This design comes from an exercise in tuning for small area on the open sky130 flow, not from production work.
In this exercise RTL edits were held to simulation tests only and were not proved equivalent to the original.
Not every run is shown, and edits may drop behaviour that the tests do not exercise.

==> flow/design.v <==
module sigmul (x, y, p);
  input  [22:0] x, y;
  output [47:0] p;
  wire neg1 = y[1];
  wire one2 = y[0] ^ 1'b0;
  wire two3 = (y[1] & ~y[0] & ~1'b0) | (~y[1] & y[0] & 1'b0);
  wire pp4, pp5;
  booth_sel u6 (x[1], x[0], one2, two3, neg1, pp5);
  assign pp4 = ((x[0] & one2) | (1'b0 & two3)) ^ neg1;
  wire pp7, pp8;
  booth_sel2 u9 (x[3], x[2], x[1], one2, two3, neg1, pp8, pp7);
  wire pp10, pp11;
  booth_sel2 u12 (x[5], x[4], x[3], one2, two3, neg1, pp11, pp10);
  wire pp13, pp14;
  booth_sel2 u15 (x[7], x[6], x[5], one2, two3, neg1, pp14, pp13);
  wire pp16, pp17;
  booth_sel2 u18 (x[9], x[8], x[7], one2, two3, neg1, pp17, pp16);
  wire pp19, pp20;
  booth_sel2 u21 (x[11], x[10], x[9], one2, two3, neg1, pp20, pp19);
  wire pp22, pp23;
  booth_sel2 u24 (x[13], x[12], x[11], one2, two3, neg1, pp23, pp22);
  wire pp25, pp26;
  booth_sel2 u27 (x[15], x[14], x[13], one2, two3, neg1, pp26, pp25);
  wire pp28, pp29;
  booth_sel2 u30 (x[17], x[16], x[15], one2, two3, neg1, pp29, pp28);
  wire pp31, pp32;
  booth_sel2 u33 (x[19], x[18], x[17], one2, two3, neg1, pp32, pp31);
  wire pp34, pp35;
  booth_sel2 u36 (x[21], x[20], x[19], one2, two3, neg1, pp35, pp34);
  wire pp37, pp38;
  assign pp38 = ((1'b1 & one2) | (x[22] & two3)) ^ neg1;
  booth_sel u39 (x[22], x[21], one2, two3, neg1, pp37);
  wire pp40;
  assign pp40 = ((1'b0 & one2) | (1'b1 & two3)) ^ neg1;
  wire ns41 = ~neg1;
  wire neg42 = y[3];
  wire one43 = y[2] ^ y[1];
  wire two44 = (y[3] & ~y[2] & ~y[1]) | (~y[3] & y[2] & y[1]);
  wire pp45, pp46;
  booth_sel u47 (x[1], x[0], one43, two44, neg42, pp46);
  assign pp45 = ((x[0] & one43) | (1'b0 & two44)) ^ neg42;
  wire pp48, pp49;
  booth_sel2 u50 (x[3], x[2], x[1], one43, two44, neg42, pp49, pp48);
  wire pp51, pp52;
  booth_sel2 u53 (x[5], x[4], x[3], one43, two44, neg42, pp52, pp51);
  wire pp54, pp55;
  booth_sel2 u56 (x[7], x[6], x[5], one43, two44, neg42, pp55, pp54);
  wire pp57, pp58;
  booth_sel2 u59 (x[9], x[8], x[7], one43, two44, neg42, pp58, pp57);
  wire pp60, pp61;
  booth_sel2 u62 (x[11], x[10], x[9], one43, two44, neg42, pp61, pp60);
  wire pp63, pp64;
  booth_sel2 u65 (x[13], x[12], x[11], one43, two44, neg42, pp64, pp63);
  wire pp66, pp67;
  booth_sel2 u68 (x[15], x[14], x[13], one43, two44, neg42, pp67, pp66);
  wire pp69, pp70;
  booth_sel2 u71 (x[17], x[16], x[15], one43, two44, neg42, pp70, pp69);
  wire pp72, pp73;
  booth_sel2 u74 (x[19], x[18], x[17], one43, two44, neg42, pp73, pp72);
  wire pp75, pp76;
  booth_sel2 u77 (x[21], x[20], x[19], one43, two44, neg42, pp76, pp75);
  wire pp78, pp79;
  assign pp79 = ((1'b1 & one43) | (x[22] & two44)) ^ neg42;
  booth_sel u80 (x[22], x[21], one43, two44, neg42, pp78);
  wire pp81;
  assign pp81 = ((1'b0 & one43) | (1'b1 & two44)) ^ neg42;
  wire ns82 = ~neg42;
  wire neg83 = y[5];
  wire one84 = y[4] ^ y[3];
  wire two85 = (y[5] & ~y[4] & ~y[3]) | (~y[5] & y[4] & y[3]);
  wire pp86, pp87;
  booth_sel u88 (x[1], x[0], one84, two85, neg83, pp87);
  assign pp86 = ((x[0] & one84) | (1'b0 & two85)) ^ neg83;
  wire pp89, pp90;
  booth_sel2 u91 (x[3], x[2], x[1], one84, two85, neg83, pp90, pp89);
  wire pp92, pp93;
  booth_sel2 u94 (x[5], x[4], x[3], one84, two85, neg83, pp93, pp92);
  wire pp95, pp96;
  booth_sel2 u97 (x[7], x[6], x[5], one84, two85, neg83, pp96, pp95);
  wire pp98, pp99;
  booth_sel2 u100 (x[9], x[8], x[7], one84, two85, neg83, pp99, pp98);
  wire pp101, pp102;
  booth_sel2 u103 (x[11], x[10], x[9], one84, two85, neg83, pp102, pp101);
  wire pp104, pp105;
  booth_sel2 u106 (x[13], x[12], x[11], one84, two85, neg83, pp105, pp104);
  wire pp107, pp108;
  booth_sel2 u109 (x[15], x[14], x[13], one84, two85, neg83, pp108, pp107);
  wire pp110, pp111;
  booth_sel2 u112 (x[17], x[16], x[15], one84, two85, neg83, pp111, pp110);
  wire pp113, pp114;
  booth_sel2 u115 (x[19], x[18], x[17], one84, two85, neg83, pp114, pp113);
  wire pp116, pp117;
  booth_sel2 u118 (x[21], x[20], x[19], one84, two85, neg83, pp117, pp116);
  wire pp119, pp120;
  assign pp120 = ((1'b1 & one84) | (x[22] & two85)) ^ neg83;
  booth_sel u121 (x[22], x[21], one84, two85, neg83, pp119);
  wire pp122;
  assign pp122 = ((1'b0 & one84) | (1'b1 & two85)) ^ neg83;
  wire ns123 = ~neg83;
  wire neg124 = y[7];
  wire one125 = y[6] ^ y[5];
  wire two126 = (y[7] & ~y[6] & ~y[5]) | (~y[7] & y[6] & y[5]);
  wire pp127, pp128;
  booth_sel u129 (x[1], x[0], one125, two126, neg124, pp128);
  assign pp127 = ((x[0] & one125) | (1'b0 & two126)) ^ neg124;
  wire pp130, pp131;
  booth_sel2 u132 (x[3], x[2], x[1], one125, two126, neg124, pp131, pp130);
  wire pp133, pp134;
  booth_sel2 u135 (x[5], x[4], x[3], one125, two126, neg124, pp134, pp133);
  wire pp136, pp137;
  booth_sel2 u138 (x[7], x[6], x[5], one125, two126, neg124, pp137, pp136);
  wire pp139, pp140;
  booth_sel2 u141 (x[9], x[8], x[7], one125, two126, neg124, pp140, pp139);
  wire pp142, pp143;
  booth_sel2 u144 (x[11], x[10], x[9], one125, two126, neg124, pp143, pp142);
  wire pp145, pp146;
  booth_sel2 u147 (x[13], x[12], x[11], one125, two126, neg124, pp146, pp145);
  wire pp148, pp149;
  booth_sel2 u150 (x[15], x[14], x[13], one125, two126, neg124, pp149, pp148);
  wire pp151, pp152;
  booth_sel2 u153 (x[17], x[16], x[15], one125, two126, neg124, pp152, pp151);
  wire pp154, pp155;
  booth_sel2 u156 (x[19], x[18], x[17], one125, two126, neg124, pp155, pp154);
  wire pp157, pp158;
  booth_sel2 u159 (x[21], x[20], x[19], one125, two126, neg124, pp158, pp157);
  wire pp160, pp161;
  assign pp161 = ((1'b1 & one125) | (x[22] & two126)) ^ neg124;
  booth_sel u162 (x[22], x[21], one125, two126, neg124, pp160);
  wire pp163;
  assign pp163 = ((1'b0 & one125) | (1'b1 & two126)) ^ neg124;
  wire ns164 = ~neg124;
  wire neg165 = y[9];
  wire one166 = y[8] ^ y[7];
  wire two167 = (y[9] & ~y[8] & ~y[7]) | (~y[9] & y[8] & y[7]);
  wire pp168, pp169;
  booth_sel u170 (x[1], x[0], one166, two167, neg165, pp169);
  assign pp168 = ((x[0] & one166) | (1'b0 & two167)) ^ neg165;
  wire pp171, pp172;
  booth_sel2 u173 (x[3], x[2], x[1], one166, two167, neg165, pp172, pp171);
  wire pp174, pp175;
  booth_sel2 u176 (x[5], x[4], x[3], one166, two167, neg165, pp175, pp174);
  wire pp177, pp178;
  booth_sel2 u179 (x[7], x[6], x[5], one166, two167, neg165, pp178, pp177);
  wire pp180, pp181;
  booth_sel2 u182 (x[9], x[8], x[7], one166, two167, neg165, pp181, pp180);
  wire pp183, pp184;
  booth_sel2 u185 (x[11], x[10], x[9], one166, two167, neg165, pp184, pp183);
  wire pp186, pp187;
  booth_sel2 u188 (x[13], x[12], x[11], one166, two167, neg165, pp187, pp186);
  wire pp189, pp190;
  booth_sel2 u191 (x[15], x[14], x[13], one166, two167, neg165, pp190, pp189);
  wire pp192, pp193;
  booth_sel2 u194 (x[17], x[16], x[15], one166, two167, neg165, pp193, pp192);
  wire pp195, pp196;
  booth_sel2 u197 (x[19], x[18], x[17], one166, two167, neg165, pp196, pp195);
  wire pp198, pp199;
  booth_sel2 u200 (x[21], x[20], x[19], one166, two167, neg165, pp199, pp198);
  wire pp201, pp202;
  assign pp202 = ((1'b1 & one166) | (x[22] & two167)) ^ neg165;
  booth_sel u203 (x[22], x[21], one166, two167, neg165, pp201);
  wire pp204;
  assign pp204 = ((1'b0 & one166) | (1'b1 & two167)) ^ neg165;
  wire ns205 = ~neg165;
  wire neg206 = y[11];
  wire one207 = y[10] ^ y[9];
  wire two208 = (y[11] & ~y[10] & ~y[9]) | (~y[11] & y[10] & y[9]);
  wire pp209, pp210;
  booth_sel u211 (x[1], x[0], one207, two208, neg206, pp210);
  assign pp209 = ((x[0] & one207) | (1'b0 & two208)) ^ neg206;
  wire pp212, pp213;
  booth_sel2 u214 (x[3], x[2], x[1], one207, two208, neg206, pp213, pp212);
  wire pp215, pp216;
  booth_sel2 u217 (x[5], x[4], x[3], one207, two208, neg206, pp216, pp215);
  wire pp218, pp219;
  booth_sel2 u220 (x[7], x[6], x[5], one207, two208, neg206, pp219, pp218);
  wire pp221, pp222;
  booth_sel2 u223 (x[9], x[8], x[7], one207, two208, neg206, pp222, pp221);
  wire pp224, pp225;
  booth_sel2 u226 (x[11], x[10], x[9], one207, two208, neg206, pp225, pp224);
  wire pp227, pp228;
  booth_sel2 u229 (x[13], x[12], x[11], one207, two208, neg206, pp228, pp227);
  wire pp230, pp231;
  booth_sel2 u232 (x[15], x[14], x[13], one207, two208, neg206, pp231, pp230);
  wire pp233, pp234;
  booth_sel2 u235 (x[17], x[16], x[15], one207, two208, neg206, pp234, pp233);
  wire pp236, pp237;
  booth_sel2 u238 (x[19], x[18], x[17], one207, two208, neg206, pp237, pp236);
  wire pp239, pp240;
  booth_sel2 u241 (x[21], x[20], x[19], one207, two208, neg206, pp240, pp239);
  wire pp242, pp243;
  assign pp243 = ((1'b1 & one207) | (x[22] & two208)) ^ neg206;
  booth_sel u244 (x[22], x[21], one207, two208, neg206, pp242);
  wire pp245;
  assign pp245 = ((1'b0 & one207) | (1'b1 & two208)) ^ neg206;
  wire ns246 = ~neg206;
  wire neg247 = y[13];
  wire one248 = y[12] ^ y[11];
  wire two249 = (y[13] & ~y[12] & ~y[11]) | (~y[13] & y[12] & y[11]);
  wire pp250, pp251;
  booth_sel u252 (x[1], x[0], one248, two249, neg247, pp251);
  assign pp250 = ((x[0] & one248) | (1'b0 & two249)) ^ neg247;
  wire pp253, pp254;
  booth_sel2 u255 (x[3], x[2], x[1], one248, two249, neg247, pp254, pp253);
  wire pp256, pp257;
  booth_sel2 u258 (x[5], x[4], x[3], one248, two249, neg247, pp257, pp256);
  wire pp259, pp260;
  booth_sel2 u261 (x[7], x[6], x[5], one248, two249, neg247, pp260, pp259);
  wire pp262, pp263;
  booth_sel2 u264 (x[9], x[8], x[7], one248, two249, neg247, pp263, pp262);
  wire pp265, pp266;
  booth_sel2 u267 (x[11], x[10], x[9], one248, two249, neg247, pp266, pp265);
  wire pp268, pp269;
  booth_sel2 u270 (x[13], x[12], x[11], one248, two249, neg247, pp269, pp268);
  wire pp271, pp272;
  booth_sel2 u273 (x[15], x[14], x[13], one248, two249, neg247, pp272, pp271);
  wire pp274, pp275;
  booth_sel2 u276 (x[17], x[16], x[15], one248, two249, neg247, pp275, pp274);
  wire pp277, pp278;
  booth_sel2 u279 (x[19], x[18], x[17], one248, two249, neg247, pp278, pp277);
  wire pp280, pp281;
  booth_sel2 u282 (x[21], x[20], x[19], one248, two249, neg247, pp281, pp280);
  wire pp283, pp284;
  assign pp284 = ((1'b1 & one248) | (x[22] & two249)) ^ neg247;
  booth_sel u285 (x[22], x[21], one248, two249, neg247, pp283);
  wire pp286;
  assign pp286 = ((1'b0 & one248) | (1'b1 & two249)) ^ neg247;
  wire ns287 = ~neg247;
  wire neg288 = y[15];
  wire one289 = y[14] ^ y[13];
  wire two290 = (y[15] & ~y[14] & ~y[13]) | (~y[15] & y[14] & y[13]);
  wire pp291, pp292;
  booth_sel u293 (x[1], x[0], one289, two290, neg288, pp292);
  assign pp291 = ((x[0] & one289) | (1'b0 & two290)) ^ neg288;
  wire pp294, pp295;
  booth_sel2 u296 (x[3], x[2], x[1], one289, two290, neg288, pp295, pp294);
  wire pp297, pp298;
  booth_sel2 u299 (x[5], x[4], x[3], one289, two290, neg288, pp298, pp297);
  wire pp300, pp301;
  booth_sel2 u302 (x[7], x[6], x[5], one289, two290, neg288, pp301, pp300);
  wire pp303, pp304;
  booth_sel2 u305 (x[9], x[8], x[7], one289, two290, neg288, pp304, pp303);
  wire pp306, pp307;
  booth_sel2 u308 (x[11], x[10], x[9], one289, two290, neg288, pp307, pp306);
  wire pp309, pp310;
  booth_sel2 u311 (x[13], x[12], x[11], one289, two290, neg288, pp310, pp309);
  wire pp312, pp313;
  booth_sel2 u314 (x[15], x[14], x[13], one289, two290, neg288, pp313, pp312);
  wire pp315, pp316;
  booth_sel2 u317 (x[17], x[16], x[15], one289, two290, neg288, pp316, pp315);
  wire pp318, pp319;
  booth_sel2 u320 (x[19], x[18], x[17], one289, two290, neg288, pp319, pp318);
  wire pp321, pp322;
  booth_sel2 u323 (x[21], x[20], x[19], one289, two290, neg288, pp322, pp321);
  wire pp324, pp325;
  assign pp325 = ((1'b1 & one289) | (x[22] & two290)) ^ neg288;
  booth_sel u326 (x[22], x[21], one289, two290, neg288, pp324);
  wire pp327;
  assign pp327 = ((1'b0 & one289) | (1'b1 & two290)) ^ neg288;
  wire ns328 = ~neg288;
  wire neg329 = y[17];
  wire one330 = y[16] ^ y[15];
  wire two331 = (y[17] & ~y[16] & ~y[15]) | (~y[17] & y[16] & y[15]);
  wire pp332, pp333;
  booth_sel u334 (x[1], x[0], one330, two331, neg329, pp333);
  assign pp332 = ((x[0] & one330) | (1'b0 & two331)) ^ neg329;
  wire pp335, pp336;
  booth_sel2 u337 (x[3], x[2], x[1], one330, two331, neg329, pp336, pp335);
  wire pp338, pp339;
  booth_sel2 u340 (x[5], x[4], x[3], one330, two331, neg329, pp339, pp338);
  wire pp341, pp342;
  booth_sel2 u343 (x[7], x[6], x[5], one330, two331, neg329, pp342, pp341);
  wire pp344, pp345;
  booth_sel2 u346 (x[9], x[8], x[7], one330, two331, neg329, pp345, pp344);
  wire pp347, pp348;
  booth_sel2 u349 (x[11], x[10], x[9], one330, two331, neg329, pp348, pp347);
  wire pp350, pp351;
  booth_sel2 u352 (x[13], x[12], x[11], one330, two331, neg329, pp351, pp350);
  wire pp353, pp354;
  booth_sel2 u355 (x[15], x[14], x[13], one330, two331, neg329, pp354, pp353);
  wire pp356, pp357;
  booth_sel2 u358 (x[17], x[16], x[15], one330, two331, neg329, pp357, pp356);
  wire pp359, pp360;
  booth_sel2 u361 (x[19], x[18], x[17], one330, two331, neg329, pp360, pp359);
  wire pp362, pp363;
  booth_sel2 u364 (x[21], x[20], x[19], one330, two331, neg329, pp363, pp362);
  wire pp365, pp366;
  assign pp366 = ((1'b1 & one330) | (x[22] & two331)) ^ neg329;
  booth_sel u367 (x[22], x[21], one330, two331, neg329, pp365);
  wire pp368;
  assign pp368 = ((1'b0 & one330) | (1'b1 & two331)) ^ neg329;
  wire ns369 = ~neg329;
  wire neg370 = y[19];
  wire one371 = y[18] ^ y[17];
  wire two372 = (y[19] & ~y[18] & ~y[17]) | (~y[19] & y[18] & y[17]);
  wire pp373, pp374;
  booth_sel u375 (x[1], x[0], one371, two372, neg370, pp374);
  assign pp373 = ((x[0] & one371) | (1'b0 & two372)) ^ neg370;
  wire pp376, pp377;
  booth_sel2 u378 (x[3], x[2], x[1], one371, two372, neg370, pp377, pp376);
  wire pp379, pp380;
  booth_sel2 u381 (x[5], x[4], x[3], one371, two372, neg370, pp380, pp379);
  wire pp382, pp383;
  booth_sel2 u384 (x[7], x[6], x[5], one371, two372, neg370, pp383, pp382);
  wire pp385, pp386;
  booth_sel2 u387 (x[9], x[8], x[7], one371, two372, neg370, pp386, pp385);
  wire pp388, pp389;
  booth_sel2 u390 (x[11], x[10], x[9], one371, two372, neg370, pp389, pp388);
  wire pp391, pp392;
  booth_sel2 u393 (x[13], x[12], x[11], one371, two372, neg370, pp392, pp391);
  wire pp394, pp395;
  booth_sel2 u396 (x[15], x[14], x[13], one371, two372, neg370, pp395, pp394);
  wire pp397, pp398;
  booth_sel2 u399 (x[17], x[16], x[15], one371, two372, neg370, pp398, pp397);
  wire pp400, pp401;
  booth_sel2 u402 (x[19], x[18], x[17], one371, two372, neg370, pp401, pp400);
  wire pp403, pp404;
  booth_sel2 u405 (x[21], x[20], x[19], one371, two372, neg370, pp404, pp403);
  wire pp406, pp407;
  assign pp407 = ((1'b1 & one371) | (x[22] & two372)) ^ neg370;
  booth_sel u408 (x[22], x[21], one371, two372, neg370, pp406);
  wire pp409;
  assign pp409 = ((1'b0 & one371) | (1'b1 & two372)) ^ neg370;
  wire ns410 = ~neg370;
  wire neg411 = y[21];
  wire one412 = y[20] ^ y[19];
  wire two413 = (y[21] & ~y[20] & ~y[19]) | (~y[21] & y[20] & y[19]);
  wire pp414, pp415;
  booth_sel u416 (x[1], x[0], one412, two413, neg411, pp415);
  assign pp414 = ((x[0] & one412) | (1'b0 & two413)) ^ neg411;
  wire pp417, pp418;
  booth_sel2 u419 (x[3], x[2], x[1], one412, two413, neg411, pp418, pp417);
  wire pp420, pp421;
  booth_sel2 u422 (x[5], x[4], x[3], one412, two413, neg411, pp421, pp420);
  wire pp423, pp424;
  booth_sel2 u425 (x[7], x[6], x[5], one412, two413, neg411, pp424, pp423);
  wire pp426, pp427;
  booth_sel2 u428 (x[9], x[8], x[7], one412, two413, neg411, pp427, pp426);
  wire pp429, pp430;
  booth_sel2 u431 (x[11], x[10], x[9], one412, two413, neg411, pp430, pp429);
  wire pp432, pp433;
  booth_sel2 u434 (x[13], x[12], x[11], one412, two413, neg411, pp433, pp432);
  wire pp435, pp436;
  booth_sel2 u437 (x[15], x[14], x[13], one412, two413, neg411, pp436, pp435);
  wire pp438, pp439;
  booth_sel2 u440 (x[17], x[16], x[15], one412, two413, neg411, pp439, pp438);
  wire pp441, pp442;
  booth_sel2 u443 (x[19], x[18], x[17], one412, two413, neg411, pp442, pp441);
  wire pp444, pp445;
  booth_sel2 u446 (x[21], x[20], x[19], one412, two413, neg411, pp445, pp444);
  wire pp447, pp448;
  assign pp448 = ((1'b1 & one412) | (x[22] & two413)) ^ neg411;
  booth_sel u449 (x[22], x[21], one412, two413, neg411, pp447);
  wire pp450;
  assign pp450 = ((1'b0 & one412) | (1'b1 & two413)) ^ neg411;
  wire ns451 = ~neg411;
  wire neg452 = 1'b1;
  wire one453 = y[22] ^ y[21];
  wire two454 = (1'b1 & ~y[22] & ~y[21]) | (~1'b1 & y[22] & y[21]);
  wire pp455, pp456;
  assign pp456 = ((x[1] & one453) | (x[0] & two454)) ^ neg452;
  assign pp455 = ((x[0] & one453) | (1'b0 & two454)) ^ neg452;
  wire pp457, pp458;
  booth_sel2n u459 (x[3], x[2], x[1], one453, two454, pp458, pp457);
  wire pp460, pp461;
  booth_sel2n u462 (x[5], x[4], x[3], one453, two454, pp461, pp460);
  wire pp463, pp464;
  booth_sel2n u465 (x[7], x[6], x[5], one453, two454, pp464, pp463);
  wire pp466, pp467;
  booth_sel2n u468 (x[9], x[8], x[7], one453, two454, pp467, pp466);
  wire pp469, pp470;
  booth_sel2n u471 (x[11], x[10], x[9], one453, two454, pp470, pp469);
  wire pp472, pp473;
  booth_sel2n u474 (x[13], x[12], x[11], one453, two454, pp473, pp472);
  wire pp475, pp476;
  booth_sel2n u477 (x[15], x[14], x[13], one453, two454, pp476, pp475);
  wire pp478, pp479;
  booth_sel2n u480 (x[17], x[16], x[15], one453, two454, pp479, pp478);
  wire pp481, pp482;
  booth_sel2n u483 (x[19], x[18], x[17], one453, two454, pp482, pp481);
  wire pp484, pp485;
  booth_sel2n u486 (x[21], x[20], x[19], one453, two454, pp485, pp484);
  wire pp487, pp488;
  assign pp488 = ((1'b1 & one453) | (x[22] & two454)) ^ neg452;
  assign pp487 = ((x[22] & one453) | (x[21] & two454)) ^ neg452;
  wire pp489;
  assign pp489 = ((1'b0 & one453) | (1'b1 & two454)) ^ neg452;
  wire ns490 = ~neg452;
  wire s491, c492;
  csa_fa u493 (pp7, pp45, neg42, s491, c492);
  wire s494, c495;
  csa_fa u496 (pp10, pp48, pp86, s494, c495);
  wire s497, c498;
  csa_fa u499 (pp11, pp49, pp87, s497, c498);
  wire s500, c501;
  csa_fa u502 (pp13, pp51, pp89, s500, c501);
  wire s503, c504;
  csa_fa u505 (pp14, pp52, pp90, s503, c504);
  wire s506, c507;
  csa_fa u508 (pp16, pp54, pp92, s506, c507);
  wire s509, c510;
  csa_fa u511 (pp130, pp168, neg165, s509, c510);
  wire s512, c513;
  csa_fa u514 (pp17, pp55, pp93, s512, c513);
  wire s515, c516;
  csa_fa u517 (pp19, pp57, pp95, s515, c516);
  wire s518, c519;
  csa_fa u520 (pp133, pp171, pp209, s518, c519);
  wire s521, c522;
  csa_fa u523 (pp20, pp58, pp96, s521, c522);
  wire s524, c525;
  csa_fa u526 (pp134, pp172, pp210, s524, c525);
  wire s527, c528;
  csa_fa u529 (pp22, pp60, pp98, s527, c528);
  wire s530, c531;
  csa_fa u532 (pp136, pp174, pp212, s530, c531);
  wire s533, c534;
  csa_fa u535 (pp23, pp61, pp99, s533, c534);
  wire s536, c537;
  csa_fa u538 (pp137, pp175, pp213, s536, c537);
  wire s539, c540;
  csa_fa u541 (pp25, pp63, pp101, s539, c540);
  wire s542, c543;
  csa_fa u544 (pp139, pp177, pp215, s542, c543);
  wire s545, c546;
  csa_fa u547 (pp253, pp291, neg288, s545, c546);
  wire s548, c549;
  csa_fa u550 (pp26, pp64, pp102, s548, c549);
  wire s551, c552;
  csa_fa u553 (pp140, pp178, pp216, s551, c552);
  wire s554, c555;
  csa_fa u556 (pp28, pp66, pp104, s554, c555);
  wire s557, c558;
  csa_fa u559 (pp142, pp180, pp218, s557, c558);
  wire s560, c561;
  csa_fa u562 (pp256, pp294, pp332, s560, c561);
  wire s563, c564;
  csa_fa u565 (pp29, pp67, pp105, s563, c564);
  wire s566, c567;
  csa_fa u568 (pp143, pp181, pp219, s566, c567);
  wire s569, c570;
  csa_fa u571 (pp257, pp295, pp333, s569, c570);
  wire s572, c573;
  csa_fa u574 (pp31, pp69, pp107, s572, c573);
  wire s575, c576;
  csa_fa u577 (pp145, pp183, pp221, s575, c576);
  wire s578, c579;
  csa_fa u580 (pp259, pp297, pp335, s578, c579);
  wire s581, c582;
  csa_fa u583 (pp32, pp70, pp108, s581, c582);
  wire s584, c585;
  csa_fa u586 (pp146, pp184, pp222, s584, c585);
  wire s587, c588;
  csa_fa u589 (pp260, pp298, pp336, s587, c588);
  wire s590, c591;
  csa_fa u592 (pp34, pp72, pp110, s590, c591);
  wire s593, c594;
  csa_fa u595 (pp148, pp186, pp224, s593, c594);
  wire s596, c597;
  csa_fa u598 (pp262, pp300, pp338, s596, c597);
  wire s599, c600;
  csa_fa u601 (pp376, pp414, neg411, s599, c600);
  wire s602, c603;
  csa_fa u604 (pp35, pp73, pp111, s602, c603);
  wire s605, c606;
  csa_fa u607 (pp149, pp187, pp225, s605, c606);
  wire s608, c609;
  csa_fa u610 (pp263, pp301, pp339, s608, c609);
  wire s611, c612;
  csa_fa u613 (pp37, pp75, pp113, s611, c612);
  wire s614, c615;
  csa_fa u616 (pp151, pp189, pp227, s614, c615);
  wire s617, c618;
  csa_fa u619 (pp265, pp303, pp341, s617, c618);
  wire s620, c621;
  csa_fa u622 (pp379, pp417, pp455, s620, c621);
  wire s623, c624;
  csa_fa u625 (pp38, pp76, pp114, s623, c624);
  wire s626, c627;
  csa_fa u628 (pp152, pp190, pp228, s626, c627);
  wire s629, c630;
  csa_fa u631 (pp266, pp304, pp342, s629, c630);
  wire s632, c633;
  csa_fa u634 (pp380, pp418, pp456, s632, c633);
  wire s635, c636;
  csa_fa u637 (pp40, pp78, pp116, s635, c636);
  wire s638, c639;
  csa_fa u640 (pp154, pp192, pp230, s638, c639);
  wire s641, c642;
  csa_fa u643 (pp268, pp306, pp344, s641, c642);
  wire s644, c645;
  csa_fa u646 (pp382, pp420, pp457, s644, c645);
  wire s647, c648;
  csa_fa u649 (ns41, pp79, pp117, s647, c648);
  wire s650, c651;
  csa_fa u652 (pp155, pp193, pp231, s650, c651);
  wire s653, c654;
  csa_fa u655 (pp269, pp307, pp345, s653, c654);
  wire s656, c657;
  csa_fa u658 (pp383, pp421, pp458, s656, c657);
  wire s659, c660;
  csa_fa u661 (pp81, pp119, pp157, s659, c660);
  wire s662, c663;
  csa_fa u664 (pp195, pp233, pp271, s662, c663);
  wire s665, c666;
  csa_fa u667 (pp309, pp347, pp385, s665, c666);
  wire s668, c669;
  csa_fa u670 (pp423, pp460, x[2], s668, c669);
  wire s671, c672;
  csa_fa u673 (ns82, pp120, pp158, s671, c672);
  wire s674, c675;
  csa_fa u676 (pp196, pp234, pp272, s674, c675);
  wire s677, c678;
  csa_fa u679 (pp310, pp348, pp386, s677, c678);
  wire s680, c681;
  csa_fa u682 (pp424, pp461, x[3], s680, c681);
  wire s683, c684;
  csa_fa u685 (pp122, pp160, pp198, s683, c684);
  wire s686, c687;
  csa_fa u688 (pp236, pp274, pp312, s686, c687);
  wire s689, c690;
  csa_fa u691 (pp350, pp388, pp426, s689, c690);
  wire s692, c693;
  assign s692 = ~(pp463 ^ x[4]);
  assign c693 = pp463 | x[4];
  wire s694, c695;
  csa_fa u696 (ns123, pp161, pp199, s694, c695);
  wire s697, c698;
  csa_fa u699 (pp237, pp275, pp313, s697, c698);
  wire s700, c701;
  csa_fa u702 (pp351, pp389, pp427, s700, c701);
  wire s703, c704;
  csa_fa u705 (pp163, pp201, pp239, s703, c704);
  wire s706, c707;
  csa_fa u708 (pp277, pp315, pp353, s706, c707);
  wire s709, c710;
  csa_fa u711 (pp391, pp429, pp466, s709, c710);
  wire s712, c713;
  csa_fa u714 (ns164, pp202, pp240, s712, c713);
  wire s715, c716;
  csa_fa u717 (pp278, pp316, pp354, s715, c716);
  wire s718, c719;
  csa_fa u720 (pp392, pp430, pp467, s718, c719);
  wire s721, c722;
  csa_fa u723 (pp204, pp242, pp280, s721, c722);
  wire s724, c725;
  csa_fa u726 (pp318, pp356, pp394, s724, c725);
  wire s727, c728;
  csa_fa u729 (pp432, pp469, x[8], s727, c728);
  wire s730, c731;
  csa_fa u732 (ns205, pp243, pp281, s730, c731);
  wire s733, c734;
  csa_fa u735 (pp319, pp357, pp395, s733, c734);
  wire s736, c737;
  csa_fa u738 (pp433, pp470, x[9], s736, c737);
  wire s739, c740;
  csa_fa u741 (pp245, pp283, pp321, s739, c740);
  wire s742, c743;
  csa_fa u744 (pp359, pp397, pp435, s742, c743);
  wire s745, c746;
  assign s745 = ~(pp472 ^ x[10]);
  assign c746 = pp472 | x[10];
  wire s747, c748;
  csa_fa u749 (ns246, pp284, pp322, s747, c748);
  wire s750, c751;
  csa_fa u752 (pp360, pp398, pp436, s750, c751);
  wire s753, c754;
  csa_fa u755 (pp286, pp324, pp362, s753, c754);
  wire s756, c757;
  csa_fa u758 (pp400, pp438, pp475, s756, c757);
  wire s759, c760;
  csa_fa u761 (ns287, pp325, pp363, s759, c760);
  wire s762, c763;
  csa_fa u764 (pp401, pp439, pp476, s762, c763);
  wire s765, c766;
  csa_fa u767 (pp327, pp365, pp403, s765, c766);
  wire s768, c769;
  csa_fa u770 (pp441, pp478, x[14], s768, c769);
  wire s771, c772;
  csa_fa u773 (ns328, pp366, pp404, s771, c772);
  wire s774, c775;
  csa_fa u776 (pp442, pp479, x[15], s774, c775);
  wire s777, c778;
  csa_fa u779 (pp368, pp406, pp444, s777, c778);
  wire s780, c781;
  assign s780 = ~(pp481 ^ x[16]);
  assign c781 = pp481 | x[16];
  wire s782, c783;
  csa_fa u784 (ns369, pp407, pp445, s782, c783);
  wire s785, c786;
  csa_fa u787 (pp409, pp447, pp484, s785, c786);
  wire s788, c789;
  csa_fa u790 (ns410, pp448, pp485, s788, c789);
  wire s791, c792;
  csa_fa u793 (pp450, pp487, x[20], s791, c792);
  wire s794, c795;
  csa_fa u796 (ns451, pp488, x[21], s794, c795);
  wire s797, c798;
  assign s797 = ~(pp489 ^ x[22]);
  assign c798 = pp489 | x[22];
  wire s799, c800;
  csa_fa u801 (pp8, pp46, c492, s799, c800);
  wire s802, c803;
  csa_fa u804 (pp127, neg124, s500, s802, c803);
  wire s805, c806;
  csa_fa u807 (pp128, s503, c501, s805, c806);
  wire s808, c809;
  csa_fa u810 (s506, s509, c504, s808, c809);
  wire s811, c812;
  csa_fa u813 (pp131, pp169, s512, s811, c812);
  wire s814, c815;
  csa_fa u816 (neg206, s515, s518, s814, c815);
  wire s817, c818;
  csa_fa u819 (s521, s524, c516, s817, c818);
  wire s820, c821;
  csa_fa u822 (pp250, neg247, s527, s820, c821);
  wire s823, c824;
  csa_fa u825 (s530, c522, c525, s823, c824);
  wire s826, c827;
  csa_fa u828 (pp251, s533, s536, s826, c827);
  wire s829, c830;
  csa_fa u831 (s539, s542, s545, s829, c830);
  wire s832, c833;
  csa_fa u834 (pp254, pp292, s548, s832, c833);
  wire s835, c836;
  csa_fa u837 (s551, c540, c543, s835, c836);
  wire s838, c839;
  csa_fa u840 (neg329, s554, s557, s838, c839);
  wire s841, c842;
  csa_fa u843 (s560, c549, c552, s841, c842);
  wire s844, c845;
  csa_fa u846 (s563, s566, s569, s844, c845);
  wire s847, c848;
  csa_fa u849 (c555, c558, c561, s847, c848);
  wire s850, c851;
  csa_fa u852 (pp373, neg370, s572, s850, c851);
  wire s853, c854;
  csa_fa u855 (s575, s578, c564, s853, c854);
  wire s856, c857;
  csa_fa u858 (pp374, s581, s584, s856, c857);
  wire s859, c860;
  csa_fa u861 (s587, c573, c576, s859, c860);
  wire s862, c863;
  csa_fa u864 (s590, s593, s596, s862, c863);
  wire s865, c866;
  csa_fa u867 (s599, c582, c585, s865, c866);
  wire s868, c869;
  csa_fa u870 (pp377, pp415, s602, s868, c869);
  wire s871, c872;
  csa_fa u873 (s605, s608, c591, s871, c872);
  wire s874, c875;
  csa_fa u876 (c594, c597, c600, s874, c875);
  wire s877, c878;
  csa_fa u879 (neg452, s611, s614, s877, c878);
  wire s880, c881;
  csa_fa u882 (s617, s620, c603, s880, c881);
  wire s883, c884;
  csa_fa u885 (s623, s626, s629, s883, c884);
  wire s886, c887;
  csa_fa u888 (s632, c612, c615, s886, c887);
  wire s889, c890;
  csa_fa u891 (x[0], s635, s638, s889, c890);
  wire s892, c893;
  csa_fa u894 (s641, s644, c624, s892, c893);
  wire s895, c896;
  csa_fa u897 (c627, c630, c633, s895, c896);
  wire s898, c899;
  assign s898 = ~(x[1] ^ s647);
  assign c899 = x[1] | s647;
  wire s900, c901;
  csa_fa u902 (s650, s653, s656, s900, c901);
  wire s903, c904;
  csa_fa u905 (c636, c639, c642, s903, c904);
  wire s906, c907;
  assign s906 = ~(s659 ^ s662);
  assign c907 = s659 | s662;
  wire s908, c909;
  csa_fa u910 (s665, s668, c648, s908, c909);
  wire s911, c912;
  csa_fa u913 (c651, c654, c657, s911, c912);
  wire s914, c915;
  csa_fa u916 (s671, s674, s677, s914, c915);
  wire s917, c918;
  csa_fa u919 (s680, c660, c663, s917, c918);
  wire s920, c921;
  csa_fa u922 (s683, s686, s689, s920, c921);
  wire s923, c924;
  csa_fa u925 (s692, c672, c675, s923, c924);
  wire s926, c927;
  csa_fa u928 (pp464, x[5], s694, s926, c927);
  wire s929, c930;
  csa_fa u931 (s697, s700, c684, s929, c930);
  wire s932, c933;
  csa_fa u934 (c687, c690, c693, s932, c933);
  wire s935, c936;
  assign s935 = ~(x[6] ^ s703);
  assign c936 = x[6] | s703;
  wire s937, c938;
  csa_fa u939 (s706, s709, c695, s937, c938);
  wire s940, c941;
  csa_fa u942 (x[7], s712, s715, s940, c941);
  wire s943, c944;
  csa_fa u945 (s718, c704, c707, s943, c944);
  wire s946, c947;
  assign s946 = ~(s721 ^ s724);
  assign c947 = s721 | s724;
  wire s948, c949;
  csa_fa u950 (s727, c713, c716, s948, c949);
  wire s951, c952;
  csa_fa u953 (s730, s733, s736, s951, c952);
  wire s954, c955;
  csa_fa u956 (c722, c725, c728, s954, c955);
  wire s957, c958;
  csa_fa u959 (s739, s742, s745, s957, c958);
  wire s960, c961;
  csa_fa u962 (c731, c734, c737, s960, c961);
  wire s963, c964;
  csa_fa u965 (pp473, x[11], s747, s963, c964);
  wire s966, c967;
  csa_fa u968 (s750, c740, c743, s966, c967);
  wire s969, c970;
  assign s969 = ~(x[12] ^ s753);
  assign c970 = x[12] | s753;
  wire s971, c972;
  csa_fa u973 (s756, c748, c751, s971, c972);
  wire s974, c975;
  csa_fa u976 (x[13], s759, s762, s974, c975);
  wire s977, c978;
  assign s977 = ~(s765 ^ s768);
  assign c978 = s765 | s768;
  wire s979, c980;
  csa_fa u981 (s771, s774, c766, s979, c980);
  wire s982, c983;
  csa_fa u984 (s777, s780, c772, s982, c983);
  wire s985, c986;
  csa_fa u987 (pp482, x[17], s782, s985, c986);
  wire s988, c989;
  assign s988 = ~(x[18] ^ s785);
  assign c989 = x[18] | s785;
  wire s990, c991;
  csa_fa u992 (x[19], s788, c786, s990, c991);
  wire s993, c994;
  assign s993 = ~(s791 ^ c789);
  assign c994 = s791 | c789;
  wire s995, c996;
  assign s995 = ~(ns490 ^ c798);
  assign c996 = ns490 | c798;
  wire s997, c998;
  csa_fa u999 (neg83, s494, c800, s997, c998);
  wire s1000, c1001;
  csa_fa u1002 (c507, c510, s811, s1000, c1001);
  wire s1003, c1004;
  csa_fa u1005 (c513, s814, c812, s1003, c1004);
  wire s1006, c1007;
  csa_fa u1008 (c519, s817, c815, s1006, c1007);
  wire s1009, c1010;
  csa_fa u1011 (s820, s823, c818, s1009, c1010);
  wire s1012, c1013;
  csa_fa u1014 (c528, c531, s826, s1012, c1013);
  wire s1015, c1016;
  csa_fa u1017 (c534, c537, s829, s1015, c1016);
  wire s1018, c1019;
  csa_fa u1020 (c546, s832, s835, s1018, c1019);
  wire s1021, c1022;
  csa_fa u1023 (s838, s841, c833, s1021, c1022);
  wire s1024, c1025;
  csa_fa u1026 (s844, s847, c839, s1024, c1025);
  wire s1027, c1028;
  csa_fa u1029 (c567, c570, s850, s1027, c1028);
  wire s1030, c1031;
  csa_fa u1032 (s853, c845, c848, s1030, c1031);
  wire s1033, c1034;
  csa_fa u1035 (c579, s856, s859, s1033, c1034);
  wire s1036, c1037;
  csa_fa u1038 (c588, s862, s865, s1036, c1037);
  wire s1039, c1040;
  csa_fa u1041 (s868, s871, s874, s1039, c1040);
  wire s1042, c1043;
  csa_fa u1044 (c606, c609, s877, s1042, c1043);
  wire s1045, c1046;
  csa_fa u1047 (s880, c869, c872, s1045, c1046);
  wire s1048, c1049;
  csa_fa u1050 (c618, c621, s883, s1048, c1049);
  wire s1051, c1052;
  csa_fa u1053 (s886, c878, c881, s1051, c1052);
  wire s1054, c1055;
  csa_fa u1056 (s889, s892, s895, s1054, c1055);
  wire s1057, c1058;
  csa_fa u1059 (c645, s898, s900, s1057, c1058);
  wire s1060, c1061;
  csa_fa u1062 (s903, c890, c893, s1060, c1061);
  wire s1063, c1064;
  csa_fa u1065 (s906, s908, s911, s1063, c1064);
  wire s1066, c1067;
  csa_fa u1068 (c899, c901, c904, s1066, c1067);
  wire s1069, c1070;
  csa_fa u1071 (c666, c669, s914, s1069, c1070);
  wire s1072, c1073;
  csa_fa u1074 (s917, c907, c909, s1072, c1073);
  wire s1075, c1076;
  csa_fa u1077 (c678, c681, s920, s1075, c1076);
  wire s1078, c1079;
  csa_fa u1080 (s923, c915, c918, s1078, c1079);
  wire s1081, c1082;
  csa_fa u1083 (s926, s929, s932, s1081, c1082);
  wire s1084, c1085;
  csa_fa u1086 (c698, c701, s935, s1084, c1085);
  wire s1087, c1088;
  csa_fa u1089 (s937, c927, c930, s1087, c1088);
  wire s1090, c1091;
  csa_fa u1092 (c710, s940, s943, s1090, c1091);
  wire s1093, c1094;
  csa_fa u1095 (c719, s946, s948, s1093, c1094);
  wire s1096, c1097;
  csa_fa u1098 (s951, s954, c947, s1096, c1097);
  wire s1099, c1100;
  csa_fa u1101 (s957, s960, c952, s1099, c1100);
  wire s1102, c1103;
  csa_fa u1104 (c746, s963, s966, s1102, c1103);
  wire s1105, c1106;
  csa_fa u1107 (s969, s971, c964, s1105, c1106);
  wire s1108, c1109;
  csa_fa u1110 (c754, c757, s974, s1108, c1109);
  wire s1111, c1112;
  csa_fa u1113 (c760, c763, s977, s1111, c1112);
  wire s1114, c1115;
  csa_fa u1116 (c769, s979, c978, s1114, c1115);
  wire s1117, c1118;
  csa_fa u1119 (c775, s982, c980, s1117, c1118);
  wire s1120, c1121;
  csa_fa u1122 (c778, c781, s985, s1120, c1121);
  wire s1123, c1124;
  csa_fa u1125 (c783, s988, c986, s1123, c1124);
  wire s1126, c1127;
  csa_fa u1128 (s794, c792, c994, s1126, c1127);
  wire s1129, c1130;
  csa_fa u1131 (s497, c495, c998, s1129, c1130);
  wire s1132, c1133;
  csa_fa u1134 (c821, c824, s1012, s1132, c1133);
  wire s1135, c1136;
  csa_fa u1137 (c827, s1015, c1013, s1135, c1136);
  wire s1138, c1139;
  csa_fa u1140 (c830, s1018, c1016, s1138, c1139);
  wire s1141, c1142;
  csa_fa u1143 (c836, s1021, c1019, s1141, c1142);
  wire s1144, c1145;
  csa_fa u1146 (c842, s1024, c1022, s1144, c1145);
  wire s1147, c1148;
  csa_fa u1149 (s1027, s1030, c1025, s1147, c1148);
  wire s1150, c1151;
  csa_fa u1152 (c851, c854, s1033, s1150, c1151);
  wire s1153, c1154;
  csa_fa u1155 (c857, c860, s1036, s1153, c1154);
  wire s1156, c1157;
  csa_fa u1158 (c863, c866, s1039, s1156, c1157);
  wire s1159, c1160;
  csa_fa u1161 (c875, s1042, s1045, s1159, c1160);
  wire s1162, c1163;
  csa_fa u1164 (s1048, s1051, c1043, s1162, c1163);
  wire s1165, c1166;
  csa_fa u1167 (c884, c887, s1054, s1165, c1166);
  wire s1168, c1169;
  csa_fa u1170 (c896, s1057, s1060, s1168, c1169);
  wire s1171, c1172;
  csa_fa u1173 (s1063, s1066, c1058, s1171, c1172);
  wire s1174, c1175;
  csa_fa u1176 (c912, s1069, s1072, s1174, c1175);
  wire s1177, c1178;
  csa_fa u1179 (s1075, s1078, c1070, s1177, c1178);
  wire s1180, c1181;
  csa_fa u1182 (c921, c924, s1081, s1180, c1181);
  wire s1183, c1184;
  csa_fa u1185 (c933, s1084, s1087, s1183, c1184);
  wire s1186, c1187;
  csa_fa u1188 (c936, c938, s1090, s1186, c1187);
  wire s1189, c1190;
  csa_fa u1191 (c941, c944, s1093, s1189, c1190);
  wire s1192, c1193;
  csa_fa u1194 (c949, s1096, c1094, s1192, c1193);
  wire s1195, c1196;
  csa_fa u1197 (c955, s1099, c1097, s1195, c1196);
  wire s1198, c1199;
  csa_fa u1200 (c958, c961, s1102, s1198, c1199);
  wire s1201, c1202;
  csa_fa u1203 (c967, s1105, c1103, s1201, c1202);
  wire s1204, c1205;
  csa_fa u1206 (c970, c972, s1108, s1204, c1205);
  wire s1207, c1208;
  csa_fa u1209 (c975, s1111, c1109, s1207, c1208);
  wire s1210, c1211;
  csa_fa u1212 (c983, s1120, c1118, s1210, c1211);
  wire s1213, c1214;
  csa_fa u1215 (s990, c989, c1124, s1213, c1214);
  wire s1216, c1217;
  csa_fa u1218 (s797, c795, c1127, s1216, c1217);
  wire s1219, c1220;
  csa_fa u1221 (c498, s802, c1130, s1219, c1220);
  wire s1222, c1223;
  csa_fa u1224 (c1028, c1031, s1150, s1222, c1223);
  wire s1225, c1226;
  csa_fa u1227 (c1034, s1153, c1151, s1225, c1226);
  wire s1228, c1229;
  csa_fa u1230 (c1037, s1156, c1154, s1228, c1229);
  wire s1231, c1232;
  csa_fa u1233 (c1040, s1159, c1157, s1231, c1232);
  wire s1234, c1235;
  csa_fa u1236 (c1046, s1162, c1160, s1234, c1235);
  wire s1237, c1238;
  csa_fa u1239 (c1049, c1052, s1165, s1237, c1238);
  wire s1240, c1241;
  csa_fa u1242 (c1055, s1168, c1166, s1240, c1241);
  wire s1243, c1244;
  csa_fa u1245 (c1061, s1171, c1169, s1243, c1244);
  wire s1246, c1247;
  csa_fa u1248 (c1064, c1067, s1174, s1246, c1247);
  wire s1249, c1250;
  csa_fa u1251 (c1073, s1177, c1175, s1249, c1250);
  wire s1252, c1253;
  csa_fa u1254 (c1076, c1079, s1180, s1252, c1253);
  wire s1255, c1256;
  csa_fa u1257 (c1082, s1183, c1181, s1255, c1256);
  wire s1258, c1259;
  csa_fa u1260 (c1085, c1088, s1186, s1258, c1259);
  wire s1261, c1262;
  csa_fa u1263 (c1091, s1189, c1187, s1261, c1262);
  wire s1264, c1265;
  csa_fa u1266 (c1100, s1198, c1196, s1264, c1265);
  wire s1267, c1268;
  csa_fa u1269 (c1106, s1204, c1202, s1267, c1268);
  wire s1270, c1271;
  csa_fa u1272 (s1114, c1112, c1208, s1270, c1271);
  wire s1273, c1274;
  csa_fa u1275 (s1123, c1121, c1211, s1273, c1274);
  wire s1276, c1277;
  csa_fa u1278 (s993, c991, c1214, s1276, c1277);
  wire s1279, c1280;
  csa_fa u1281 (s805, c803, c1220, s1279, c1280);
  wire s1282, c1283;
  csa_ha u1284 (s808, c806, s1282, c1283);
  wire s1285, c1286;
  csa_ha u1287 (c809, s1000, s1285, c1286);
  wire s1288, c1289;
  csa_ha u1290 (s1003, c1001, s1288, c1289);
  wire s1291, c1292;
  csa_ha u1293 (s1006, c1004, s1291, c1292);
  wire s1294, c1295;
  csa_ha u1296 (s1009, c1007, s1294, c1295);
  wire s1297, c1298;
  csa_ha u1299 (c1010, s1132, s1297, c1298);
  wire s1300, c1301;
  csa_ha u1302 (s1135, c1133, s1300, c1301);
  wire s1303, c1304;
  csa_ha u1305 (s1138, c1136, s1303, c1304);
  wire s1306, c1307;
  csa_ha u1308 (s1141, c1139, s1306, c1307);
  wire s1309, c1310;
  csa_ha u1311 (s1144, c1142, s1309, c1310);
  wire s1312, c1313;
  csa_ha u1314 (s1147, c1145, s1312, c1313);
  wire s1315, c1316;
  csa_ha u1317 (c1148, s1222, s1315, c1316);
  wire s1318, c1319;
  csa_ha u1320 (s1225, c1223, s1318, c1319);
  wire s1321, c1322;
  csa_ha u1323 (s1228, c1226, s1321, c1322);
  wire s1324, c1325;
  csa_ha u1326 (s1231, c1229, s1324, c1325);
  wire s1327, c1328;
  csa_ha u1329 (s1234, c1232, s1327, c1328);
  wire s1330, c1331;
  csa_fa u1332 (c1163, s1237, c1235, s1330, c1331);
  wire s1333, c1334;
  csa_ha u1335 (s1240, c1238, s1333, c1334);
  wire s1336, c1337;
  csa_ha u1338 (s1243, c1241, s1336, c1337);
  wire s1339, c1340;
  csa_fa u1341 (c1172, s1246, c1244, s1339, c1340);
  wire s1342, c1343;
  csa_ha u1344 (s1249, c1247, s1342, c1343);
  wire s1345, c1346;
  csa_fa u1347 (c1178, s1252, c1250, s1345, c1346);
  wire s1348, c1349;
  csa_ha u1350 (s1255, c1253, s1348, c1349);
  wire s1351, c1352;
  csa_fa u1353 (c1184, s1258, c1256, s1351, c1352);
  wire s1354, c1355;
  csa_ha u1356 (s1261, c1259, s1354, c1355);
  wire s1357, c1358;
  csa_fa u1359 (s1192, c1190, c1262, s1357, c1358);
  wire s1360, c1361;
  csa_ha u1362 (s1195, c1193, s1360, c1361);
  wire s1363, c1364;
  csa_fa u1365 (s1201, c1199, c1265, s1363, c1364);
  wire s1366, c1367;
  csa_fa u1368 (s1207, c1205, c1268, s1366, c1367);
  wire s1369, c1370;
  csa_fa u1371 (s1117, c1115, c1271, s1369, c1370);
  wire [47:0] an = {s995, s1216, s1126, s1276, s1213, s1273, s1210, s1369, s1270, s1366, s1267, s1363, s1264, s1360, s1357, s1354, s1351, s1348, s1345, s1342, s1339, s1336, s1333, s1330, s1327, s1324, s1321, s1318, s1315, s1312, s1309, s1306, s1303, s1300, s1297, s1294, s1291, s1288, s1285, s1282, s1279, s1219, s1129, s997, s799, s491, pp5, pp4};
  wire [47:0] bn = {c1217, 1'b0, c1277, 1'b0, c1274, 1'b0, c1370, 1'b0, c1367, 1'b0, c1364, 1'b0, c1361, c1358, c1355, c1352, c1349, c1346, c1343, c1340, c1337, c1334, c1331, c1328, c1325, c1322, c1319, c1316, c1313, c1310, c1307, c1304, c1301, c1298, c1295, c1292, c1289, c1286, c1283, c1280, 1'b0, 1'b0, 1'b0, 1'b0, 1'b0, 1'b0, 1'b0, neg1};
  assign p = an + bn;
endmodule
module csa_fa (a, b, c, s, co);
  input a, b, c;
  output s, co;
  assign {co, s} = a + b + c;
endmodule
module csa_ha (a, b, s, co);
  input a, b;
  output s, co;
  assign {co, s} = a + b;
endmodule
module booth_sel2 (a, b, c, one, two, neg, p, q);
  input a, b, c, one, two, neg;
  output p, q;
  assign p = ((a & one) | (b & two)) ^ neg;
  assign q = ((b & one) | (c & two)) ^ neg;
endmodule
module booth_sel2n (a, b, c, one, two, p, q);
  input a, b, c, one, two;
  output p, q;
  assign p = ~((a & one) | (b & two));
  assign q = ~((b & one) | (c & two));
endmodule
module booth_sel (a, b, one, two, neg, p);
  input a, b, one, two, neg;
  output p;
  assign p = ((a & one) | (b & two)) ^ neg;
endmodule
module mul_front (A, B, MS);
   input  [31:0] A, B;
   output [40:0] MS;    
   function [33:0] to_flopoco;
      input [31:0] w;
      reg expZero, expInfty, fracZero, sub;
      begin
         expZero  = (w[30:23] == 8'h00);
         expInfty = (w[30:23] == 8'hff);
         fracZero = (w[22:0] == 23'd0);
         sub = w[22];
         to_flopoco[31:23] = w[31:23];
         to_flopoco[22:0]  = (expZero & sub) ? {w[21:0], 1'b0} : w[22:0];
         to_flopoco[33:32] = (expZero & ~sub) ? 2'b00 :
                             (expInfty & fracZero) ? 2'b10 :
                             (expInfty & ~fracZero) ? 2'b11 : 2'b01;
      end
   endfunction
   wire [33:0] X = to_flopoco(A);
   wire [33:0] Y = to_flopoco(B);
   wire sign = X[31] ^ Y[31];
   wire [9:0] expSum = {2'b00, X[30:23]} + {2'b00, Y[30:23]} - 10'd127;
   wire [3:0] excSel = {X[33:32], Y[33:32]};
   wire [1:0] exc = (excSel == 4'b0000 || excSel == 4'b0001 || excSel == 4'b0100) ? 2'b00 :
                    (excSel == 4'b0101) ? 2'b01 :
                    (excSel == 4'b0110 || excSel == 4'b1001 || excSel == 4'b1010) ? 2'b10 :
                    2'b11;
   wire [47:0] P;
   sigmul sm (.x(X[22:0]), .y(Y[22:0]), .p(P));
   assign MS = {exc, sign, expSum, P[47:21], |P[20:0]};
endmodule
module mul_back (MS, result);
   input  [40:0] MS;
   output [31:0] result;
   wire [1:0] exc = MS[40:39];
   wire sign = MS[38];
   wire [9:0] expSum = MS[37:28];
   wire [47:21] P = MS[27:1];
   wire stk20 = MS[0];            
   wire norm = P[47];
   wire [22:0] frac = norm ? P[46:24] : P[45:23];
   wire sticky = norm ? P[23] : P[22];
   wire guard = norm ? (P[22] | P[21] | stk20) : (P[21] | stk20);
   wire lsb = norm ? P[24] : P[23];
   wire round = sticky & (guard | lsb);
   wire [32:0] expSigPostRound;
   wire [33:0] c;
   assign c[0] = round;
   genvar i;
   generate
      for (i = 0; i < 23; i = i + 1) begin : rf
         csa_ha h (.a(frac[i]), .b(c[i]), .s(expSigPostRound[i]), .co(c[i+1]));
      end
   endgenerate
   csa_fa e0 (.a(expSum[0]), .b(norm), .c(c[23]), .s(expSigPostRound[23]), .co(c[24]));
   generate
      for (i = 1; i < 10; i = i + 1) begin : re
         csa_ha h (.a(expSum[i]), .b(c[23+i]), .s(expSigPostRound[23+i]), .co(c[24+i]));
      end
   endgenerate
   wire [1:0] excPostNorm = (expSigPostRound[32:31] == 2'b00) ? 2'b01 :
                            (expSigPostRound[32:31] == 2'b01) ? 2'b10 : 2'b00;
   wire [1:0] finalExc = (exc == 2'b11 || exc == 2'b10 || exc == 2'b00) ? exc : excPostNorm;
   wire [33:0] R = {finalExc, sign, expSigPostRound[30:0]};
   wire [1:0] exnX = R[33:32];
   wire expZero = (R[30:23] == 8'h00);
   assign result[31] = (exnX == 2'b11) ? 1'b0 : R[31];
   assign result[30:23] = (exnX == 2'b00) ? 8'h00 : (exnX == 2'b01) ? R[30:23] : 8'hff;
   assign result[22:0] = (exnX == 2'b00) ? 23'd0 :
                         (expZero & exnX == 2'b01) ? {1'b1, R[22:1]} :
                         (exnX == 2'b01) ? R[22:0] :
                         {22'd0, exnX[0]};
endmodule
module add_front (A, B, St);
   input  [31:0] A, B;
   output [38:0] St;    
   function [33:0] to_flopoco;
      input [31:0] w;
      reg expZero, expInfty, fracZero, sub;
      begin
         expZero  = (w[30:23] == 8'h00);
         expInfty = (w[30:23] == 8'hff);
         fracZero = (w[22:0] == 23'd0);
         sub = w[22];
         to_flopoco[31:23] = w[31:23];
         to_flopoco[22:0]  = (expZero & sub) ? {w[21:0], 1'b0} : w[22:0];
         to_flopoco[33:32] = (expZero & ~sub) ? 2'b00 :
                             (expInfty & fracZero) ? 2'b10 :
                             (expInfty & ~fracZero) ? 2'b11 : 2'b01;
      end
   endfunction
   wire [33:0] X = to_flopoco(A);
   wire [33:0] Y = to_flopoco(B);
   wire swap = ({X[33:32], X[30:0]} < {Y[33:32], Y[30:0]});
   wire [33:0] newX = swap ? Y : X;
   wire [33:0] newY = swap ? X : Y;
   wire [1:0] excX = newX[33:32];
   wire [1:0] excY = newY[33:32];
   wire signX = newX[31];
   wire signY = newY[31];
   wire diffSigns = signX ^ signY;
   wire [5:0] sXsYExnXY = {signX, signY, excX, excY};
   wire [1:0] excRt = (sXsYExnXY == 6'b000000 || sXsYExnXY == 6'b010000 || sXsYExnXY == 6'b100000 || sXsYExnXY == 6'b110000) ? 2'b00 :
                      (sXsYExnXY == 6'b000101 || sXsYExnXY == 6'b010101 || sXsYExnXY == 6'b100101 || sXsYExnXY == 6'b110101 || sXsYExnXY == 6'b000100 || sXsYExnXY == 6'b010100 || sXsYExnXY == 6'b100100 || sXsYExnXY == 6'b110100 || sXsYExnXY == 6'b000001 || sXsYExnXY == 6'b010001 || sXsYExnXY == 6'b100001 || sXsYExnXY == 6'b110001) ? 2'b01 :
                      (sXsYExnXY == 6'b111010 || sXsYExnXY == 6'b001010 || sXsYExnXY == 6'b001000 || sXsYExnXY == 6'b011000 || sXsYExnXY == 6'b101000 || sXsYExnXY == 6'b111000 || sXsYExnXY == 6'b000010 || sXsYExnXY == 6'b010010 || sXsYExnXY == 6'b100010 || sXsYExnXY == 6'b110010 || sXsYExnXY == 6'b001001 || sXsYExnXY == 6'b011001 || sXsYExnXY == 6'b101001 || sXsYExnXY == 6'b111001 || sXsYExnXY == 6'b000110 || sXsYExnXY == 6'b010110 || sXsYExnXY == 6'b100110 || sXsYExnXY == 6'b110110) ? 2'b10 :
                      2'b11;
   wire signR = (sXsYExnXY == 6'b100000 | sXsYExnXY == 6'b010000) ? 1'b0 : signX;
   wire [8:0] eXmeY = {1'b0, X[30:23]} - {1'b0, Y[30:23]};
   wire [8:0] eYmeX = {1'b0, Y[30:23]} - {1'b0, X[30:23]};
   wire [8:0] expDiff = swap ? eYmeX : eXmeY;
   wire [4:0] shiftVal = (expDiff >= 25) ? 5'd26 : expDiff[4:0];
   wire [23:0] fracY = (excY == 2'b00) ? 24'd0 : {1'b1, newY[22:0]};
   wire [25:0] fracYshift = {fracY, 2'b00} >> shiftVal;
   reg [4:0] tz;
   integer k;
   always @* begin
      tz = 5'd24;
      for (k = 23; k >= 0; k = k - 1) if (fracY[k]) tz = k[4:0];
   end
   wire sticky = ({1'b0, shiftVal} > {1'b0, tz} + 6'd2);
   wire [26:0] fracX = {2'b01, newX[22:0], 2'b00};
   wire [27:0] Tc;
   bk_add28 tadd (.a({fracX, 1'b1}), .b({({1'b0, fracYshift} ^ {27{diffSigns}}), diffSigns & ~sticky}), .s(Tc));
   assign St = {Tc[27:1], sticky, newX[30:23], signR, excRt};
endmodule
module add_back (St, result);
   input  [38:0] St;
   output [31:0] result;
   wire [27:0] G = St[38:11];
   wire [7:0] expX = St[10:3];
   wire signR = St[2];
   wire [1:0] excRt = St[1:0];
   wire count4 = (G[27:12] == 16'd0);
   wire [27:0] level4 = count4 ? {G[11:0], 16'd0} : G;
   wire count3 = (level4[27:20] == 8'd0);
   wire [27:0] level3 = count3 ? {level4[19:0], 8'd0} : level4;
   wire count2 = (level3[27:24] == 4'd0);
   wire [27:0] level2 = count2 ? {level3[23:0], 4'd0} : level3;
   wire count1 = (level2[27:26] == 2'd0);
   wire [27:0] level1 = count1 ? {level2[25:0], 2'd0} : level2;
   wire count0 = ~level1[27];
   wire [27:0] O = count0 ? {level1[26:0], 1'b0} : level1;
   wire [4:0] nZeros = {count4, count3, count2, count1, count0};
   wire [9:0] updatedExp = {2'b00, expX} + 10'd1 - {5'b00000, nZeros};
   wire zero = (nZeros == 5'b11111);
   wire stk = O[1] | O[0];
   wire rnd = O[2];
   wire grd = O[3];
   wire lsb = O[4];
   wire addToRoundBit = (~lsb & grd & ~rnd & ~stk) ? 1'b0 : 1'b1;
   wire [33:0] Rounded;
   bk_inc34 rinc (.a({updatedExp, O[26:3]}), .cin(addToRoundBit), .s(Rounded));
   wire [3:0] exExpExc = {Rounded[33:32], excRt};
   wire [1:0] excRt2 = (exExpExc == 4'b0000 || exExpExc == 4'b0100 || exExpExc == 4'b1000 || exExpExc == 4'b1100 || exExpExc == 4'b1001 || exExpExc == 4'b1101) ? 2'b00 :
                       (exExpExc == 4'b0001) ? 2'b01 :
                       (exExpExc == 4'b0010 || exExpExc == 4'b0110 || exExpExc == 4'b0101) ? 2'b10 :
                       2'b11;
   wire [1:0] exnX = zero ? 2'b00 : excRt2;
   wire [7:0] expR = Rounded[31:24];
   wire [22:0] fracR = Rounded[23:1];
   assign result[31] = (exnX == 2'b11) ? 1'b0 : signR;
   assign result[30:23] = (exnX == 2'b00) ? 8'h00 : (exnX == 2'b01) ? expR : 8'hff;
   assign result[22:0] = (exnX == 2'b00) ? 23'd0 :
                         ((expR == 8'h00) & exnX == 2'b01) ? {1'b1, fracR[22:1]} :
                         (exnX == 2'b01) ? fracR :
                         {22'd0, exnX[0]};
endmodule
module add_back_ripple (St, result);
   input  [38:0] St;
   output [31:0] result;
   wire [27:0] G = St[38:11];
   wire [7:0] expX = St[10:3];
   wire signR = St[2];
   wire [1:0] excRt = St[1:0];
   wire count4 = (G[27:12] == 16'd0);
   wire [27:0] level4 = count4 ? {G[11:0], 16'd0} : G;
   wire count3 = (level4[27:20] == 8'd0);
   wire [27:0] level3 = count3 ? {level4[19:0], 8'd0} : level4;
   wire count2 = (level3[27:24] == 4'd0);
   wire [27:0] level2 = count2 ? {level3[23:0], 4'd0} : level3;
   wire count1 = (level2[27:26] == 2'd0);
   wire [27:0] level1 = count1 ? {level2[25:0], 2'd0} : level2;
   wire count0 = ~level1[27];
   wire [27:0] O = count0 ? {level1[26:0], 1'b0} : level1;
   wire [4:0] nZeros = {count4, count3, count2, count1, count0};
   wire [9:0] updatedExp = {2'b00, expX} + 10'd1 - {5'b00000, nZeros};
   wire zero = (nZeros == 5'b11111);
   wire stk = O[1] | O[0];
   wire rnd = O[2];
   wire grd = O[3];
   wire lsb = O[4];
   wire addToRoundBit = (~lsb & grd & ~rnd & ~stk) ? 1'b0 : 1'b1;
   wire [33:0] Rounded;
   wire [34:0] c;
   assign c[0] = addToRoundBit;
   wire [33:0] v = {updatedExp, O[26:3]};
   genvar i;
   generate
      for (i = 0; i < 34; i = i + 1) begin : ri
         csa_ha h (.a(v[i]), .b(c[i]), .s(Rounded[i]), .co(c[i+1]));
      end
   endgenerate
   wire [3:0] exExpExc = {Rounded[33:32], excRt};
   wire [1:0] excRt2 = (exExpExc == 4'b0000 || exExpExc == 4'b0100 || exExpExc == 4'b1000 || exExpExc == 4'b1100 || exExpExc == 4'b1001 || exExpExc == 4'b1101) ? 2'b00 :
                       (exExpExc == 4'b0001) ? 2'b01 :
                       (exExpExc == 4'b0010 || exExpExc == 4'b0110 || exExpExc == 4'b0101) ? 2'b10 :
                       2'b11;
   wire [1:0] exnX = zero ? 2'b00 : excRt2;
   wire [7:0] expR = Rounded[31:24];
   wire [22:0] fracR = Rounded[23:1];
   assign result[31] = (exnX == 2'b11) ? 1'b0 : signR;
   assign result[30:23] = (exnX == 2'b00) ? 8'h00 : (exnX == 2'b01) ? expR : 8'hff;
   assign result[22:0] = (exnX == 2'b00) ? 23'd0 :
                         ((expR == 8'h00) & exnX == 2'b01) ? {1'b1, fracR[22:1]} :
                         (exnX == 2'b01) ? fracR :
                         {22'd0, exnX[0]};
endmodule
module bk_add28 (a, b, s);
   input [27:0] a, b;
   output [27:0] s;
   wire [27:0] g = a & b;
   wire [27:0] p = a ^ b;
   wire G1 = g[1] | (p[1] & g[0]);
   wire P1 = p[1] & p[0];
   wire G2 = g[3] | (p[3] & g[2]);
   wire P2 = p[3] & p[2];
   wire G3 = g[5] | (p[5] & g[4]);
   wire P3 = p[5] & p[4];
   wire G4 = g[7] | (p[7] & g[6]);
   wire P4 = p[7] & p[6];
   wire G5 = g[9] | (p[9] & g[8]);
   wire P5 = p[9] & p[8];
   wire G6 = g[11] | (p[11] & g[10]);
   wire P6 = p[11] & p[10];
   wire G7 = g[13] | (p[13] & g[12]);
   wire P7 = p[13] & p[12];
   wire G8 = g[15] | (p[15] & g[14]);
   wire P8 = p[15] & p[14];
   wire G9 = g[17] | (p[17] & g[16]);
   wire P9 = p[17] & p[16];
   wire G10 = g[19] | (p[19] & g[18]);
   wire P10 = p[19] & p[18];
   wire G11 = g[21] | (p[21] & g[20]);
   wire P11 = p[21] & p[20];
   wire G12 = g[23] | (p[23] & g[22]);
   wire P12 = p[23] & p[22];
   wire G13 = g[25] | (p[25] & g[24]);
   wire P13 = p[25] & p[24];
   wire G14 = g[27] | (p[27] & g[26]);
   wire P14 = p[27] & p[26];
   wire G15 = G2 | (P2 & G1);
   wire P15 = P2 & P1;
   wire G16 = G4 | (P4 & G3);
   wire P16 = P4 & P3;
   wire G17 = G6 | (P6 & G5);
   wire P17 = P6 & P5;
   wire G18 = G8 | (P8 & G7);
   wire P18 = P8 & P7;
   wire G19 = G10 | (P10 & G9);
   wire P19 = P10 & P9;
   wire G20 = G12 | (P12 & G11);
   wire P20 = P12 & P11;
   wire G21 = G14 | (P14 & G13);
   wire P21 = P14 & P13;
   wire G22 = G16 | (P16 & G15);
   wire P22 = P16 & P15;
   wire G23 = G18 | (P18 & G17);
   wire P23 = P18 & P17;
   wire G24 = G20 | (P20 & G19);
   wire P24 = P20 & P19;
   wire G25 = G23 | (P23 & G22);
   wire P25 = P23 & P22;
   wire G26 = G24 | (P24 & G25);
   wire P26 = P24 & P25;
   wire G27 = G17 | (P17 & G22);
   wire P27 = P17 & P22;
   wire G28 = G19 | (P19 & G25);
   wire P28 = P19 & P25;
   wire G29 = G21 | (P21 & G26);
   wire P29 = P21 & P26;
   wire G30 = G3 | (P3 & G15);
   wire P30 = P3 & P15;
   wire G31 = G5 | (P5 & G22);
   wire P31 = P5 & P22;
   wire G32 = G7 | (P7 & G27);
   wire P32 = P7 & P27;
   wire G33 = G9 | (P9 & G25);
   wire P33 = P9 & P25;
   wire G34 = G11 | (P11 & G28);
   wire P34 = P11 & P28;
   wire G35 = G13 | (P13 & G26);
   wire P35 = P13 & P26;
   wire G36 = g[2] | (p[2] & G1);
   wire P36 = p[2] & P1;
   wire G37 = g[4] | (p[4] & G15);
   wire P37 = p[4] & P15;
   wire G38 = g[6] | (p[6] & G30);
   wire P38 = p[6] & P30;
   wire G39 = g[8] | (p[8] & G22);
   wire P39 = p[8] & P22;
   wire G40 = g[10] | (p[10] & G31);
   wire P40 = p[10] & P31;
   wire G41 = g[12] | (p[12] & G27);
   wire P41 = p[12] & P27;
   wire G42 = g[14] | (p[14] & G32);
   wire P42 = p[14] & P32;
   wire G43 = g[16] | (p[16] & G25);
   wire P43 = p[16] & P25;
   wire G44 = g[18] | (p[18] & G33);
   wire P44 = p[18] & P33;
   wire G45 = g[20] | (p[20] & G28);
   wire P45 = p[20] & P28;
   wire G46 = g[22] | (p[22] & G34);
   wire P46 = p[22] & P34;
   wire G47 = g[24] | (p[24] & G26);
   wire P47 = p[24] & P26;
   wire G48 = g[26] | (p[26] & G35);
   wire P48 = p[26] & P35;
   assign s = p ^ {G48, G35, G47, G26, G46, G34, G45, G28, G44, G33, G43, G25, G42, G32, G41, G27, G40, G31, G39, G22, G38, G30, G37, G15, G36, G1, g[0], 1'b0};
endmodule
module bk_inc34 (a, cin, s);
   input [33:0] a;
   input cin;
   output [33:0] s;
   wire P1 = a[1] & a[0];
   wire P2 = a[3] & a[2];
   wire P3 = a[5] & a[4];
   wire P4 = a[7] & a[6];
   wire P5 = a[9] & a[8];
   wire P6 = a[11] & a[10];
   wire P7 = a[13] & a[12];
   wire P8 = a[15] & a[14];
   wire P9 = a[17] & a[16];
   wire P10 = a[19] & a[18];
   wire P11 = a[21] & a[20];
   wire P12 = a[23] & a[22];
   wire P13 = a[25] & a[24];
   wire P14 = a[27] & a[26];
   wire P15 = a[29] & a[28];
   wire P16 = a[31] & a[30];
   wire P17 = a[33] & a[32];
   wire P18 = P2 & P1;
   wire P19 = P4 & P3;
   wire P20 = P6 & P5;
   wire P21 = P8 & P7;
   wire P22 = P10 & P9;
   wire P23 = P12 & P11;
   wire P24 = P14 & P13;
   wire P25 = P16 & P15;
   wire P26 = P19 & P18;
   wire P27 = P21 & P20;
   wire P28 = P23 & P22;
   wire P29 = P25 & P24;
   wire P30 = P27 & P26;
   wire P31 = P29 & P28;
   wire P32 = P31 & P30;
   wire P33 = P28 & P30;
   wire P34 = P20 & P26;
   wire P35 = P22 & P30;
   wire P36 = P24 & P33;
   wire P37 = P3 & P18;
   wire P38 = P5 & P26;
   wire P39 = P7 & P34;
   wire P40 = P9 & P30;
   wire P41 = P11 & P35;
   wire P42 = P13 & P33;
   wire P43 = P15 & P36;
   wire P44 = P17 & P32;
   wire P45 = a[2] & P1;
   wire P46 = a[4] & P18;
   wire P47 = a[6] & P37;
   wire P48 = a[8] & P26;
   wire P49 = a[10] & P38;
   wire P50 = a[12] & P34;
   wire P51 = a[14] & P39;
   wire P52 = a[16] & P30;
   wire P53 = a[18] & P40;
   wire P54 = a[20] & P35;
   wire P55 = a[22] & P41;
   wire P56 = a[24] & P33;
   wire P57 = a[26] & P42;
   wire P58 = a[28] & P36;
   wire P59 = a[30] & P43;
   wire P60 = a[32] & P32;
   assign s = a ^ ({P60, P32, P59, P43, P58, P36, P57, P42, P56, P33, P55, P41, P54, P35, P53, P40, P52, P30, P51, P39, P50, P34, P49, P38, P48, P26, P47, P37, P46, P18, P45, P1, a[0], 1'b1} & {34{cin}});
endmodule
module fp_dot4 (
    input  wire         clk,
    input  wire         rst,
    input  wire         in_valid,
    input  wire [127:0] a,
    input  wire [127:0] b,
    output wire         out_valid,
    output wire [31:0]  result
);
    localparam LATENCY = 5;
    wire [163:0] ms;
    reg  [163:0] ms_r;
    wire [127:0] prod;
    reg  [127:0] prod_r;
    wire [38:0]  st01, st23, st;
    reg  [38:0]  st01_r, st23_r, st_r;
    wire [31:0]  sum01, sum23;
    reg  [31:0]  sum01_r, sum23_r;
    reg  [LATENCY-1:0] valid_pipe;
    genvar i;
    generate
        for (i = 0; i < 4; i = i + 1) begin : mul
            mul_front mf (.A(a[32*i+31:32*i]), .B(b[32*i+31:32*i]), .MS(ms[41*i+40:41*i]));
            mul_back  mb (.MS(ms_r[41*i+40:41*i]), .result(prod[32*i+31:32*i]));
        end
    endgenerate
    add_front af01 (.A(prod_r[31:0]),  .B(prod_r[63:32]),  .St(st01));
    add_front af23 (.A(prod_r[95:64]), .B(prod_r[127:96]), .St(st23));
    add_back_ripple ab01 (.St(st01_r), .result(sum01));
    add_back_ripple ab23 (.St(st23_r), .result(sum23));
    add_front af   (.A(sum01_r), .B(sum23_r), .St(st));
    add_back  ab   (.St(st_r), .result(result));
    always @(posedge clk) begin
        ms_r    <= ms;
        prod_r  <= prod;
        st01_r  <= st01;
        st23_r  <= st23;
        sum01_r <= sum01;
        sum23_r <= sum23;
        st_r    <= st;
    end
    always @(posedge clk) begin
        if (rst)
            valid_pipe <= {LATENCY{1'b0}};
        else
            valid_pipe <= {valid_pipe[LATENCY-2:0], in_valid};
    end
    assign out_valid = valid_pipe[LATENCY-1];
endmodule
==> flow/flow/run.sh <==
#!/bin/bash
# The standard layout (standard.sh: ORFS from synthesis to the final
# layout), with two ORFS options the standard layout leaves at their
# defaults:
#  - the port buffers are sky130_fd_sc_hd__buf_1 instead of the delay cell
#    buffer_ports picks by default (the resizer still upsizes them where
#    timing or slew needs it);
#  - after synthesis, flow/downsize.tcl sets combinational cells to drive
#    strength 1 (ORFS's POST_SYNTH_TCL hook), leaving sizing to the resizer.
# make's full output goes to standard_make.log in this folder; each ORFS step
# also keeps its own log under orfs/logs/.
set -euo pipefail
export BUFFER_PORTS_ARGS="-buffer_cell sky130_fd_sc_hd__buf_1"
export POST_SYNTH_TCL="$PWD/flow/downsize.tcl"
bash standard.sh > standard_make.log 2>&1
==> flow/flow/downsize.tcl <==
# Sourced by ORFS's synth_odb step (POST_SYNTH_TCL), after the synthesised
# netlist is loaded: every combinational cell that synthesis mapped to a
# drive strength above 1 goes back to the drive-1 cell of the same function
# and pins (ABC sizes gates for loads it only guesses at). Flip-flops, clock
# cells and tie cells keep theirs. The resizer in the later steps sizes up
# again where slew, capacitance or timing need it.
set db [ord::get_db]
set n 0
foreach inst [[ord::get_db_block] getInsts] {
  set name [[$inst getMaster] getName]
  if {![regexp {^(sky130_fd_sc_hd__[a-z0-9]+)_([0-9]+)$} $name -> base drive]} { continue }
  if {$drive <= 1} { continue }
  if {[regexp {dfxtp|dfrtp|dfstp|clk|conb|lpflow|probe|tap|fill|decap|dlygate|dlymetal} $base]} { continue }
  set nm [$db findMaster ${base}_1]
  if {$nm eq "NULL"} { continue }
  if {[catch {$inst swapMaster $nm} err]} { puts "downsize: kept $name ([$inst getName]): $err"; continue }
  incr n
}
puts "downsize: $n instances set to drive strength 1"
==> flow/standard.sh <==
#!/bin/bash
# synth_recipe.tcl (not shown) runs the flow's synth.tcl, then flattens the netlist and writes it again
# the make line also repeats each setting of config.mk as NAME=value (left out here)
make -C /OpenROAD-flow-scripts/flow DESIGN_CONFIG=/design/flow/config.mk WORK_HOME=/design/flow/orfs CLKGATE_MAP_FILE= SYNTH_SCRIPT=/design/flow/synth_recipe.tcl "${@:-finish}"
==> flow/config.mk <==
export PLATFORM = sky130hd
export DESIGN_NAME = fp_dot4
export DESIGN_NICKNAME = fp_dot4
export VERILOG_FILES = /design/flow/design.v
export SDC_FILE = /design/flow/constraint.sdc
export NUM_CORES = 4
export LEC_CHECK = 0
export CAP_MARGIN = 20
export CORE_MARGIN = 2
export CORE_UTILIZATION = 75
export PLACE_DENSITY = 0.85
export SLEW_MARGIN = 20
export SYNTH_HIERARCHICAL = 1
export SYNTH_MINIMUM_KEEP_SIZE = 0
==> flow/constraint.sdc <==
create_clock -name core_clock -period 11.0 [get_ports {clk}]
set_input_delay 2.2000 -clock core_clock [delete_from_list [all_inputs] [get_ports {clk}]]
set_output_delay 2.2000 -clock core_clock [all_outputs]
set_load 0.01 [all_outputs]
**Run 1: congestion heat map**

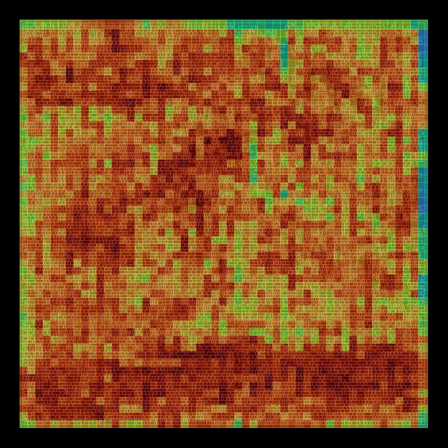
grt met2 use: 74.3%
utilization after layout: 80.6%
GR Util All Layers: 48.1%

**Run 1: metal 2**

Bar = 100 um.
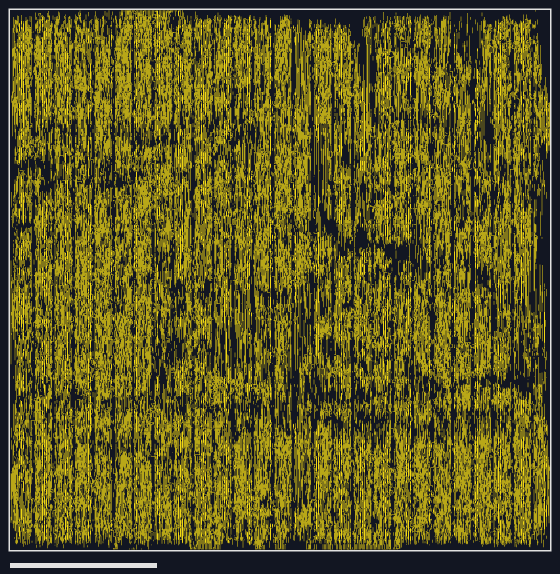
- share of all routed wire: 44%
- wire length on this layer: 146 mm
vias post-DR: 97,900
WL final: 333 mm

==> results_dict.tcl, run 1 <==
set metrics [dict create \
    status "timing/DRC/antenna clean" \
    final_cell_area_mm2 0.106 \
    num-fill-cells 8548 \
    stdcell_count 13300 \
    cts_root_buffer "clkbuf_16" \
    clock_path_buffers 3 \
    r2r_start "st23_r[31]$_DFF_P_" \
    cts_buffers 50 \
    io_pins 292 \
    cp_max_fo 11 \
    dp_slack_ns 0.103 \
    firstDrtPassIters 10 \
    buffers 669 \
    crit_type "reg2reg" \
    critical-path-slowest-cell "or4_1" \
    crit_family "adder cells" \
    timing.rr.end "sum23_r[31]$_DFF_P_" \
    chipHeight_um 367 \
    min_from "valid_pipe[2]$_SDFF_PP0_" \
    multi_input_cells 9700 \
    clk_pin_slew_ns 0.07 \
    gr-usage-met1_pct 59.4 \
    final_nets 13700 \
    antennaDiodeCount 7 \
    avgRoutedWirePerCell_um 25.0 \
    largest_register "ms_r" \
    end_kind "register" \
    grt_pass1_vias 97300 \
    seqCellArea_mm2 0.00957 \
    cp.arrival_ns 11.13 \
    finalSetupTns_ns 0 \
    hp-class "reg2reg" \
    clock_sinks 478 \
    vias_per_cell 7.34 \
    cp-endpoint "sum23_r[31]$_DFF_P_" \
    hold_end "valid_pipe[3]$_SDFF_PP0_" \
    timing.final.crit_share_pct 96.2 \
    cts_resized 0 \
    highest_layer "met5" \
    finalMaxSlewViolations 0 \
    clk_latency_ns 0.66 \
    clk_share_pct 1.69 \
    rows 133 \
    grt_overflow_total 0 \
    fmax_mhz 94.5 \
    die_x_um 367 \
    max_slew.worst_pin.slew_ns 1.20 \
    worst-path-stages 52 \
    dp_hpwl_mm 256 \
    netlist_area_mm2 0.0989 \
    cpMostUsedCell "ha_1" \
    grt_max_degree 76 \
    whs_ns 0.437 \
    fin_skew_ns 0.0306 \
    largestRegisters "ms_r: 164 flops, prod_r: 128 flops" \
    largest_class "multi-input gates" \
    worst_slack_ns 0.423 \
    htreeDepth 2 \
    cts_tree "done" \
    maxSlewHeadroom_pct 20.0 \
    coreArea_mm2 0.131 \
    worst-path-buf-inv 6 \
    cts_hold_buf 0 \
    portBuffers 291 \
    multi_input_area_share_pct 81.2 \
    layout_commonest_cell "xnor2_1" \
    area_growth_syn_to_layout_pct 6.85 \
    synth_warnings 9 \
    num_tap_cells 1755 \
]
**Run 1: M3 wires**

Bar = 100 um.
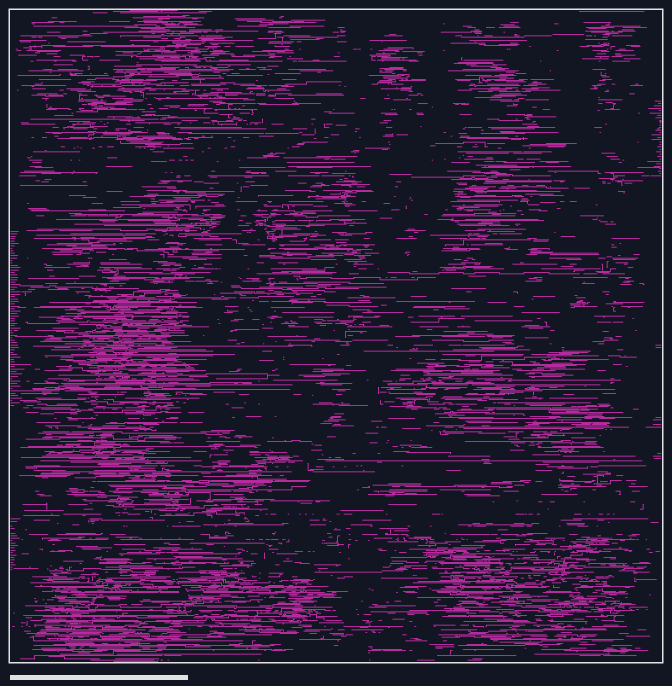
- main direction: horizontal
- share of all routed wire: 13%
- longest straight run: 178 um
- nets with wire on the layer: 2,449
grt met3 use: 13.7%

**Run 1: routed clock nets over the placement**

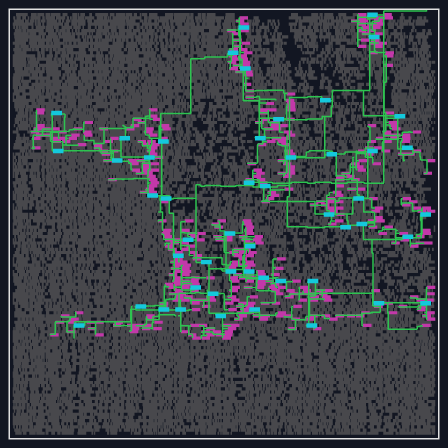
- cyan: cells driving clock nets (count 50)
- magenta: flip-flops (count 478)
- green: clock wires (length 6,590 um)
- routed clock nets: 51

--- run 2 (diff from run 1) ---
--- a/flow/config.mk
+++ b/flow/config.mk
@@ -8,6 +8,7 @@
 export CAP_MARGIN = 20
 export CORE_MARGIN = 2
 export CORE_UTILIZATION = 75
+export GPL_TIMING_DRIVEN = 0
 export PLACE_DENSITY = 0.85
 export SLEW_MARGIN = 20
 export SYNTH_HIERARCHICAL = 1
==> results_dict.tcl, run 2 <==
set metrics [dict create \
    status "aborted with a tool error" \
    failing_step "global routing" \
    firstError "[ERROR GRT-0232] Routing congestion too high. Check the congestion heatmap in the GUI." \
    place_congestion 1.08 \
    met2_usage_pct 87.9 \
    place_inst 13300 \
    grt_use_total_pct 72.2 \
    portBuffers 291 \
    dp_hpwl_mm 286 \
    cts_hold_buf 0 \
    grt_overflow_total 300 \
    syn_area_per_cell_um2 8.86 \
    cts_buffers 50 \
    die_x_um 367 \
    busiest_layer "met2" \
    grt_use_met3_pct 57.7 \
    chipHeight_um 367 \
    netlist_area_mm2 0.0989 \
    htreeDepth 2 \
    cts_setup_buffers 1 \
    dp_slack_ns -1.64 \
    placed_cell_area_mm2 0.104 \
    cts_root_buffer "clkbuf_16" \
    start_util_pct 75.4 \
    cts_resized 111 \
    gr-usage-met1_pct 75.6 \
    rows 133 \
    io_pins 292 \
    grt_max_degree 27 \
    clock_path_buffers 3 \
    syn_inst 11200 \
    synth_warnings 9 \
]
--- run 3: outline of the changes from run 2 ---
flow/design.v: 1462 -> 1806 lines; modules unchanged: 4
  sigmul: edited, 1000 -> 1595 lines
  mul_back: edited, 42 -> 29 lines
  add_front: edited, 52 -> 46 lines
  add_back: edited, 42 -> 41 lines
  fp_dot4: edited, 49 -> 49 lines
  removed: booth_sel2, booth_sel2n, add_back_ripple, bk_add28, bk_inc34
==> module add_front as of run 3 <==
module add_front (A, B, St);
   input  [31:0] A, B;
   output [38:0] St;    
   function [33:0] to_flopoco;
      input [31:0] w;
      reg expZero, expInfty, fracZero, sub;
      begin
         expZero  = (w[30:23] == 8'h00);
         expInfty = (w[30:23] == 8'hff);
         fracZero = (w[22:0] == 23'd0);
         sub = w[22];
         to_flopoco[31:23] = w[31:23];
         to_flopoco[22:0]  = (expZero & sub) ? {w[21:0], 1'b0} : w[22:0];
         to_flopoco[33:32] = (expZero & ~sub) ? 2'b00 :
                             (expInfty & fracZero) ? 2'b10 :
                             (expInfty & ~fracZero) ? 2'b11 : 2'b01;
      end
   endfunction
   wire [33:0] X = to_flopoco(A);
   wire [33:0] Y = to_flopoco(B);
   wire swap = ({X[33:32], X[30:0]} < {Y[33:32], Y[30:0]});
   wire [33:0] newX = swap ? Y : X;
   wire [33:0] newY = swap ? X : Y;
   wire [1:0] excX = newX[33:32];
   wire [1:0] excY = newY[33:32];
   wire signX = newX[31];
   wire signY = newY[31];
   wire diffSigns = signX ^ signY;
   wire [5:0] sXsYExnXY = {signX, signY, excX, excY};
   wire [1:0] excRt = (sXsYExnXY == 6'b000000 || sXsYExnXY == 6'b010000 || sXsYExnXY == 6'b100000 || sXsYExnXY == 6'b110000) ? 2'b00 :
                      (sXsYExnXY == 6'b000101 || sXsYExnXY == 6'b010101 || sXsYExnXY == 6'b100101 || sXsYExnXY == 6'b110101 || sXsYExnXY == 6'b000100 || sXsYExnXY == 6'b010100 || sXsYExnXY == 6'b100100 || sXsYExnXY == 6'b110100 || sXsYExnXY == 6'b000001 || sXsYExnXY == 6'b010001 || sXsYExnXY == 6'b100001 || sXsYExnXY == 6'b110001) ? 2'b01 :
                      (sXsYExnXY == 6'b111010 || sXsYExnXY == 6'b001010 || sXsYExnXY == 6'b001000 || sXsYExnXY == 6'b011000 || sXsYExnXY == 6'b101000 || sXsYExnXY == 6'b111000 || sXsYExnXY == 6'b000010 || sXsYExnXY == 6'b010010 || sXsYExnXY == 6'b100010 || sXsYExnXY == 6'b110010 || sXsYExnXY == 6'b001001 || sXsYExnXY == 6'b011001 || sXsYExnXY == 6'b101001 || sXsYExnXY == 6'b111001 || sXsYExnXY == 6'b000110 || sXsYExnXY == 6'b010110 || sXsYExnXY == 6'b100110 || sXsYExnXY == 6'b110110) ? 2'b10 :
                      2'b11;
   wire signR = (sXsYExnXY == 6'b100000 | sXsYExnXY == 6'b010000) ? 1'b0 : signX;
   wire [8:0] eXmeY = {1'b0, X[30:23]} - {1'b0, Y[30:23]};
   wire [8:0] eYmeX = {1'b0, Y[30:23]} - {1'b0, X[30:23]};
   wire [8:0] expDiff = swap ? eYmeX : eXmeY;
   wire [4:0] shiftVal = (expDiff >= 25) ? 5'd26 : expDiff[4:0];
   wire [23:0] fracY = (excY == 2'b00) ? 24'd0 : {1'b1, newY[22:0]};
   wire [25:0] fracYshift = {fracY, 2'b00} >> shiftVal;
   wire [23:0] stickyMask = ~(24'hffffff << ((shiftVal > 5'd2) ? (shiftVal - 5'd2) : 5'd0));
   wire sticky = |(fracY & stickyMask);
   wire [26:0] fracX = {2'b01, newX[22:0], 2'b00};
   wire [27:0] Tc = {fracX, 1'b1} + {({1'b0, fracYshift} ^ {27{diffSigns}}), diffSigns & ~sticky};
   assign St = {Tc[27:1], sticky, newX[30:23], signR, excRt};
endmodule
==> module add_back as of run 3 <==
module add_back (St, result);
   input  [38:0] St;
   output [31:0] result;
   wire [27:0] G = St[38:11];
   wire [7:0] expX = St[10:3];
   wire signR = St[2];
   wire [1:0] excRt = St[1:0];
   wire count4 = (G[27:12] == 16'd0);
   wire [27:0] level4 = count4 ? {G[11:0], 16'd0} : G;
   wire count3 = (level4[27:20] == 8'd0);
   wire [27:0] level3 = count3 ? {level4[19:0], 8'd0} : level4;
   wire count2 = (level3[27:24] == 4'd0);
   wire [27:0] level2 = count2 ? {level3[23:0], 4'd0} : level3;
   wire count1 = (level2[27:26] == 2'd0);
   wire [27:0] level1 = count1 ? {level2[25:0], 2'd0} : level2;
   wire count0 = ~level1[27];
   wire [27:0] O = count0 ? {level1[26:0], 1'b0} : level1;
   wire [4:0] nZeros = {count4, count3, count2, count1, count0};
   wire [9:0] updatedExp = {2'b00, expX} + 10'd1 - {5'b00000, nZeros};
   wire zero = (nZeros == 5'b11111);
   wire stk = O[1] | O[0];
   wire rnd = O[2];
   wire grd = O[3];
   wire lsb = O[4];
   wire addToRoundBit = (~lsb & grd & ~rnd & ~stk) ? 1'b0 : 1'b1;
   wire [33:0] Rounded = {updatedExp, O[26:3]} + {33'd0, addToRoundBit};
   wire [3:0] exExpExc = {Rounded[33:32], excRt};
   wire [1:0] excRt2 = (exExpExc == 4'b0000 || exExpExc == 4'b0100 || exExpExc == 4'b1000 || exExpExc == 4'b1100 || exExpExc == 4'b1001 || exExpExc == 4'b1101) ? 2'b00 :
                       (exExpExc == 4'b0001) ? 2'b01 :
                       (exExpExc == 4'b0010 || exExpExc == 4'b0110 || exExpExc == 4'b0101) ? 2'b10 :
                       2'b11;
   wire [1:0] exnX = zero ? 2'b00 : excRt2;
   wire [7:0] expR = Rounded[31:24];
   wire [22:0] fracR = Rounded[23:1];
   assign result[31] = (exnX == 2'b11) ? 1'b0 : signR;
   assign result[30:23] = (exnX == 2'b00) ? 8'h00 : (exnX == 2'b01) ? expR : 8'hff;
   assign result[22:0] = (exnX == 2'b00) ? 23'd0 :
                         ((expR == 8'h00) & exnX == 2'b01) ? {1'b1, fracR[22:1]} :
                         (exnX == 2'b01) ? fracR :
                         {22'd0, exnX[0]};
endmodule
==> module fp_dot4 as of run 3 <==
module fp_dot4 (
    input  wire         clk,
    input  wire         rst,
    input  wire         in_valid,
    input  wire [127:0] a,
    input  wire [127:0] b,
    output wire         out_valid,
    output wire [31:0]  result
);
    localparam LATENCY = 5;
    wire [163:0] ms;
    reg  [163:0] ms_r;
    wire [127:0] prod;
    reg  [127:0] prod_r;
    wire [38:0]  st01, st23, st;
    reg  [38:0]  st01_r, st23_r, st_r;
    wire [31:0]  sum01, sum23;
    reg  [31:0]  sum01_r, sum23_r;
    reg  [LATENCY-1:0] valid_pipe;
    genvar i;
    generate
        for (i = 0; i < 4; i = i + 1) begin : mul
            mul_front mf (.A(a[32*i+31:32*i]), .B(b[32*i+31:32*i]), .MS(ms[41*i+40:41*i]));
            mul_back  mb (.MS(ms_r[41*i+40:41*i]), .result(prod[32*i+31:32*i]));
        end
    endgenerate
    add_front af01 (.A(prod_r[31:0]),  .B(prod_r[63:32]),  .St(st01));
    add_front af23 (.A(prod_r[95:64]), .B(prod_r[127:96]), .St(st23));
    add_back  ab01 (.St(st01_r), .result(sum01));
    add_back  ab23 (.St(st23_r), .result(sum23));
    add_front af   (.A(sum01_r), .B(sum23_r), .St(st));
    add_back  ab   (.St(st_r), .result(result));
    always @(posedge clk) begin
        ms_r    <= ms;
        prod_r  <= prod;
        st01_r  <= st01;
        st23_r  <= st23;
        sum01_r <= sum01;
        sum23_r <= sum23;
        st_r    <= st;
    end
    always @(posedge clk) begin
        if (rst)
            valid_pipe <= {LATENCY{1'b0}};
        else
            valid_pipe <= {valid_pipe[LATENCY-2:0], in_valid};
    end
    assign out_valid = valid_pipe[LATENCY-1];
endmodule
==> module mul_back as of run 3 <==
module mul_back (MS, result);
   input  [40:0] MS;
   output [31:0] result;
   wire [1:0] exc = MS[40:39];
   wire sign = MS[38];
   wire [9:0] expSum = MS[37:28];
   wire [47:21] P = MS[27:1];
   wire stk20 = MS[0];            
   wire norm = P[47];
   wire [9:0] expPostNorm = expSum + {9'd0, norm};
   wire [22:0] frac = norm ? P[46:24] : P[45:23];
   wire sticky = norm ? P[23] : P[22];
   wire guard = norm ? (P[22] | P[21] | stk20) : (P[21] | stk20);
   wire lsb = norm ? P[24] : P[23];
   wire round = sticky & (guard | lsb);
   wire [32:0] expSigPostRound = {expPostNorm, frac} + {32'd0, round};
   wire [1:0] excPostNorm = (expSigPostRound[32:31] == 2'b00) ? 2'b01 :
                            (expSigPostRound[32:31] == 2'b01) ? 2'b10 : 2'b00;
   wire [1:0] finalExc = (exc == 2'b11 || exc == 2'b10 || exc == 2'b00) ? exc : excPostNorm;
   wire [33:0] R = {finalExc, sign, expSigPostRound[30:0]};
   wire [1:0] exnX = R[33:32];
   wire expZero = (R[30:23] == 8'h00);
   assign result[31] = (exnX == 2'b11) ? 1'b0 : R[31];
   assign result[30:23] = (exnX == 2'b00) ? 8'h00 : (exnX == 2'b01) ? R[30:23] : 8'hff;
   assign result[22:0] = (exnX == 2'b00) ? 23'd0 :
                         (expZero & exnX == 2'b01) ? {1'b1, R[22:1]} :
                         (exnX == 2'b01) ? R[22:0] :
                         {22'd0, exnX[0]};
endmodule
==> flow/run.sh (new file) <==
#!/bin/bash
# synth_recipe.tcl (not shown) runs the flow's synth.tcl, then flattens the netlist and writes it again
# the make line also repeats each setting of config.mk as NAME=value (left out here)
make -C /OpenROAD-flow-scripts/flow DESIGN_CONFIG=/design/flow/config.mk WORK_HOME=/design/flow/orfs CLKGATE_MAP_FILE= SYNTH_SCRIPT=/design/flow/synth_recipe.tcl finish
--- a/flow/config.mk
+++ b/flow/config.mk
@@ -8,7 +8,5 @@
 export CAP_MARGIN = 20
 export CORE_MARGIN = 2
-export CORE_UTILIZATION = 75
-export GPL_TIMING_DRIVEN = 0
-export PLACE_DENSITY = 0.85
+export CORE_UTILIZATION = 40
 export SLEW_MARGIN = 20
 export SYNTH_HIERARCHICAL = 1
removed: flow/flow/run.sh
removed: flow/flow/downsize.tcl
removed: flow/standard.sh
**Run 3: M3 wires**

Bar = 200 um.
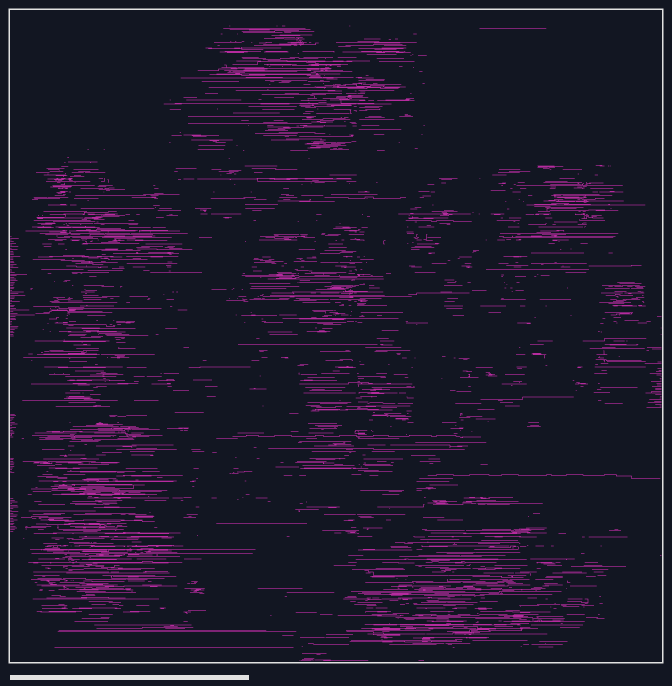
- longest straight run: 199 um
- wire length on this layer: 38.6 mm
- share of all routed wire: 9.4%
- main direction: horizontal
- nets with wire on the layer: 1,676

**Run 3: routed clock nets over the placement**

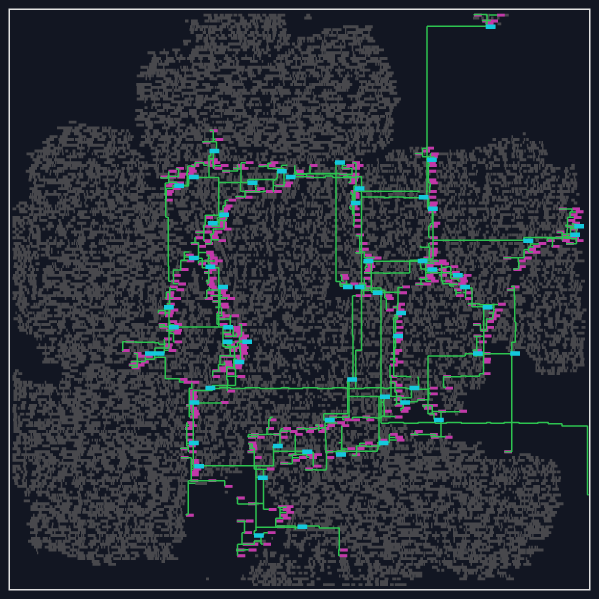
- green: clock wires (length 7,790 um)
- cyan: cells driving clock nets (count 59)
- magenta: flip-flops (count 478)
- routed clock nets: 60
clk_skew: 0.0891 ns

==> results_dict.tcl, run 3 <==
set metrics [dict create \
    largest_register "ms_r" \
    gr-usage-met1_pct 37.3 \
    layout_common_cells "2,772 x nand2_1, 1,949 x fa_1, 1,085 x nor2_1" \
    timing.rr.end "st_r[36]$_DFF_P_" \
    grt_max_degree 85 \
    cpPeakStageDelay_ns 0.84 \
    highest_layer "met5" \
    cts_buffers 59 \
    placed_cell_area_mm2 0.124 \
    htreeDepth 2 \
    end_kind "output port" \
    cts_setup_buffers 0 \
    grt_overflow_total 0 \
    area_growth_syn_to_layout_pct 7.67 \
    synthSimpleGateAreaFrac_pct 20.5 \
    worst-path-stages 24 \
    io_pins 292 \
    synth_edf_count 0 \
    die_x_um 545 \
    synth_fa_ha_area_share_pct 39.7 \
    drc 0 \
    place_congestion 0.981 \
    status "timing/DRC/antenna clean" \
    syn_inst 13800 \
    grt_pass1_wl_mm 633 \
    busiest_layer "met2" \
    rows 198 \
    yosys-top-cells-count "2,772 x nand2_1, 1,949 x fa_1, 1,089 x nor2_1" \
    inv_count 766 \
    met2_usage_pct 42.9 \
    cts_root_buffer "clkbuf_16" \
    cts_hold_buf 0 \
    cts_resized 0 \
    r2r_slack_ns 1.58 \
    syn_area_per_cell_um2 8.47 \
    grt_use_total_pct 27.3 \
    grt_use_met3_pct 5.66 \
    crit_type "reg2out" \
    synth_warnings 9 \
    clock_buffers 69 \
    worst_slack_ns 0.846 \
    synth_top_family_by_area "adder cells" \
    clock_sinks 478 \
    fin_crit_ns 10.15 \
    firstDrtPassIters 6 \
    layout_commonest_cell "nand2_1" \
    maxSlewHeadroom_pct 24.5 \
    place_inst 17500 \
    portBuffers 291 \
    dp_slack_ns 0.217 \
    start_util_pct 40.2 \
    wl_met3_mm 38.6 \
    largest_reg_flops 164 \
    cp_cell_sequence "or4_1, nor4_4, buf_4, inv_2, o21a_4, o211ai_4, nand2_4, inv_2, ha_1, inv_1, ha_1, fa_1, nand3_1, nor2_1, and3_1, and2_1, nand2b_1, nor2_1, nand4_1, xor2_1, nor2_1, o221ai_2, o21a_1, clkdlybuf4s50_1" \
    seq_share_pct 7.60 \
    dp_hpwl_mm 333 \
    whs_ns 0.422 \
    finalSetupViolations 0 \
    chipHeight_um 545 \
    hold_end "sum23_r[31]$_DFF_P_" \
    cp-endpoint "result[31]" \
    clock_path_buffers 3 \
    timing.final.crit_share_pct 92.3 \
    dr_wl_met2_mm 184 \
    async_flop_share_pct 0 \
    netlist_area_mm2 0.117 \
]
**Run 3: metal 2**

Bar = 200 um.
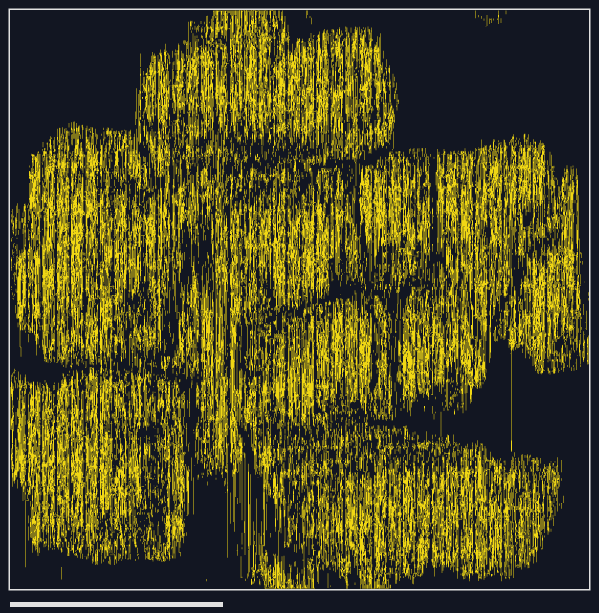
- share of all routed wire: 45%
- main direction: vertical

**Run 3: where the registers sit**

Other sequential cells in the stronger grey, the rest of the logic in the fainter grey.
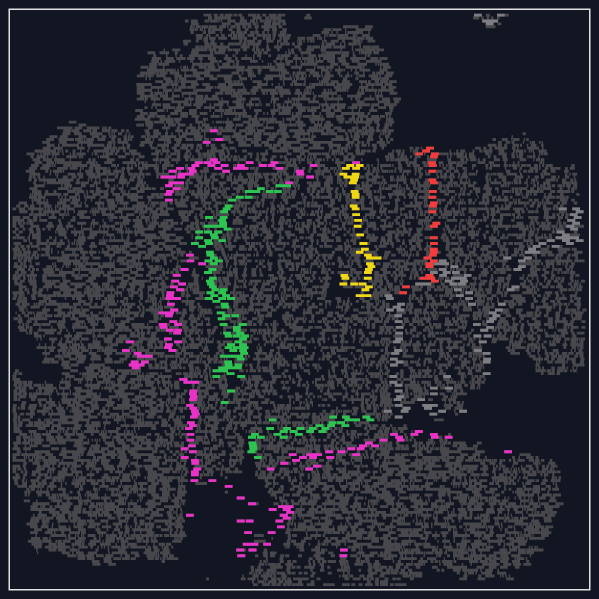
- magenta: `ms_r` (sequential cells 164)
- red: `sum23_r` (sequential cells 32)
- green: `prod_r` (sequential cells 128)
- yellow: `st23_r` (sequential cells 39; where centre)
- not coloured: 115

==> port drivers added, routing unchanged <==
In the flow no input, the clock included, has a driving cell. The finished layouts below were timed again as built, in two steps. Step 1: set_driving_cell puts a clkbuf_16 on clk and a buf_2 on each other input, an assumption about the parent block. Step 2, shift: input delay + t, output delay - t, t = (earliest + latest rising clock arrival at the registers) / 2. This alone moves slack from input paths to output paths. a / b / c = ideal / step 1 / step 2; a / b = the first two.
run | t (ns) | setup slack, ns | hold WS [ns] | worst data-port slew with drivers (ns)
run 1 | 0.726 | 0.423 / 0.423 / 0.073 | 0.437 / 0.437 / 0.437 | 0.26
run 3 | 0.772 | 0.846 / 0.766 / 0.148 | 0.422 / 0.422 / 0.422 | 0.08
After both steps setup and hold are still met in every run listed. For run 3, which loses most, drivers alone change the setup slack by -0.080 ns; drivers and shift together by -0.698 ns.
